Background: an optimization exercise with open tools, aiming at small area. Do not read the settings as production practice. In this exercise RTL edits were held to simulation tests only and were not proved equivalent to the original. The series may have gaps, and a smaller design here may also do less where the tests do not look.

==> flow/design.v, too long to show whole: its modules and the start of the top module <==
// module manyakproject: 9330 lines
module manyakproject(clock_50, rst, clock_25, start, high_button, low_button, red_out, blue_out, green_out, hsync, vsync, nsync);
  // ...
==> flow/flow/run.sh <==
#!/bin/bash
# Own layout flow: the standard synthesis, then the combinational logic is
# re-mapped with ABC's area mapper (registers untouched), then the standard
# layout from floorplan to finish on that netlist, with a smaller clock tree.
set -euo pipefail
W=$(pwd)
R=orfs/results/$FLOW_PLATFORM/manyakproject/base
LIB=$FLOW_HOME/platforms/$FLOW_PLATFORM/lib/sky130_fd_sc_hd__tt_025C_1v80.lib
YOSYS=$(command -v yosys || true)
[[ -n "$YOSYS" ]] || YOSYS=$FLOW_HOME/../tools/install/yosys/bin/yosys

# 1. standard synthesis
bash standard.sh synth > log_1_standard_synth.txt 2>&1
cp $R/1_2_yosys.v std_1_2_yosys.v

# 2. re-map the logic between the registers
sed -e "s|@LIB@|$LIB|g" -e "s|@IN@|$W/std_1_2_yosys.v|" -e "s|@OUT@|$W/$R/1_2_yosys.v|" \
    -e "s|@ABC@|$W/flow/remap.abc|" -e "s|@TOP@|$FLOW_TOP|" flow/remap.ys.in > remap.ys
"$YOSYS" -l log_2_remap.txt -q remap.ys > /dev/null

# 3. standard layout on the new netlist (1_synth.odb is rebuilt from it)
rm -f $R/1_synth.odb $R/1_synth.sdc
# clock tree: clkbuf_8 buffers for clusters of up to 12 registers, no dummy loads
bash standard.sh finish "CTS_ARGS=-sink_clustering_enable -repair_clock_nets -dont_use_dummy_load -buf_list sky130_fd_sc_hd__clkbuf_8 -sink_clustering_size 12 -sink_clustering_max_diameter 60" > log_3_standard_layout.txt 2>&1
==> flow/flow/remap.abc <==
strash
&get -n
&deepsyn -T 120
&put
dch -f
amap -m
topo
==> flow/flow/remap.ys.in <==
# Re-maps the combinational cells of the standard synthesis netlist with ABC's
# area mapper. Every register instance keeps its name and cell: the register
# cells are black boxes here, the other cells are read as their functions.
read_liberty -ignore_miss_func @LIB@
blackbox sky130_fd_sc_hd__*df* sky130_fd_sc_hd__*dl*
read_verilog @IN@
hierarchy -top @TOP@
flatten
opt_clean
abc -liberty @LIB@ -script @ABC@ -dont_use sky130_fd_sc_hd__probe_p_8 -dont_use sky130_fd_sc_hd__probec_p_8 -dont_use sky130_fd_sc_hd__lpflow_*
opt_clean -purge
hilomap -singleton -hicell sky130_fd_sc_hd__conb_1 HI -locell sky130_fd_sc_hd__conb_1 LO
insbuf -buf sky130_fd_sc_hd__buf_1 A X
tee -o remap_stat.txt stat -liberty @LIB@
write_verilog -noattr -noexpr -nohex -nodec @OUT@
==> flow/standard.sh <==
#!/bin/bash
# synth_recipe.tcl (not shown) runs the flow's synth.tcl, then flattens the netlist and writes it again
# the make line also repeats each setting of config.mk as NAME=value (left out here)
make -C /OpenROAD-flow-scripts/flow DESIGN_CONFIG=/design/flow/config.mk WORK_HOME=/design/flow/orfs CLKGATE_MAP_FILE= SYNTH_SCRIPT=/design/flow/synth_recipe.tcl "${@:-finish}"
==> flow/config.mk <==
export PLATFORM = sky130hd
export DESIGN_NAME = manyakproject
export DESIGN_NICKNAME = manyakproject
export VERILOG_FILES = /design/flow/design.v
export SDC_FILE = /design/flow/constraint.sdc
export NUM_CORES = 8
export LEC_CHECK = 0
export ABC_AREA = 1
export CAP_MARGIN = 20
export CORE_MARGIN = 2
export CORE_UTILIZATION = 40
export GPL_TIMING_DRIVEN = 0
export SLEW_MARGIN = 20
export SYNTH_MEMORY_MAX_BITS = 131072
==> flow/constraint.sdc <==
create_clock -name core_clock -period 25.0 [get_ports {clock_50}]
set_input_delay 5.0000 -clock core_clock [delete_from_list [all_inputs] [get_ports {clock_50}]]
set_output_delay 5.0000 -clock core_clock [all_outputs]
set_load 0.01 [all_outputs]
**Run 1: signal wires on met1**

(2 px per µm) Supply wires on this layer in gray.
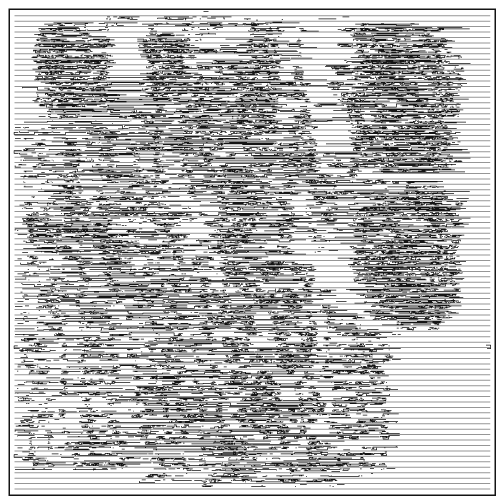
The layer carries 38.1 mm of wire. 3524 nets have wire on it. The wires run mostly horizontal. The layer holds 43% of the routed length. The longest straight run is 68.5 µm.
final WL: 89400 µm
vias: 27.1k

**Run 1: the metal 2 layer**

(1.5 px per µm) Cells faint in the background.
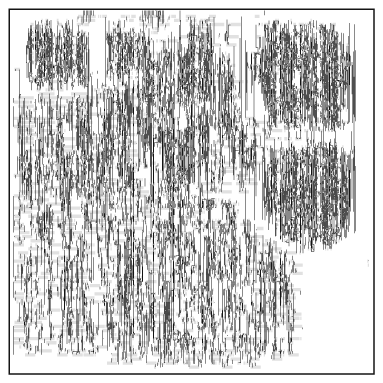
The longest straight run is 132 µm. 2993 nets have wire on it.
met2 Resource Use GR: 0.462

**Run 1: signal wires on met3**

(3 px per µm) Cells faint in the background.
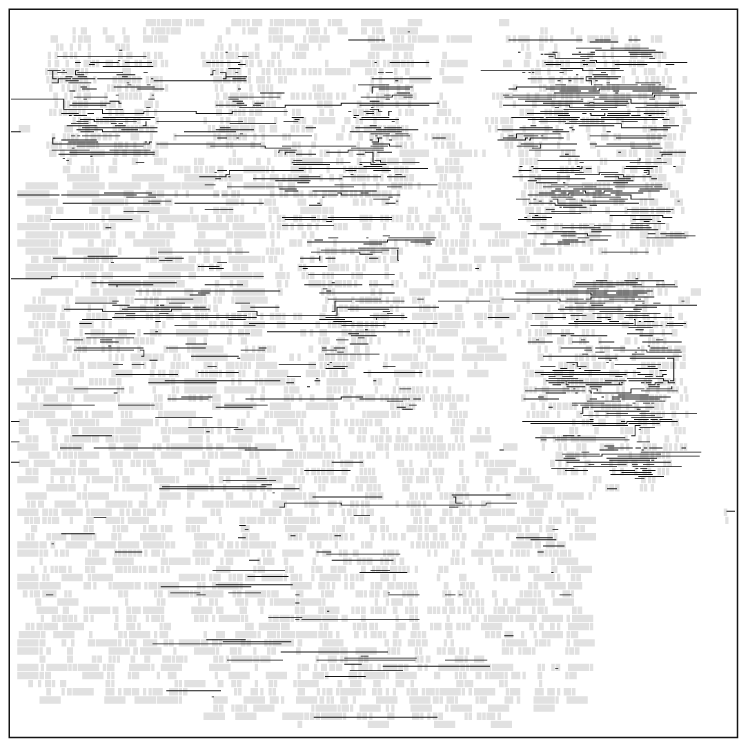
The layer holds 10% of the routed length. The longest straight run is 70.6 µm. The wires run mostly horizontal. 548 nets have wire on it.
M3 GR Usage: 0.0504

**Run 1: metal 4**

(2 px per µm) Supply wires on this layer in gray.
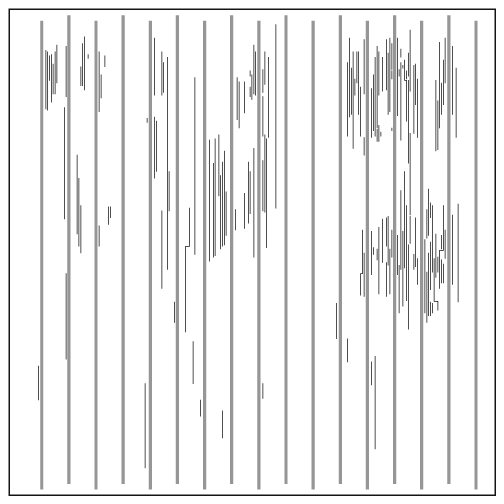
149 nets have wire on it. The longest straight run is 106 µm. The layer carries 4160 µm of wire. The wires run mostly vertical. The layer holds 4.7% of the routed length.

==> reports/summary.txt, run 1 <==
Syn Std Cell Area = 22700 µm²
detailed placer's ending HPWL = 67400 µm
Worst R2R Setup Slack = 5.08 ns
Final nets = 3619
max-slew headroom at the worst pin = 0.156
first-pass GRT wire length = 140000 µm
Worst Max-Slew Pin Slew = 1.25 ns
CTS Hold Buffers Added = 0
synthesized netlist net count = 3541
WL/cell = 20.5 µm
vias in the first global route = 24.8k
CP peak stage delay = 0.74 ns
CP top delay family = simple AND/OR/NAND/NOR gates
Final Hold Vio Count = 0
HP Class = flop to flop
Reg clk slew, reported paths = 0.08 ns
IO buf count = 31
Critical Path End Type = flop
Synth-to-Final Area Change = 8.87%
Ys Warns = 1
GRT overflow = 0
vias per cell = 6.20
drt first pass iters = 8
CP Depth = 96
RSZ-0062 raised after global routing = false
max_cap viols = 0
total track usage = 0.294
Clock Skews = 0.105 ns
Top cell by count, worst path = nor2_1
Longest Clk Path Bufs = 3
Worst Path Buf+Inv = 13
area of the die = 58700 µm²
Final Critical Period = 19.92 ns
Initial Utilization = 0.403
Num Clock Sinks = 297
worst-path maximum fanout = 35
Final Wtd Congestion = 1.08
worst skew pair latency = 0.68 ns
Die X = 242 µm
Detail Route Antenna Nets = 0
fin util = 0.439
Critical-path top delay cell = o221ai_1
Cell Rows = 87
largest net degree at the start of global routing = 87
Worst EP arrival = 20.34 ns
cells after synthesis = 3536
H-tree levels = 1
Die Ht = 242 µm
initial antenna violation count = 0
setup bufs post-CTS = 0
critical path class = flop to flop
post_cts resized = 0
outcome = timing/DRC/antenna clean
CTS tree = done
Fmax = 50.2 MHz
diodes inserted = 0
Core Area = 56300 µm²
fin crit share = 0.797
Final setup viols = 0
clock root buffer = clkbuf_8
crit start category = flop
[run 1: cell type report]
| class | count | area [µm²] |
|---|---|---|
| plain buffers | 23 | 86.3 |
| clock buffers | 30 | 413 |
| fillers | 5976 | 31600 |
| inverters | 451 | 1700 |
| multi-input cells | 2765 | 14500 |
| flip-flops and latches | 297 | 6560 |
| well taps | 756 | 946 |
| repair buffers | 46 | 515 |
[run 1: cell usage in the layout (no fill, tap or decap), types with 23 or more instances in the layout]
cell type and count:
clkinv_1 448, a21oi_1 266, edfxtp_1 61, clkdlybuf4s50_1 30, nor2_1 887, dfxtp_1 235
o221ai_1 56, buf_1 23, o21ai_0 300, a211oi_1 116, nor3_1 138, nand3_1 56
o21a_1 48, clkbuf_8 30, a222oi_1 26, nor4_1 38, nand2_1 327, or2_0 26
o22ai_1 76, a221oi_1 52, a31oi_1 59, a22oi_1 29
[run 1: worst reg2reg max path, delay by kind of cell, from the launching register on]
kind	cells	cell delay, ns
simple gates	53	8.74
compound gates	29	6.83
buf+inv	13	3.26
flops	1	0.73
xor+xnor	1	0.20
[run 1: layer usage]
metal | up-vias | routed length, µm | GRT usage
met5 | - | 0 | 0
met4 | 0 | 4160 | 0.110
met3 | 351 | 8950 | 0.0504
met2 | 1575 | 38200 | 0.462
met1 | 12200 | 38100 | 0.403
li1 | 13000 | - | -
[run 1: stage by stage]
| stage | worst slack (ns) | area (µm²) | std cells | hold slack [ns] |
|---|---|---|---|---|
| 2_1_floorplan | 7.00 | 22700 | 3536 | 0.414 |
| 3_3_place_gp | -3.01 | 24000 | 4323 | 0.419 |
| 3_5_place_dp | 5.62 | 24300 | 4338 | 0.430 |
| 4_1_cts | 5.50 | 24700 | 4368 | 0.448 |
| 5_1_grt | 3.09 | 24700 | 4368 | 0.458 |
| 6_report | 5.08 | 24700 | 4368 | 0.441 |
**Run 1: the routed nets**

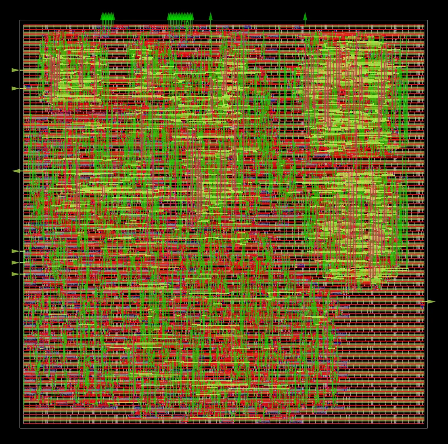

==> run 1 -> run 2 <==
--- a/flow/config.mk
+++ b/flow/config.mk
@@ -9,6 +9,5 @@
 export CAP_MARGIN = 20
 export CORE_MARGIN = 2
 export CORE_UTILIZATION = 40
-export GPL_TIMING_DRIVEN = 0
 export SLEW_MARGIN = 20
 export SYNTH_MEMORY_MAX_BITS = 131072
**Run 2: the routed nets**

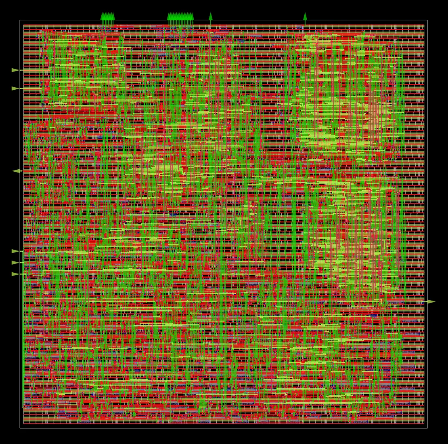
WL met2: 42400 µm
met3 wire len: 8920 µm
Max Used Layer: met4

==> run 2 against run 1 <==
  * Still clean on timing, DRC and antenna
  * Synthesized area unchanged
  * Routed wire length up 9.3%
  * Via count is 0.48% higher
  * Worst hold slack improved by 0.010 ns
  * Highest routed layer unchanged
==> reports/summary.txt, run 2 <==
Worst R2R Setup Slack = 7.46 ns
Final setup viols = 0
diodes inserted = 0
CP peak stage delay = 0.63 ns
Top cell by count, worst path = nor2_1
critical path class = flop to flop
most common cell after layout, fill and taps aside = nor2_1
Longest Clk Path Bufs = 3
Die X = 242 µm
vias per cell = 6.20
cells after synthesis = 3536
RSZ-0062 raised after global routing = false
crit start category = flop
initial antenna violation count = 1
Core Area = 56300 µm²
fin util = 0.441
Clock Skews = 0.0731 ns
commonest cells after routing, fill and taps aside = 888 x nor2_1, 450 x clkinv_1, 327 x nand2_1, 302 x o21ai_0, 266 x a21oi_1
Cell Rows = 87
WL/cell = 22.3 µm
Initial Utilization = 0.403
worst hold margin = 0.451 ns
Final Wtd Congestion = 1.05
Worst Max-Slew Pin Slew = 1.06 ns
pre-CTS setup slack = 7.96 ns
synthesized netlist net count = 3541
Num Clock Sinks = 297
Ys Warns = 1
Reg clk slew, reported paths = 0.08 ns
CTS tree = done
Final nets = 3641
outcome = timing/DRC/antenna clean
clock root buffer = clkbuf_8
GRT overflow = 0
worst skew pair latency = 0.62 ns
max_cap viols = 0
Synth-to-Final Area Change = 9.32%
Critical Path End Type = flop
drt first pass iters = 8
H-tree levels = 2
Detail Route Antenna Nets = 0
max-slew headroom at the worst pin = 0.291
**Run 2: signal wires on met1**

(2 px per µm) Supply wires on this layer in gray.
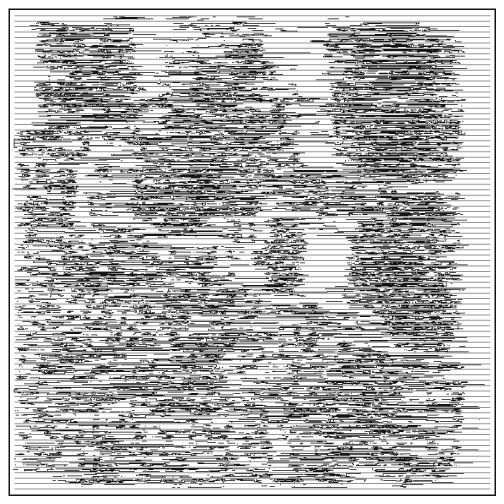
The wires run mostly horizontal. The longest straight run is 59.8 µm. The layer carries 42.3 mm of wire. 3553 nets have wire on it. The layer holds 43% of the routed length.
GRT met1 Usage: 0.449
vias: 27.2k
final WL: 97700 µm

==> run 2: worst max-delay path, delay by kind of cell (launching register included) <==
kind | cells | cell delay (ns)
AO/OA/AOI/OAI | 30 | 6.47
XOR/XNOR | 1 | 0.19
AND/OR/NAND/NOR | 50 | 7.28
buffers and inverters | 11 | 2.78
flip-flops | 1 | 0.63
==> run 2: stage by stage <==
stage	cells	instance area [µm²]
global placement	4354	24300
CTS	4390	24800
detailed placement	4355	24300
floorplan	3536	22700
finish	4390	24800
global route	4390	24800
==> run 2: metal layers <==
layer | up-vias | global-route usage | share of wire
met5 | - | 0 | 0
met4 | 0 | 0.120 | 0.042
met3 | 309 | 0.0491 | 0.091
met2 | 1458 | 0.504 | 0.43
met1 | 12400 | 0.449 | 0.43
li1 | 13000 | - | -
==> run 2: final cells by class <==
| type | instances | area (µm²) | area share |
|---|---|---|---|
| Multi-Input combinational cell | 2765 | 14400 | 0.581 |
| Timing Repair Buffer | 86 | 718 | 0.0289 |
| Sequential cell | 297 | 6560 | 0.264 |
| Tap cell | 756 | 946 | 0.0381 |
| Clock buffer | 35 | 482 | 0.0194 |
| Inverter | 451 | 1690 | 0.0682 |
**Run 2: metal 4**

(2 px per µm) Supply wires on this layer in gray.
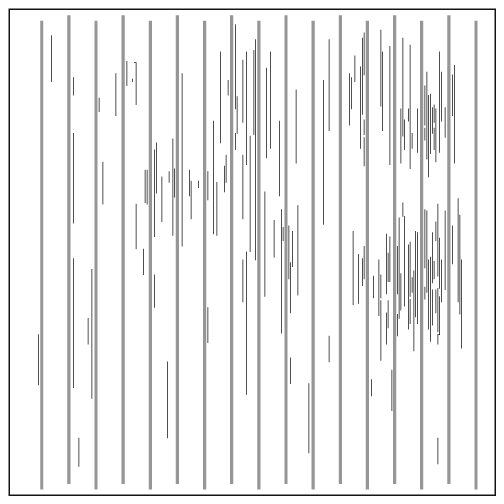

==> run 2 -> run 3 <==
--- a/flow/flow/run.sh
+++ b/flow/flow/run.sh
@@ -20,5 +20,6 @@
 
 # 3. standard layout on the new netlist (1_synth.odb is rebuilt from it)
 rm -f $R/1_synth.odb $R/1_synth.sdc
-# clock tree: clkbuf_8 buffers for clusters of up to 12 registers, no dummy loads
-bash standard.sh finish "CTS_ARGS=-sink_clustering_enable -repair_clock_nets -dont_use_dummy_load -buf_list sky130_fd_sc_hd__clkbuf_8 -sink_clustering_size 12 -sink_clustering_max_diameter 60" > log_3_standard_layout.txt 2>&1
+# port buffers: buf_1; clock tree: clkbuf_8 buffers for clusters of up to 12
+# registers, no dummy loads
+bash standard.sh finish "BUFFER_PORTS_ARGS=-buffer_cell sky130_fd_sc_hd__buf_1" "CTS_ARGS=-sink_clustering_enable -repair_clock_nets -dont_use_dummy_load -buf_list sky130_fd_sc_hd__clkbuf_8 -sink_clustering_size 12 -sink_clustering_max_diameter 60" > log_3_standard_layout.txt 2>&1
--- a/flow/config.mk
+++ b/flow/config.mk
@@ -9,5 +9,6 @@
 export CAP_MARGIN = 20
 export CORE_MARGIN = 2
 export CORE_UTILIZATION = 40
+export GPL_TIMING_DRIVEN = 0
 export SLEW_MARGIN = 20
 export SYNTH_MEMORY_MAX_BITS = 131072
**Run 3: metal 4**

(2 px per µm) Supply wires on this layer in gray.
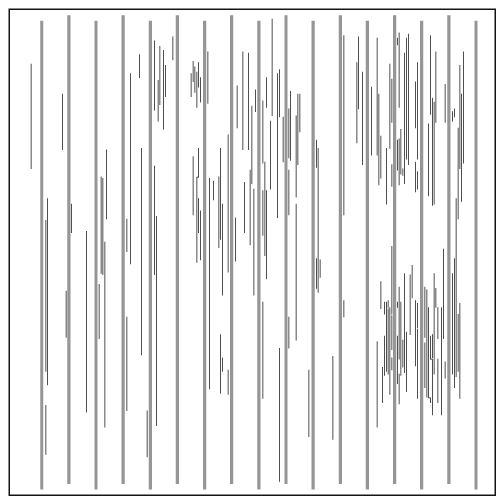
The layer holds 6.1% of the routed length. 149 nets have wire on it.
vias: 26.8k
final WL: 93800 µm

**Run 3: signal wires on met3**

(3 px per µm) Cells faint in the background.
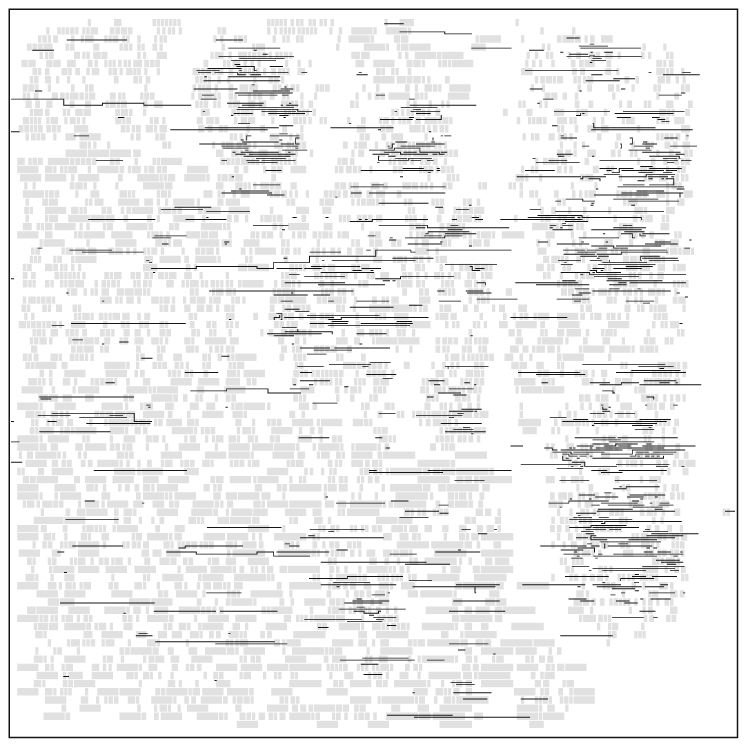
The wires run mostly horizontal. The longest straight run is 47.8 µm.
M3 GR Usage: 0.0390

==> run 3 against run 2 <==
  * Final area down 0.67%
  * Maximum frequency down 11%
  * Synthesized area unchanged
  * Sequential share of layout area up 0.18 points
  * Highest routed layer unchanged
  * Largest cell class unchanged
  * Critical path type unchanged
  * Still clean on timing, DRC and antenna
  * First-iteration DRC count down 12%
  * Non-clock buffer count down 12
  * Routed wire length down 4.0%
==> reports/summary.txt, run 3 <==
first-pass GRT wire length = 144000 µm
RSZ-0062 raised after global routing = false
Final nets = 3630
commonest cells after routing, fill and taps aside = 886 x nor2_1, 448 x clkinv_1, 327 x nand2_1, 301 x o21ai_0, 266 x a21oi_1
Die X = 242 µm
max-slew headroom at the worst pin = 0.270
Critical-path top delay cell = o221ai_1
HP Class = flop to flop
Final Hold Vio Count = 0
outcome = timing/DRC/antenna clean
pre-CTS setup slack = 5.82 ns
Clock Skews = 0.108 ns
largest net degree at the start of global routing = 78
fillers = 5991
Die Ht = 242 µm
Syn Std Cell Area = 22700 µm²
setup bufs post-CTS = 0
most common cell after layout, fill and taps aside = nor2_1
worst skew pair latency = 0.63 ns
Worst Max-Slew Pin Slew = 1.09 ns
Worst EP arrival = 20.10 ns
vias per cell = 6.11
Fmax = 50.9 MHz
Reg clk slew, reported paths = 0.08 ns
Core Area = 56300 µm²
GRT overflow = 0
final cell count without fillers = 4379
max_cap viols = 0
worst setup margin = 5.34 ns
IO buf count = 31
clock root buffer = clkbuf_8
fin crit share = 0.786
CTS Hold Buffers Added = 0
H-tree levels = 2
Synth-to-Final Area Change = 8.59%
Worst R2R Setup Slack = 5.34 ns
Critical Path End Type = flop
total track usage = 0.310
Num Clock Sinks = 297
crit start category = flop
Ys Warns = 1
post_cts resized = 0
WL/cell = 21.4 µm
run 3: routing by layer:
layer / track usage / routed length, µm / vias up
met2: 0.524 / 43100 / 1325
li1: - / - / 13000
met1: 0.385 / 38500 / 12100
met4: 0.161 / 5690 / 0
met3: 0.0390 / 6530 / 351
met5: 0 / 0 / -
run 3: stage by stage:
stage          instance area [µm²]  hold WS (ns)
2_1_floorplan                22700         0.414
3_3_place_gp                 23800         0.420
3_5_place_dp                 24200         0.430
4_1_cts                      24700         0.434
5_1_grt                      24700         0.463
6_report                     24700         0.442
run 3: critical path, delay by kind of cell, from the launching register on:
| kind | cells | cell delay [ns] |
|---|---|---|
| AOI/OAI and AO/OA | 30 | 7.64 |
| xor gates and xnor gates | 1 | 0.20 |
| buffers and inverters | 12 | 3.08 |
| DFF | 1 | 0.61 |
| and+or+nand+nor | 49 | 7.93 |
run 3: layout make-up:
type	count	share of cell area
tap	756	0.0384
multi-input combinational	2765	0.587
clock buffer	36	0.0201
inverter	451	0.0690
timing repair buffer	51	0.0157
sequential	297	0.266
buffer	23	0.00350
**Run 3: the routed nets**

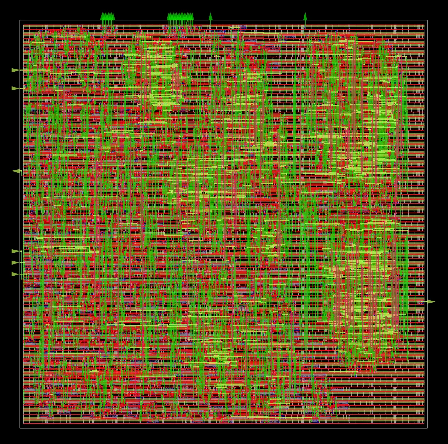

==> run 3 -> run 4 <==
--- a/flow/config.mk
+++ b/flow/config.mk
@@ -8,7 +8,7 @@
 export ABC_AREA = 1
 export CAP_MARGIN = 20
 export CORE_MARGIN = 2
-export CORE_UTILIZATION = 40
+export CORE_UTILIZATION = 55
 export GPL_TIMING_DRIVEN = 0
 export SLEW_MARGIN = 20
 export SYNTH_MEMORY_MAX_BITS = 131072
**Run 4: the routed nets**

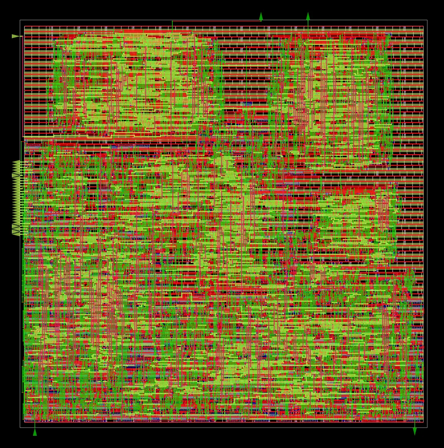
total track usage: 0.408
WL met2: 37800 µm

==> run 4 against run 3 <==
  * Still clean on timing, DRC and antenna
  * Die area fell by 27%
  * Global-route usage up 9.9 points
  * Routed wire length down 1.3%
  * Synthesized area unchanged
  * Register-to-register slack improved by 0.43 ns
  * Maximum frequency grew 2.2%
  * Sequential share of layout area grew 0.38 points
  * First-iteration DRC count rose by 58%
  * Critical endpoint unchanged
  * Largest cell class unchanged
==> reports/summary.txt, run 4 <==
HP Class = flop to flop
Reg2Reg Depth = 93
Worst Max-Slew Pin Slew = 1.25 ns
max_cap viols = 0
initial antenna violation count = 0
worst skew pair latency = 0.68 ns
Critical-path top delay cell = dfxtp_1
Synth-to-Final Area Change = 7.08%
Avg Inst Size Synth = 6.42 µm²
CP peak stage delay = 0.63 ns
Worst R2R Setup Slack = 5.78 ns
GRT met1 Usage = 0.556
GRT Max-Usage Layer = met2
Slew Limit Fails = 0
Critical Path End Type = flop
Min-Delay Path Depth = 1
Syn Std Cell Area = 22700 µm²
commonest cells after routing, fill and taps aside = 887 x nor2_1, 448 x clkinv_1, 327 x nand2_1, 301 x o21ai_0, 266 x a21oi_1
largest net degree at the start of global routing = 46
post_cts resized = 0
area of the die = 42900 µm²
synthesized netlist net count = 3541
most common cell after layout, fill and taps aside = nor2_1
vias per cell = 7.04
Fmax = 52.0 MHz
Die Ht = 207 µm
WL/cell = 22.3 µm
drt first pass iters = 9
Placed Instances = 4117
worst-path maximum fanout = 35
cells after synthesis = 3536
GRT overflow = 0
H-tree levels = 1
CTS tree = done
met2 Resource Use GR = 0.616
Clock Skews = 0.0790 ns
fin crit share = 0.769
Final Wtd Congestion = 1.11
vias in the first global route = 26.6k
Initial Utilization = 0.556
outcome = timing/DRC/antenna clean
IO buf count = 31
Top cell by count, worst path = nor2_1
crit start category = flop
Final Hold Vio Count = 0
CTS buffer count = 31
Final nets = 3624
Ys Warns = 1
Longest Clk Path Bufs = 3
CTS Hold Buffers Added = 0
DRC viols = 0
detailed placer's ending HPWL = 69900 µm
Final setup viols = 0
Detail Route Antenna Nets = 0
Core Area = 40800 µm²
critical path class = flop to flop
Reg clk slew, reported paths = 0.10 ns
setup bufs post-CTS = 0
Cell Rows = 74
Worst EP arrival = 19.76 ns
clock root buffer = clkbuf_8
Num Clock Sinks = 297
final cell count without fillers = 4150
num ports = 33
ratio of cells with drive above 1 in the final layout = 0.0194
Die X = 207 µm
Final Critical Period = 19.22 ns
first-pass GRT wire length = 144000 µm
Iteration-0 DRC Markers = 4917
max-slew headroom at the worst pin = 0.162
RSZ-0062 raised after global routing = false
**Run 4: signal wires on met3**

(4 px per µm) Cells faint in the background.
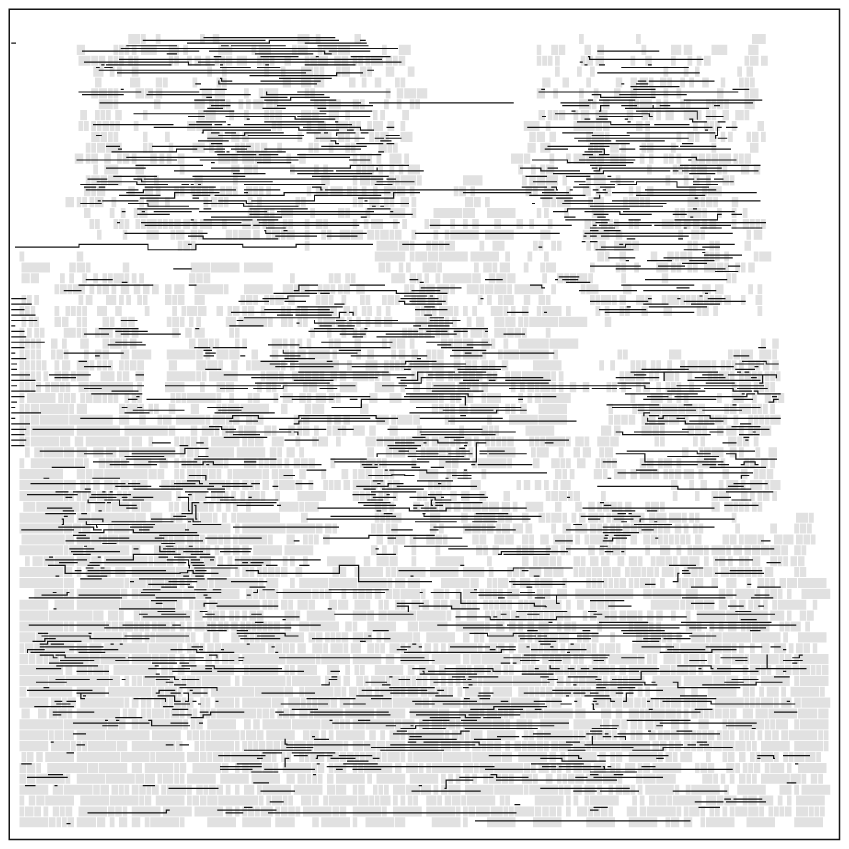
The longest straight run is 72.5 µm. The layer carries 13900 µm of wire.
vias: 29.2k
M3 GR Usage: 0.104
final WL: 92500 µm

==> run 4: area by class of cell <==
cell class                 instances  area, µm²
fill                            3674      16500
multi-input combinational       2765      14500
sequential                       297       6560
inverter                         451       1700
tap                              532        666
clock buffer                      31        427
timing repair buffer              50        397
buffer                            23       86.3
antenna                            1       2.50
==> run 4: per-stage QoR <==
| stage | TNS, ns | hold slack (ns) | area (µm²) | setup WS [ns] | utilization |
|---|---|---|---|---|---|
| floorplan | 0 | 0.414 | 22700 | 7.00 | - |
| global placement | -2.56 | 0.422 | 23500 | -0.859 | 0.575 |
| detailed placement | 0 | 0.436 | 23800 | 7.00 | 0.584 |
| CTS | 0 | 0.455 | 24300 | 6.88 | 0.595 |
| global route | 0 | 0.464 | 24300 | 4.35 | 0.595 |
| finish | 0 | 0.447 | 24300 | 5.78 | 0.595 |
==> run 4: critical path, delay by kind of cell, from the launching register on <==
family	cells	cell delay [ns]
and+or+nand+nor	52	8.21
DFF	1	0.63
buffers and inverters	10	2.82
AOI/OAI and AO/OA	30	7.20
xor gates and xnor gates	1	0.19
==> run 4: metal layers <==
metal / share of wire / vias up / wire (µm)
met4: 0.056 / 0 / 5180
met5: 0 / - / 0
li1: - / 13000 / -
met1: 0.38 / 13100 / 35600
met2: 0.41 / 2544 / 37800
met3: 0.15 / 555 / 13900
**Run 4: the metal 2 layer**

(2 px per µm) Cells faint in the background.
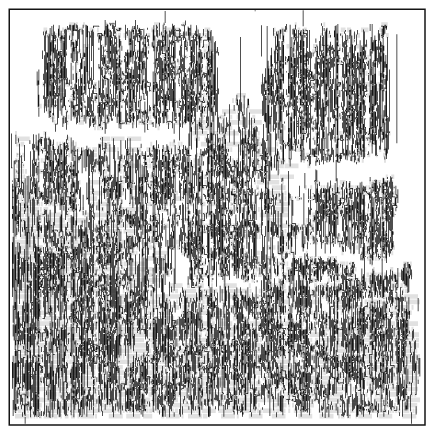

==> run 5: too many edits to list; what changed since run 4 <==
flow/design.v: 9330 -> 8952 lines; modules unchanged: 0
  manyakproject: edited, 9330 -> 8952 lines
--- a/flow/config.mk
+++ b/flow/config.mk
@@ -7,8 +7,8 @@
 export LEC_CHECK = 0
 export ABC_AREA = 1
-export CAP_MARGIN = 20
+export CAP_MARGIN = 0
 export CORE_MARGIN = 2
 export CORE_UTILIZATION = 55
 export GPL_TIMING_DRIVEN = 0
-export SLEW_MARGIN = 20
+export SLEW_MARGIN = 0
 export SYNTH_MEMORY_MAX_BITS = 131072
**Run 5: the metal 2 layer**

(2 px per µm) Cells faint in the background.
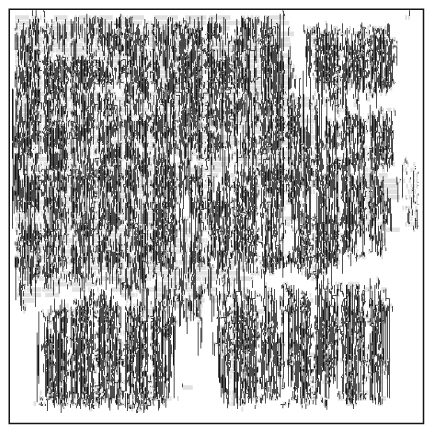
The layer carries 38.6 mm of wire. 3217 nets have wire on it. The longest straight run is 56.1 µm.
final WL: 91600 µm
met2 Resource Use GR: 0.623
vias: 28.8k

==> run 5 against run 4 <==
  * Still clean on timing, DRC and antenna
  * Routed wire length fell by 1.0%
  * Worst hold slack got worse by 0.0063 ns
  * Critical path depth rose by 1
  * Largest cell class unchanged
  * Highest routed layer is now met5
==> reports/summary.txt, run 5 <==
largest net degree at the start of global routing = 65
critical path class = flop to flop
Top cell by count, worst path = nor2_1
first-pass GRT wire length = 141000 µm
Min-Delay Path Depth = 1
Worst R2R Setup Slack = 3.38 ns
Worst Max-Slew Pin Slew = 1.32 ns
max_cap viols = 0
design area = 24000 µm²
Critical-path top delay cell = nor3_1
Die X = 206 µm
Final Critical Period = 21.62 ns
Synth-to-Final Area Change = 6.49%
fin crit share = 0.865
worst skew pair latency = 0.66 ns
CP required = 25.52 ns
crit start category = flop
num ports = 33
Slew Limit Fails = 0
clock root buffer = clkbuf_8
most common cell after layout, fill and taps aside = nor2_1
Core Area = 40600 µm²
CTS tree = done
HP Class = flop to flop
diodes inserted = 0
outcome = timing/DRC/antenna clean
Clock Skews = 0.0640 ns
Critical Path End Type = flop
Reg clk slew, reported paths = 0.08 ns
vias in the first global route = 26.2k
Initial Utilization = 0.554
area of the die = 42600 µm²
worst-path maximum fanout = 16
Detail Route Antenna Nets = 0
Avg Inst Size Synth = 6.44 µm²
H-tree levels = 1
final cell count without fillers = 4109
GRT met1 Usage = 0.544
Reg2Reg Depth = 94
CTS Hold Buffers Added = 0
Cell Rows = 74
initial antenna violation count = 2
Longest Clk Path Bufs = 3
detailed placer's ending HPWL = 69400 µm
Fmax = 46.2 MHz
synthesized netlist net count = 3503
setup bufs post-CTS = 0
post_cts resized = 0
vias per cell = 7.00
CP peak stage delay = 1.22 ns
max-slew headroom at the worst pin = 0.112
Ys Warns = 1
total track usage = 0.414
Die Ht = 206 µm
GRT overflow = 0
RSZ-0062 raised after global routing = false
Final nets = 3584
placed inst area = 23600 µm²
drt first pass iters = 10
DRC viols = 0
Iteration-0 DRC Markers = 4541
Final Wtd Congestion = 1.09
ratio of cells with drive above 1 in the final layout = 0.0168
CTS buffer count = 29
fillers = 3672
cells after synthesis = 3498
Worst EP arrival = 22.14 ns
Syn Std Cell Area = 22500 µm²
Final setup viols = 0
worst setup margin = 3.38 ns
commonest cells after routing, fill and taps aside = 891 x nor2_1, 464 x clkinv_1, 329 x o21ai_0, 311 x nand2_1, 236 x dfxtp_1
Num Clock Sinks = 297
Final Hold Vio Count = 0
pre-CTS setup slack = 4.73 ns
IO buf count = 31
Final TNS setup = 0 ns
M3 GR Usage = 0.116
GRT Max-Usage Layer = met2
max FFs per register = 13
Placed Instances = 4078
**Run 5: the routed nets**

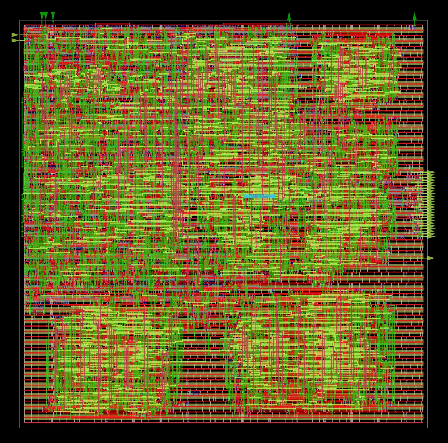
Max Used Layer: met5
met3 wire len: 12800 µm
WL/cell: 22.3 µm
met1 WL: 34900 µm

## run 5: layout make-up
cell class,instances,area [µm²],share of cell area
well taps,532,666,0.0277
plain buffers,23,86.3,0.00360
repair buffers,50,329,0.0137
inverters,465,1750,0.0728
multi-input cells,2713,14200,0.592
flip-flops and latches,297,6560,0.273
clock buffers,29,399,0.0166
## run 5: worst max-delay path: cells and delay by family, from the launching register on
| family | cells | cell delay [ns] |
|---|---|---|
| AND/OR/NAND/NOR | 39 | 7.68 |
| buffers and inverters | 11 | 3.35 |
| AO/OA/AOI/OAI | 44 | 9.86 |
| flip-flops | 1 | 0.60 |
## run 5: routing by layer
metal / up-vias / wire, µm
li1: 12800 / -
met1: 13000 / 34900
met2: 2448 / 38600
met3: 518 / 12800
met4: 2 / 5260
met5: - / 13
## run 5: per-stage QoR
step	utilization	hold WS [ns]
global placement	0.574	0.422
detailed placement	0.580	0.426
floorplan	-	0.414
CTS	0.590	0.441
global route	0.590	0.454
finish	0.590	0.441
**Run 5: signal wires on met1**

(3 px per µm) Supply wires on this layer in gray.
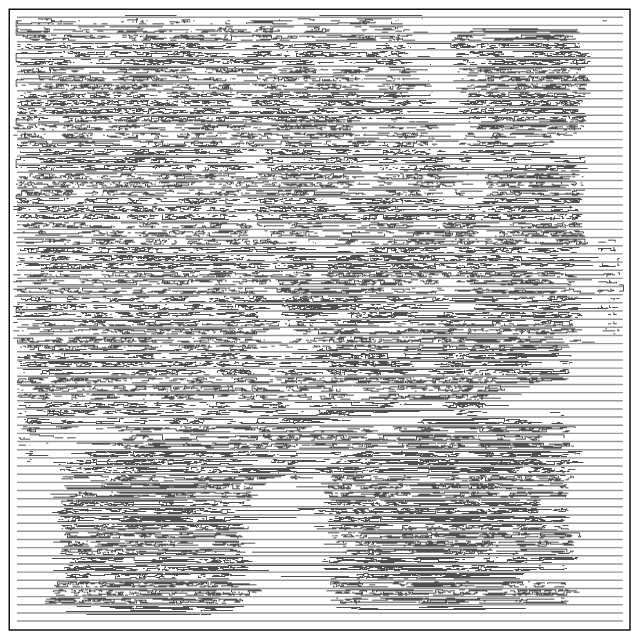

==> run 5 -> run 6 <==
--- a/flow/config.mk
+++ b/flow/config.mk
@@ -6,9 +6,9 @@
 export NUM_CORES = 8
 export LEC_CHECK = 0
 export ABC_AREA = 1
-export CAP_MARGIN = 0
+export CAP_MARGIN = 20
 export CORE_MARGIN = 2
 export CORE_UTILIZATION = 55
 export GPL_TIMING_DRIVEN = 0
-export SLEW_MARGIN = 0
+export SLEW_MARGIN = 20
 export SYNTH_MEMORY_MAX_BITS = 131072
**Run 6: signal wires on met1**

(3 px per µm) Supply wires on this layer in gray.
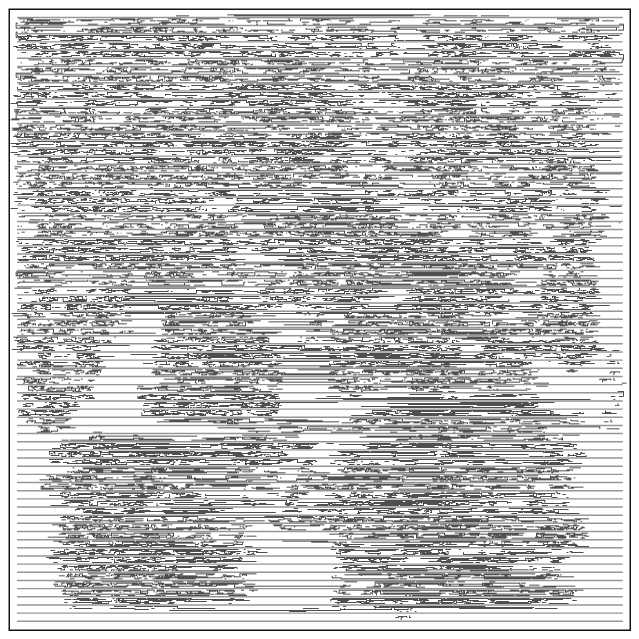
3451 nets have wire on it. The wires run mostly horizontal. The longest straight run is 82.3 µm.
final WL: 92500 µm
vias: 28.7k
GRT met1 Usage: 0.560

**Run 6: metal 4**

(2 px per µm) Supply wires on this layer in gray.
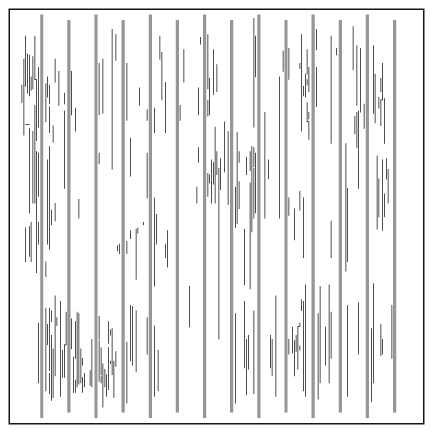
The wires run mostly vertical. The layer carries 4680 µm of wire. The longest straight run is 85.7 µm.

==> run 6 against run 5 <==
  * Critical path depth is 4 lower
  * Sequential share of layout area is 0.098 points lower
  * Setup slack better by 1.2 ns
  * Non-clock buffer count is 3 lower
  * Clock skew is 0.0067 ns higher
  * Highest routed layer is now met4
  * Synthesized cell count is 0.83% lower
  * Die area hardly changed
  * Register-to-register slack better by 1.2 ns
  * Final cell count is 0.73% lower
==> reports/summary.txt, run 6 <==
Final nets = 3554
fin crit share = 0.816
Top cell by count, worst path = nor2_1
CP peak stage delay = 0.84 ns
GRT Max-Usage Layer = met2
fillers = 3697
largest net degree at the start of global routing = 79
max_cap viols = 0
initial antenna violation count = 0
Longest Clk Path Bufs = 3
HP Class = flop to flop
Critical Path End Type = flop
first-pass GRT wire length = 142000 µm
Die Ht = 206 µm
Worst Path Buf+Inv = 12
Final TNS setup = 0 ns
Reg clk slew, reported paths = 0.08 ns
worst-path maximum fanout = 19
clock root buffer = clkbuf_8
Fmax = 49.0 MHz
num ports = 33
crit start category = flop
Initial Utilization = 0.555
post_cts resized = 0
drt first pass iters = 14
GRT overflow = 0
critical path class = flop to flop
Detail Route Antenna Nets = 0
IO buf count = 31
WL/cell = 22.7 µm
H-tree levels = 1
CP top delay family = compound AO/OA/AOI/OAI gates
Min-Delay Path Depth = 1
Cell Rows = 74
Reg2Reg Depth = 90
RSZ-0062 raised after global routing = false
max-slew headroom at the worst pin = 0.0800
Critical-path top delay cell = o311ai_0
Num Clock Sinks = 297
setup bufs post-CTS = 0
Syn Std Cell Area = 22500 µm²
pre-CTS setup slack = 5.75 ns
Worst R2R Setup Slack = 4.60 ns
vias per cell = 7.04
detailed placer's ending HPWL = 69800 µm
met2 Resource Use GR = 0.634
CTS Hold Buffers Added = 0
fin util = 0.593
cells after synthesis = 3469
total track usage = 0.418
design area = 24100 µm²
M3 GR Usage = 0.109
max FFs per register = 13
Slew Limit Fails = 0
Final setup viols = 0
diodes inserted = 0
worst skew pair latency = 0.64 ns
Avg Inst Size Synth = 6.50 µm²
Final Hold Vio Count = 0
outcome = timing/DRC/antenna clean
Clock Skews = 0.0707 ns
area of the die = 42600 µm²
Die X = 206 µm
DRC viols = 0
vias in the first global route = 26.3k
CP Depth = 90
Worst Max-Slew Pin Slew = 1.36 ns
Worst EP arrival = 20.92 ns
Synth-to-Final Area Change = 6.81%
commonest cells after routing, fill and taps aside = 865 x nor2_1, 454 x clkinv_1, 305 x nand2_1, 278 x o21ai_0, 236 x dfxtp_1
CTS buffer count = 31
worst setup margin = 4.60 ns
Final Critical Period = 20.40 ns
ratio of cells with drive above 1 in the final layout = 0.0195
synthesized netlist net count = 3474
Final Wtd Congestion = 1.08
placed inst area = 23600 µm²
CP required = 25.52 ns
CTS tree = done
Iteration-0 DRC Markers = 5072
most common cell after layout, fill and taps aside = nor2_1
Core Area = 40600 µm²
Ys Warns = 1
run 6: layer usage:
layer	routed length, µm	part of all wire	vias to the layer above
met5	0	0	-
met4	4680	0.051	0
met3	13000	0.14	479
met2	39100	0.42	2379
met1	35800	0.39	13100
li1	-	-	12800
run 6: cell type report:
type	count	area, µm²	area share
plain buffers	23	86.3	0.00358
clock buffers	31	427	0.0177
inverters	455	1710	0.0711
multi-input cells	2694	14300	0.594
flip-flops and latches	297	6560	0.272
well taps	532	666	0.0276
repair buffers	47	319	0.0132
run 6: per-stage QoR:
step | cells | hold WS, ns
after floorplan | 3469 | 0.414
after global routing | 4079 | 0.450
after detailed placement | 4048 | 0.424
after CTS | 4079 | 0.443
after global placement | 4032 | 0.422
final | 4079 | 0.443
**Run 6: the metal 2 layer**

(2 px per µm) Cells faint in the background.
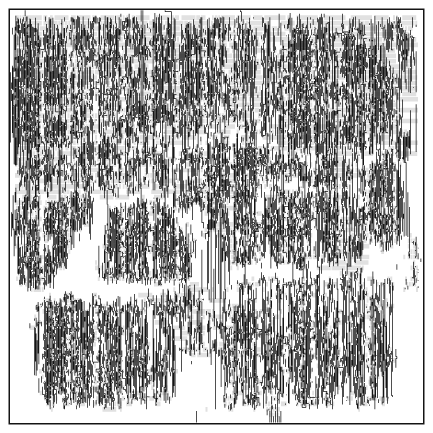

## Run 7: large edit since run 6, in outline
flow/design.v: 8952 -> 8958 lines; modules unchanged: 0
  manyakproject: edited, 8952 -> 8958 lines
==> flow/flow/run.sh (replaced) <==
#!/bin/bash
# Own layout flow: the standard synthesis, then the combinational logic is
# re-mapped with ABC's area mapper (registers untouched), then the standard
# layout from floorplan to finish on that netlist, with a smaller clock tree.
set -euo pipefail
W=$(pwd)
R=orfs/results/$FLOW_PLATFORM/manyakproject/base
LIB=$FLOW_HOME/platforms/$FLOW_PLATFORM/lib/sky130_fd_sc_hd__tt_025C_1v80.lib
YOSYS=$(command -v yosys || true)
[[ -n "$YOSYS" ]] || YOSYS=$FLOW_HOME/../tools/install/yosys/bin/yosys

# 1. standard synthesis
bash standard.sh synth > log_1_standard_synth.txt 2>&1
cp $R/1_2_yosys.v std_1_2_yosys.v

# 2. re-map the logic between the registers: four ABC runs (deepsyn seeds 0..3)
#    in parallel, keeping the smallest result
for s in 0 1 2 3; do
  sed -e "s|&deepsyn -T 120|\&deepsyn -T 120 -S $s|" flow/remap.abc > remap_$s.abc
  sed -e "s|@LIB@|$LIB|g" -e "s|@IN@|$W/std_1_2_yosys.v|" -e "s|@OUT@|$W/remap_$s.v|" \
      -e "s|@ABC@|$W/remap_$s.abc|" -e "s|@TOP@|$FLOW_TOP|" -e "s|remap_stat.txt|remap_stat_$s.txt|" \
      flow/remap.ys.in > remap_$s.ys
  ("$YOSYS" -l log_2_remap_$s.txt -q remap_$s.ys > /dev/null) &
done
wait
best=$(for s in 0 1 2 3; do a=$(grep -o 'Chip area.*: [0-9.]*' remap_stat_$s.txt 2>/dev/null | grep -o '[0-9.]*$' || true); echo "${a:-1e12} $s"; done | sort -g | head -1 | cut -d' ' -f2)
echo "remap seed $best" > remap_choice.txt
cp remap_$best.v $R/1_2_yosys.v

# 3. standard layout on the new netlist (1_synth.odb is rebuilt from it)
rm -f $R/1_synth.odb $R/1_synth.sdc
# port buffers: buf_1; clock tree: clkbuf_8 buffers for clusters of up to 14
# registers, no dummy loads
bash standard.sh finish "BUFFER_PORTS_ARGS=-buffer_cell sky130_fd_sc_hd__buf_1" "CTS_ARGS=-sink_clustering_enable -repair_clock_nets -dont_use_dummy_load -buf_list sky130_fd_sc_hd__clkbuf_8 -sink_clustering_size 14 -sink_clustering_max_diameter 60" > log_3_standard_layout.txt 2>&1
**Run 7: the metal 2 layer**

(2 px per µm) Cells faint in the background.
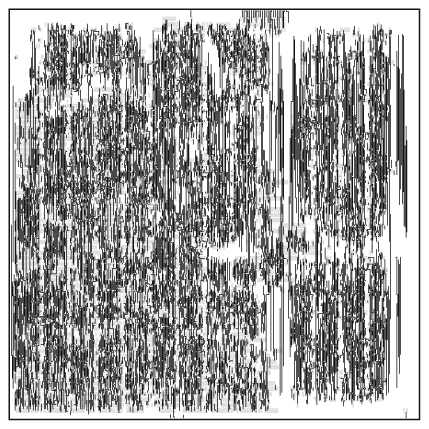
The layer carries 41.7 mm of wire. The longest straight run is 88.1 µm. 3076 nets have wire on it.
met2 Resource Use GR: 0.702
vias: 28.1k

==> run 7 against run 6 <==
  * Global-route usage grew 0.95 points
  * Setup slack gained 0.37 ns
==> reports/summary.txt, run 7 <==
outcome = timing/DRC/antenna clean
Slew Limit Fails = 0
fillers = 3570
drt first pass iters = 10
Ys Warns = 1
pre-CTS setup slack = 6.21 ns
DRC viols = 0
Initial Utilization = 0.557
Final Hold Vio Count = 0
critical path class = flop to flop
Final nets = 3440
CTS Hold Buffers Added = 0
RSZ-0062 raised after global routing = false
Die X = 204 µm
CP peak stage delay = 0.82 ns
Placed Instances = 3930
crit start category = flop
area occupied by multi-input gates = 13800 µm²
fin crit share = 0.801
Syn Std Cell Area = 22100 µm²
CTS buffer count = 28
Detail Route Antenna Nets = 0
CP required = 25.42 ns
Worst R2R Setup Slack = 4.97 ns
GRT Max-Usage Layer = met2
setup bufs post-CTS = 0
Reg clk slew, reported paths = 0.09 ns
worst hold margin = 0.453 ns
commonest cells after routing, fill and taps aside = 790 x nor2_1, 455 x clkinv_1, 285 x nand2_1, 259 x o21ai_0, 257 x a21oi_1
worst skew pair latency = 0.71 ns
Clock Skews = 0.180 ns
CTS tree = done
Critical-path top delay cell = nor2_1
IO buf count = 31
Longest Clk Path Bufs = 3
clock root buffer = clkbuf_8
most common cell after layout, fill and taps aside = nor2_1
total track usage = 0.427
Die Ht = 204 µm
cells after synthesis = 3364
GRT met1 Usage = 0.517
first-pass GRT wire length = 142000 µm
area of the die = 41800 µm²
Avg Inst Size Synth = 6.56 µm²
flip-flop and latch area = 6560 µm²
diodes inserted = 0
post_cts resized = 0
worst-path maximum fanout = 14
Critical Path End Type = flop
Synth-to-Final Area Change = 6.06%
final cell count without fillers = 3958
ratio of cells with drive above 1 in the final layout = 0.0140
Final Critical Period = 20.03 ns
detailed placer's ending HPWL = 68900 µm
vias in the first global route = 25.8k
max-slew headroom at the worst pin = 0.191
Min-Delay Path Depth = 1
Final setup viols = 0
Worst EP arrival = 20.45 ns
M3 GR Usage = 0.0789
Fmax = 49.9 MHz
Final TNS setup = 0 ns
Final Wtd Congestion = 1.08
GRT overflow = 0
Top cell by count, worst path = nor2_1
max_cap viols = 0
vias per cell = 7.10
largest net degree at the start of global routing = 80
initial antenna violation count = 1
max FFs per register = 13
Reg2Reg Depth = 89
Core Area = 39600 µm²
Worst Max-Slew Pin Slew = 1.20 ns
H-tree levels = 1
Cell Rows = 73
worst setup margin = 4.97 ns
HP Class = flop to flop
Num Clock Sinks = 297
synthesized netlist net count = 3369
WL/cell = 23.4 µm
Iteration-0 DRC Markers = 4884
num ports = 33
**Run 7: metal 4**

(2 px per µm) Supply wires on this layer in gray.
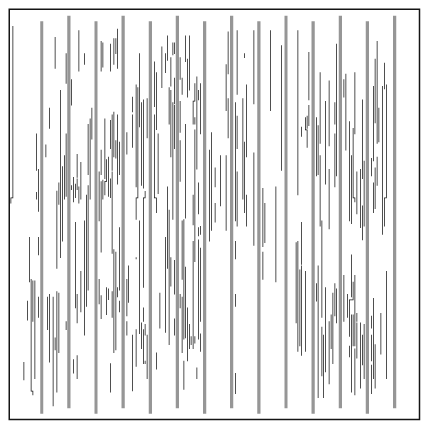
The layer holds 7.3% of the routed length. The longest straight run is 85.8 µm. The wires run mostly vertical.
final WL: 92600 µm

==> run 7: worst max-delay path: cells and delay by family, from the launching register on <==
family                 cells  cell delay (ns)
AND/OR/NAND/NOR           41             8.31
flip-flops                 1             0.67
AO/OA/AOI/OAI             39             8.79
buffers and inverters      9             2.05
==> run 7: final cells by class <==
class,instances,area share
Timing Repair Buffer,41,0.0103
Buffer,23,0.00369
Tap cell,525,0.0280
Sequential cell,297,0.280
Clock buffer,28,0.0165
Multi-Input combinational cell,2588,0.588
Inverter,456,0.0733
==> run 7: routing by layer <==
metal,part of all wire,vias up
met1,0.36,12700
met3,0.12,580
met2,0.45,2353
li1,-,12500
met4,0.073,2
met5,0.00013,-
==> run 7: stage by stage <==
| step | area [µm²] | utilization |
|---|---|---|
| 6_report | 23400 | 0.591 |
| 5_1_grt | 23400 | 0.591 |
| 4_1_cts | 23400 | 0.591 |
| 3_5_place_dp | 23000 | 0.581 |
| 3_3_place_gp | 22900 | 0.577 |
| 2_1_floorplan | 22100 | - |
**Run 7: the routed nets**

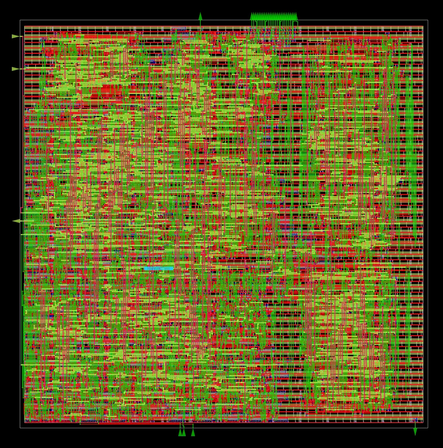

--- run 8: outline of the changes from run 7 ---
flow/design.v: 8958 -> 8725 lines; modules unchanged: 0
  manyakproject: edited, 8958 -> 8725 lines
**Run 8: the routed nets**

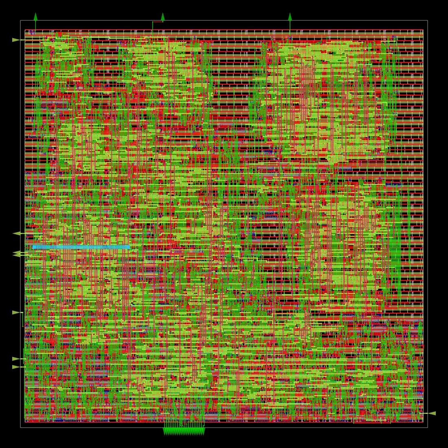
met1 WL: 32200 µm
WL/cell: 22.4 µm
vias: 28.0k

==> run 8 against run 7 <==
  * Critical path depth up 14
  * Sequential cell count decreased by 2
  * Worst hold slack lost 0.012 ns
  * Sequential share of layout area hardly changed
  * Maximum frequency fell by 6.0%
==> reports/summary.txt, run 8 <==
Avg Inst Size Synth = 6.50 µm²
fin util = 0.597
Critical Path End Type = flop
worst-path maximum fanout = 19
GRT overflow = 0
placed inst area = 22800 µm²
vias per cell = 7.08
RSZ-0062 raised after global routing = false
max_cap viols = 0
Worst EP arrival = 21.80 ns
Worst R2R Setup Slack = 3.70 ns
H-tree levels = 1
detailed placer's ending HPWL = 66200 µm
final cell count without fillers = 3954
Die X = 203 µm
Top cell by count, worst path = nor2_1
Ys Warns = 1
Slew Limit Fails = 0
synthesized netlist net count = 3364
Worst Max-Slew Pin Slew = 1.16 ns
vias in the first global route = 25.6k
most common cell after layout, fill and taps aside = nor2_1
Longest Clk Path Bufs = 3
Syn Std Cell Area = 21800 µm²
max-slew headroom at the worst pin = 0.224
Reg2Reg Depth = 103
Synth-to-Final Area Change = 6.41%
fin crit share = 0.852
Reg clk slew, reported paths = 0.08 ns
CTS buffer count = 28
cells after synthesis = 3359
DRC viols = 0
total track usage = 0.409
outcome = timing/DRC/antenna clean
Final Wtd Congestion = 1.11
setup bufs post-CTS = 0
CP required = 25.50 ns
post_cts resized = 0
Iteration-0 DRC Markers = 4918
Detail Route Antenna Nets = 0
worst skew pair latency = 0.68 ns
Placed Instances = 3923
Final setup viols = 0
Fmax = 46.9 MHz
Clock Skews = 0.147 ns
Core Area = 38900 µm²
Die Ht = 203 µm
Cell Rows = 72
initial antenna violation count = 3
Min-Delay Path Depth = 1
Critical-path top delay cell = nor2_1
CTS Hold Buffers Added = 0
Num Clock Sinks = 295
IO buf count = 31
design area = 23200 µm²
**Run 8: signal wires on met3**

(4 px per µm) Cells faint in the background.
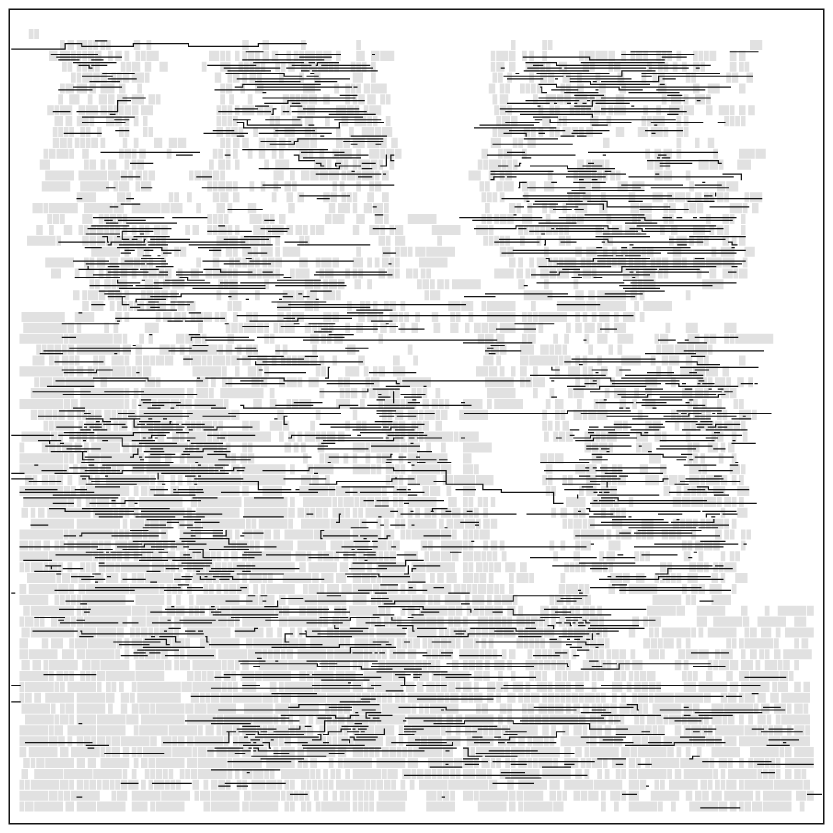
The layer carries 13000 µm of wire. The layer holds 15% of the routed length. 825 nets have wire on it. The longest straight run is 133 µm. The wires run mostly horizontal.
final WL: 88400 µm
M3 GR Usage: 0.103

-- run 8: critical path: cells and delay by family (launching register included) --
kind	cells	cell delay, ns
buffers and inverters	14	3.33
DFF	1	0.62
and+or+nand+nor	57	8.34
AOI/OAI and AO/OA	32	8.88
-- run 8: metrics by stage --
step,setup WS [ns],hold WS (ns)
6_report,3.70,0.441
2_1_floorplan,7.74,0.414
3_5_place_dp,4.48,0.428
5_1_grt,1.76,0.480
4_1_cts,4.40,0.442
3_3_place_gp,0.714,0.422
-- run 8: routing by layer --
metal	vias up	wire length (µm)	GRT usage
li1	12400	-	-
met1	12600	32200	0.528
met2	2441	37700	0.643
met3	564	13000	0.103
met4	2	5450	0.191
met5	-	46	0.00833
-- run 8: cell type report --
class | count | area, µm²
multi-input cells | 2610 | 13700
clock buffers | 28 | 385
diodes | 2 | 5.00
repair buffers | 47 | 285
plain buffers | 23 | 86.3
flip-flops and latches | 295 | 6500
inverters | 431 | 1620
well taps | 518 | 648
fillers | 3497 | 15700
**Run 8: the metal 2 layer**

(2 px per µm) Cells faint in the background.
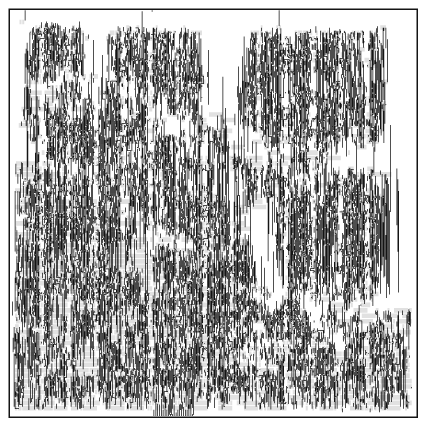

==> run 8 -> run 9 <==
--- a/flow/config.mk
+++ b/flow/config.mk
@@ -6,9 +6,9 @@
 export NUM_CORES = 8
 export LEC_CHECK = 0
 export ABC_AREA = 1
-export CAP_MARGIN = 20
+export CAP_MARGIN = 10
 export CORE_MARGIN = 2
 export CORE_UTILIZATION = 55
 export GPL_TIMING_DRIVEN = 0
-export SLEW_MARGIN = 20
+export SLEW_MARGIN = 10
 export SYNTH_MEMORY_MAX_BITS = 131072
**Run 9: the metal 2 layer**

(2 px per µm) Cells faint in the background.
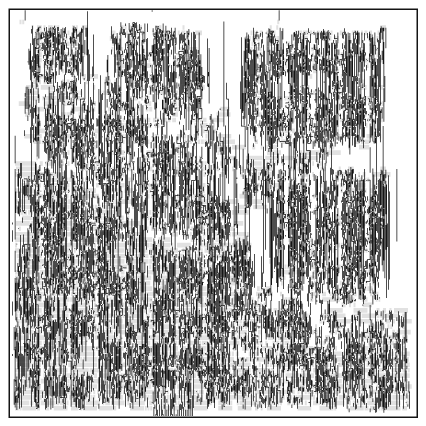
The layer carries 37.4 mm of wire. 3046 nets have wire on it.
final WL: 88100 µm
met2 Resource Use GR: 0.640
vias: 28.0k

==> run 9 against run 8 <==
  * Largest cell class unchanged
  * Highest routed layer is now met4
  * Still clean
  * First-iteration DRC count up 0.77%
  * Non-clock buffer count down 2
  * Synthesized area unchanged
==> reports/summary.txt, run 9 <==
crit start category = flop
Iteration-0 DRC Markers = 4956
Final Wtd Congestion = 1.11
Core Area = 38900 µm²
most common cell after layout, fill and taps aside = nor2_1
CTS buffer count = 28
Syn Std Cell Area = 21800 µm²
initial antenna violation count = 3
Slew Limit Fails = 0
DRC viols = 0
area occupied by multi-input gates = 13700 µm²
Initial Utilization = 0.561
drt first pass iters = 14
commonest cells after routing, fill and taps aside = 819 x nor2_1, 430 x clkinv_1, 309 x o21ai_0, 306 x nand2_1, 236 x dfxtp_1
Avg Inst Size Synth = 6.50 µm²
Min-Delay Path Depth = 1
CP peak stage delay = 0.86 ns
max_cap viols = 0
Worst EP arrival = 22.25 ns
critical path class = flop to flop
clock root buffer = clkbuf_8
Ys Warns = 1
placed inst area = 22800 µm²
synthesized netlist net count = 3364
Final Critical Period = 21.76 ns
detailed placer's ending HPWL = 66400 µm
Critical Path End Type = flop
CP required = 25.49 ns
WL/cell = 22.3 µm
vias per cell = 7.08
max FFs per register = 13
Final TNS setup = 0 ns
outcome = timing/DRC/antenna clean
Clock Skews = 0.167 ns
fillers = 3529
flip-flop and latch area = 6500 µm²
Longest Clk Path Bufs = 3
RSZ-0062 raised after global routing = false
Fmax = 46.0 MHz
Detail Route Antenna Nets = 0
post_cts resized = 0
H-tree levels = 1
max-slew headroom at the worst pin = 0.111
Synth-to-Final Area Change = 6.44%
worst-path maximum fanout = 19
Worst R2R Setup Slack = 3.24 ns
CTS tree = done
Top cell by count, worst path = nor2_1
ratio of cells with drive above 1 in the final layout = 0.0154
Final nets = 3439
Critical-path top delay cell = o21ai_0
Die X = 203 µm
Cell Rows = 72
first-pass GRT wire length = 136000 µm
vias in the first global route = 25.5k
total track usage = 0.407
Final setup viols = 0
design area = 23200 µm²
**Run 9: signal wires on met1**

(3 px per µm) Supply wires on this layer in gray.
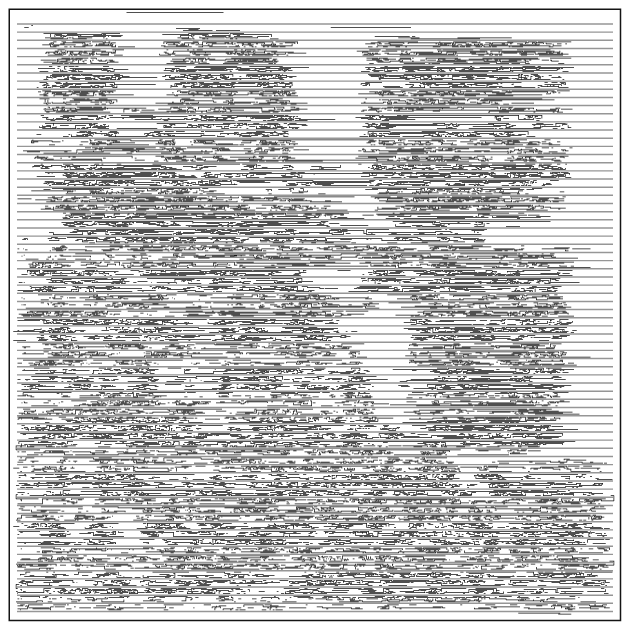
The layer carries 33.0 mm of wire. 3339 nets have wire on it. The longest straight run is 59.3 µm. The wires run mostly horizontal.
GRT met1 Usage: 0.531

-- run 9: cell types whose count changed in the layout (fill, tap and decap cells not counted), moves of 2 or more --
cell     change
buf_2        -4
buf_4        +3
buf_6        -2
o21ai_0      +3
o21ai_1      -3
-- run 9: layout make-up --
| type | instances | area share |
|---|---|---|
| diodes | 2 | 0.000215 |
| plain buffers | 23 | 0.00372 |
| clock buffers | 28 | 0.0166 |
| inverters | 431 | 0.0697 |
| multi-input cells | 2610 | 0.589 |
| flip-flops and latches | 295 | 0.280 |
| well taps | 518 | 0.0279 |
| repair buffers | 45 | 0.0130 |
-- run 9: stage by stage --
stage | hold WS (ns) | util | cells | setup slack (ns)
2_1_floorplan | 0.414 | - | 3359 | 7.74
3_3_place_gp | 0.422 | 0.581 | 3908 | 0.714
3_5_place_dp | 0.428 | 0.587 | 3921 | 4.46
4_1_cts | 0.442 | 0.597 | 3949 | 4.42
5_1_grt | 0.479 | 0.597 | 3951 | 1.10
6_report | 0.442 | 0.597 | 3952 | 3.24
-- run 9: worst max-delay path: cells and delay by family (launching register included) --
| kind | cells | cell delay [ns] |
|---|---|---|
| simple gates | 56 | 8.32 |
| compound gates | 32 | 9.27 |
| flops | 1 | 0.61 |
| buf+inv | 14 | 3.50 |
-- run 9: routing by layer --
layer / track usage / up-vias / part of all wire
met4: 0.194 / 0 / 0.062
met2: 0.640 / 2418 / 0.42
met1: 0.531 / 12500 / 0.37
met3: 0.0922 / 579 / 0.14
met5: 0 / - / 0
li1: - / 12400 / -
**Run 9: metal 4**

(2 px per µm) Supply wires on this layer in gray.
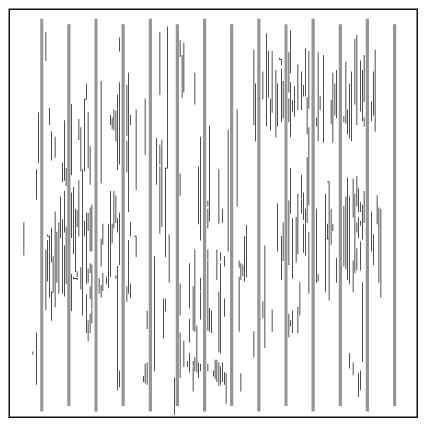

==> run 9 -> run 10 <==
--- a/flow/config.mk
+++ b/flow/config.mk
@@ -6,9 +6,9 @@
 export NUM_CORES = 8
 export LEC_CHECK = 0
 export ABC_AREA = 1
-export CAP_MARGIN = 10
+export CAP_MARGIN = 20
 export CORE_MARGIN = 2
-export CORE_UTILIZATION = 55
+export CORE_UTILIZATION = 65
 export GPL_TIMING_DRIVEN = 0
-export SLEW_MARGIN = 10
+export SLEW_MARGIN = 20
 export SYNTH_MEMORY_MAX_BITS = 131072
**Run 10: metal 4**

(2 px per µm) Supply wires on this layer in gray.
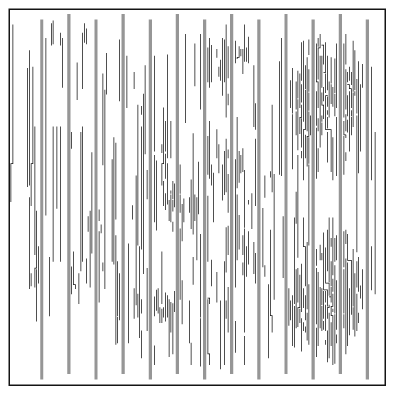
The layer carries 7800 µm of wire. 296 nets have wire on it. The wires run mostly vertical.
vias: 27.9k
final WL: 84200 µm

**Run 10: the routed nets**

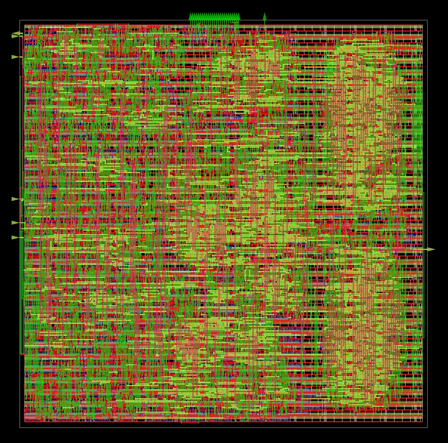
total track usage: 0.468
met3 wire len: 11000 µm
WL met2: 36800 µm
met1 WL: 28600 µm

==> run 10 against run 9 <==
  * Critical path depth is 1 higher
  * Synthesized area is the same
  * Largest cell class unchanged
  * Sequential cell count unchanged
  * Via count decreased by 0.40%
  * Sequential share of layout area is 0.13 points higher
  * Clock skew decreased by 0.022 ns
  * Clock-buffer cell count did not move
  * Non-clock buffer count is 1 lower
  * Setup slack improved by 0.80 ns
  * Die area decreased by 15%
  * Register-to-register slack gained 0.80 ns
  * Final area down 0.45%
==> reports/summary.txt, run 10 <==
Reg clk slew, reported paths = 0.10 ns
clock root buffer = clkbuf_8
crit start category = flop
placed inst area = 22700 µm²
detailed placer's ending HPWL = 61600 µm
Worst EP arrival = 21.49 ns
most common cell after layout, fill and taps aside = nor2_1
Syn Std Cell Area = 21800 µm²
Final TNS setup = 0 ns
Worst R2R Setup Slack = 4.04 ns
first-pass GRT wire length = 134000 µm
ratio of cells with drive above 1 in the final layout = 0.0146
Cell Rows = 67
design area = 23100 µm²
met2 Resource Use GR = 0.755
CTS Hold Buffers Added = 0
Final Hold Vio Count = 0
Critical-path top delay cell = nor2_1
CP required = 25.53 ns
pre-CTS setup slack = 5.00 ns
M3 GR Usage = 0.139
Iteration-0 DRC Markers = 4735
setup bufs post-CTS = 0
Clock Skews = 0.145 ns
Num Clock Sinks = 295
Initial Utilization = 0.656
Final nets = 3438
CP peak stage delay = 0.71 ns
Final Critical Period = 20.96 ns
Final Wtd Congestion = 1.27
Die Ht = 187 µm
max FFs per register = 13
worst skew pair latency = 0.69 ns
Worst Max-Slew Pin Slew = 1.22 ns
Die X = 187 µm
fin crit share = 0.838
Ys Warns = 1
GRT overflow = 0
Fmax = 47.7 MHz
initial antenna violation count = 0
vias per cell = 7.18
critical path class = flop to flop
max-slew headroom at the worst pin = 0.165
fin util = 0.695
CTS tree = done
num ports = 33
WL/cell = 21.7 µm
CTS buffer count = 28
outcome = timing/DRC/antenna clean
drt first pass iters = 21
Core Area = 33300 µm²
GRT Max-Usage Layer = met2
synthesized netlist net count = 3364
diodes inserted = 0
vias in the first global route = 25.9k
Final setup viols = 0
cells after synthesis = 3359
HP Class = flop to flop
post_cts resized = 0
Min-Delay Path Depth = 1
DRC viols = 0
worst setup margin = 4.04 ns
area of the die = 35100 µm²
Avg Inst Size Synth = 6.50 µm²
worst-path maximum fanout = 15
Synth-to-Final Area Change = 5.96%
Critical Path End Type = flop
Slew Limit Fails = 0
Top cell by count, worst path = nor2_1
Reg2Reg Depth = 103
commonest cells after routing, fill and taps aside = 819 x nor2_1, 430 x clkinv_1, 307 x o21ai_0, 306 x nand2_1, 236 x dfxtp_1
max_cap viols = 0
IO buf count = 31
Detail Route Antenna Nets = 0
H-tree levels = 1
RSZ-0062 raised after global routing = false
GRT met1 Usage = 0.532
Longest Clk Path Bufs = 3
largest net degree at the start of global routing = 84
run 10: layout make-up:
type	count	area [µm²]
multi-input combinational	2610	13700
fill	2737	10200
sequential	295	6500
inverter	431	1620
tap	448	561
clock buffer	28	385
timing repair buffer	44	292
buffer	23	86.3
run 10: metrics by stage:
step	std cells	hold WS [ns]
after floorplan	3359	0.414
after global placement	3838	0.422
after detailed placement	3851	0.429
after CTS	3879	0.445
after global routing	3879	0.464
final	3879	0.445
run 10: per-layer routing:
| layer | up-vias | part of all wire |
|---|---|---|
| met5 | - | 0 |
| met2 | 2490 | 0.44 |
| met3 | 760 | 0.13 |
| met1 | 12200 | 0.34 |
| li1 | 12400 | - |
| met4 | 0 | 0.093 |
run 10: critical path, delay by kind of cell (launching register included):
kind	cells	cell delay [ns]
compound gates	35	9.20
buf+inv	13	3.01
simple gates	55	7.91
flops	1	0.67

==> layout pictures side by side <==
Signal wires on met1.
(3 px per µm) Supply wires on this layer in gray.
panel A
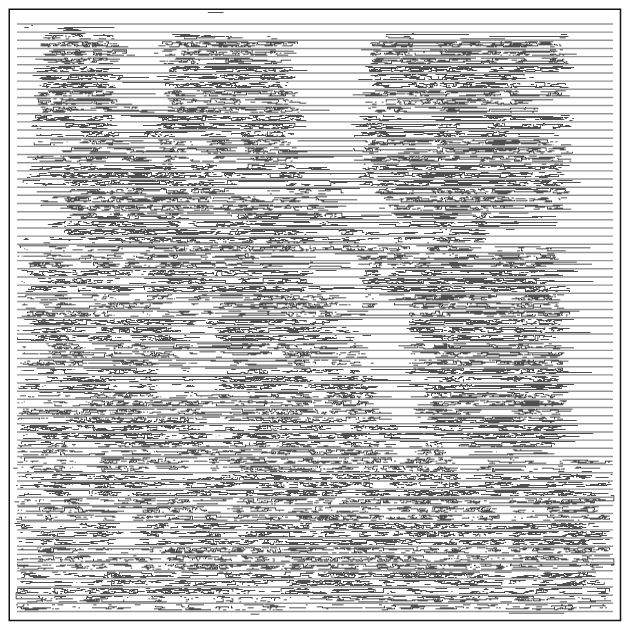
panel B
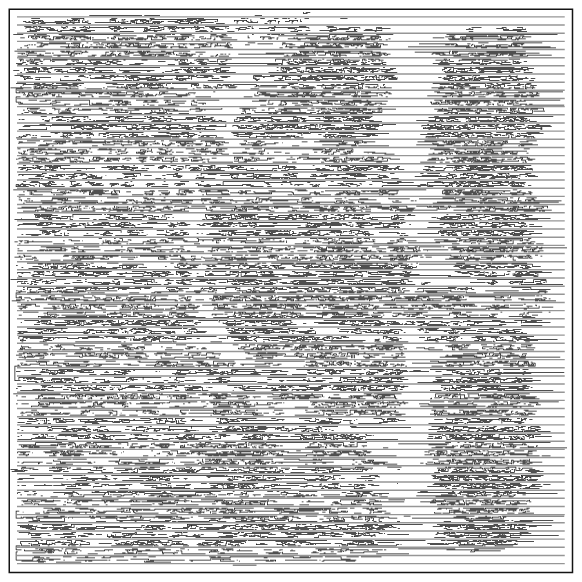
panel B: run 10
panel A: run 8


==> gallery <==
Signal wires on met3.
shot_01.png
(4 px per µm) Cells faint in the background.
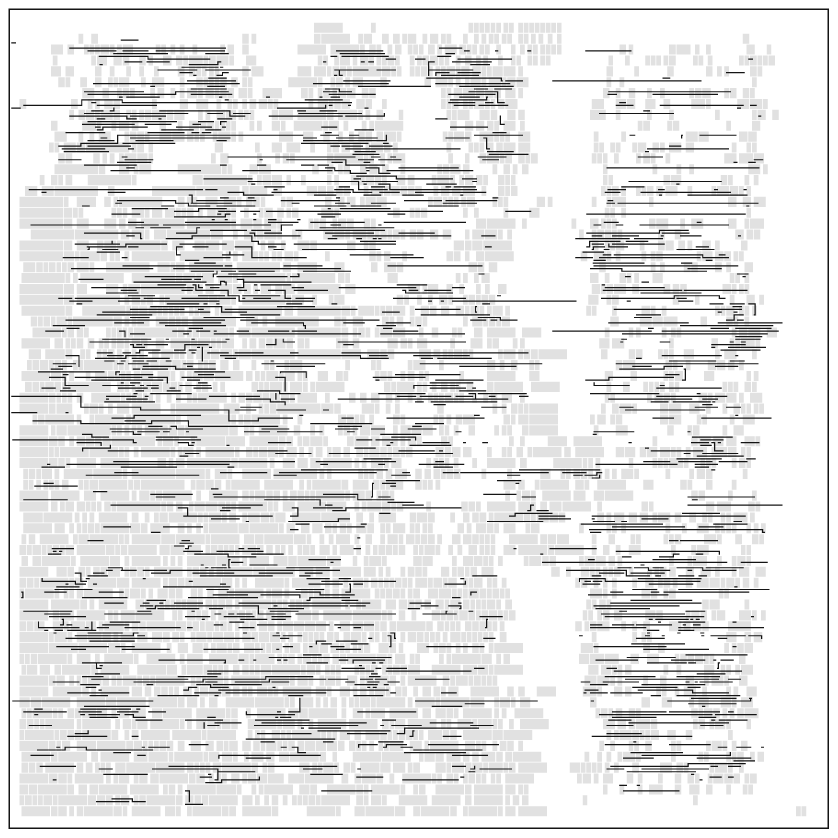
shot_02.png
(4 px per µm) Cells faint in the background.
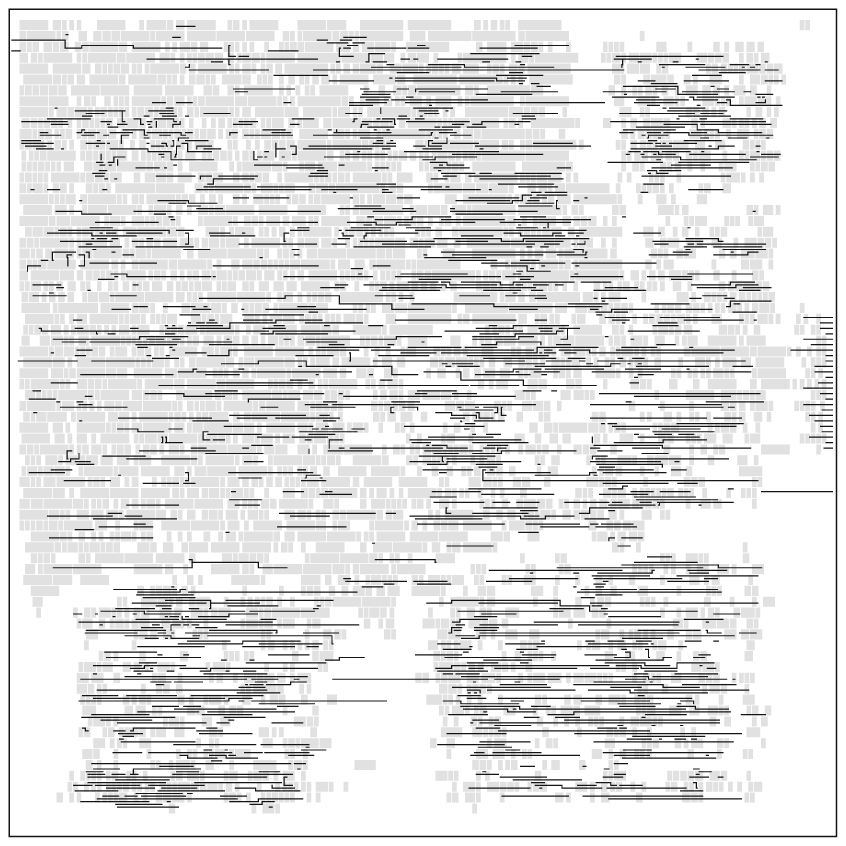
shot_03.png
(3 px per µm) Cells faint in the background.
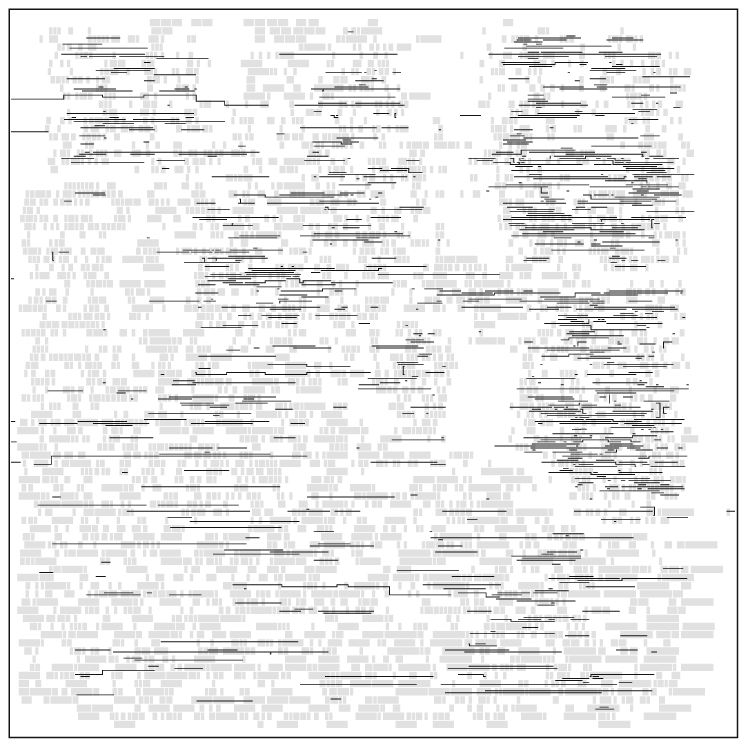
shot_04.png
(4 px per µm) Cells faint in the background.
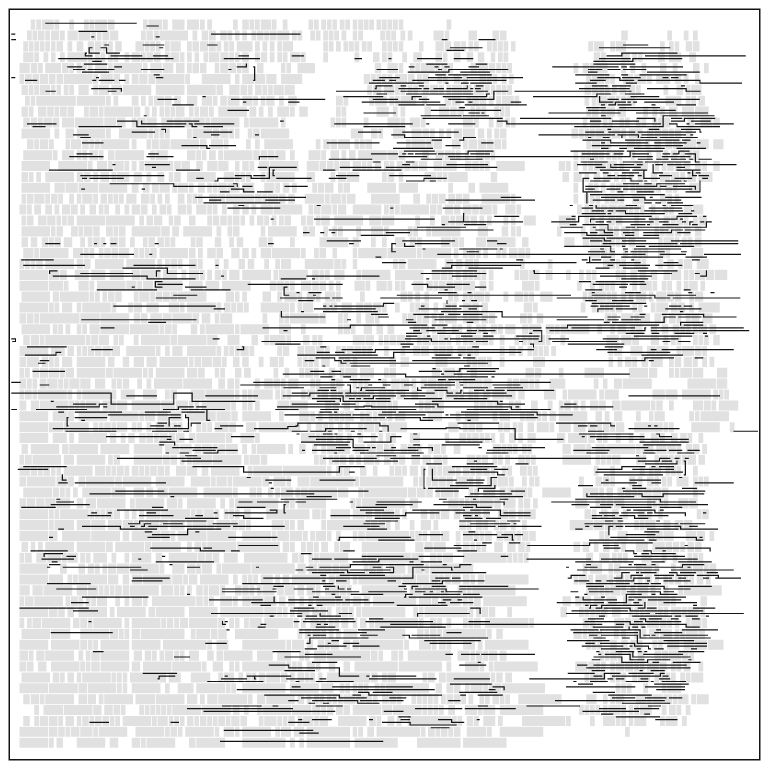
Of these, largest die: shot_03.png
Of these, smallest die: shot_04.png
shot_02.png -> run 5
shot_01.png -> run 7
shot_03.png -> run 2
shot_04.png -> run 10

Key to shot_03.png:
The longest straight run is 85.1 µm. The wires run mostly horizontal. The layer holds 9.1% of the routed length. 513 nets have wire on it. The layer carries 8920 µm of wire.

[what the ideal ports hide]
In the flow no input, the clock included, has a driving cell. The finished layouts below were timed again as built, in two steps. Step 1: set_driving_cell puts a clkbuf_16 on clock_50 and a buf_2 on each other input, an assumption about the parent block. Step 2 times the ports against the registers' clock, not the clock port: input delays grow and output delays shrink by t, the midpoint of the rising clock arrivals with the driver on. Three values: no drivers, after step 1, after step 2; two values: the first two.
run	shift t [ns]	setup WS [ns]	slew at the worst register clock pin (ns)	worst data-port slew with drivers (ns)
run 1	0.679	5.078 / 5.078 / 5.078	0.10 / 0.10	0.04
run 2	0.631	7.464 / 7.464 / 7.464	0.09 / 0.09	0.08
run 3	0.627	5.343 / 5.343 / 5.343	0.09 / 0.09	0.03
run 4	0.696	5.775 / 5.775 / 5.775	0.10 / 0.10	0.03
run 5	0.682	3.378 / 3.378 / 3.378	0.09 / 0.09	0.03
run 6	0.656	4.598 / 4.598 / 4.598	0.09 / 0.09	0.04
run 7	0.663	4.970 / 4.970 / 4.970	0.10 / 0.10	0.08
run 8	0.665	3.698 / 3.698 / 3.698	0.10 / 0.10	0.03
run 9	0.649	3.240 / 3.240 / 3.240	0.10 / 0.10	0.03
run 10	0.670	4.040 / 4.040 / 4.040	0.10 / 0.10	0.07
After both steps every run listed still meets setup and hold.
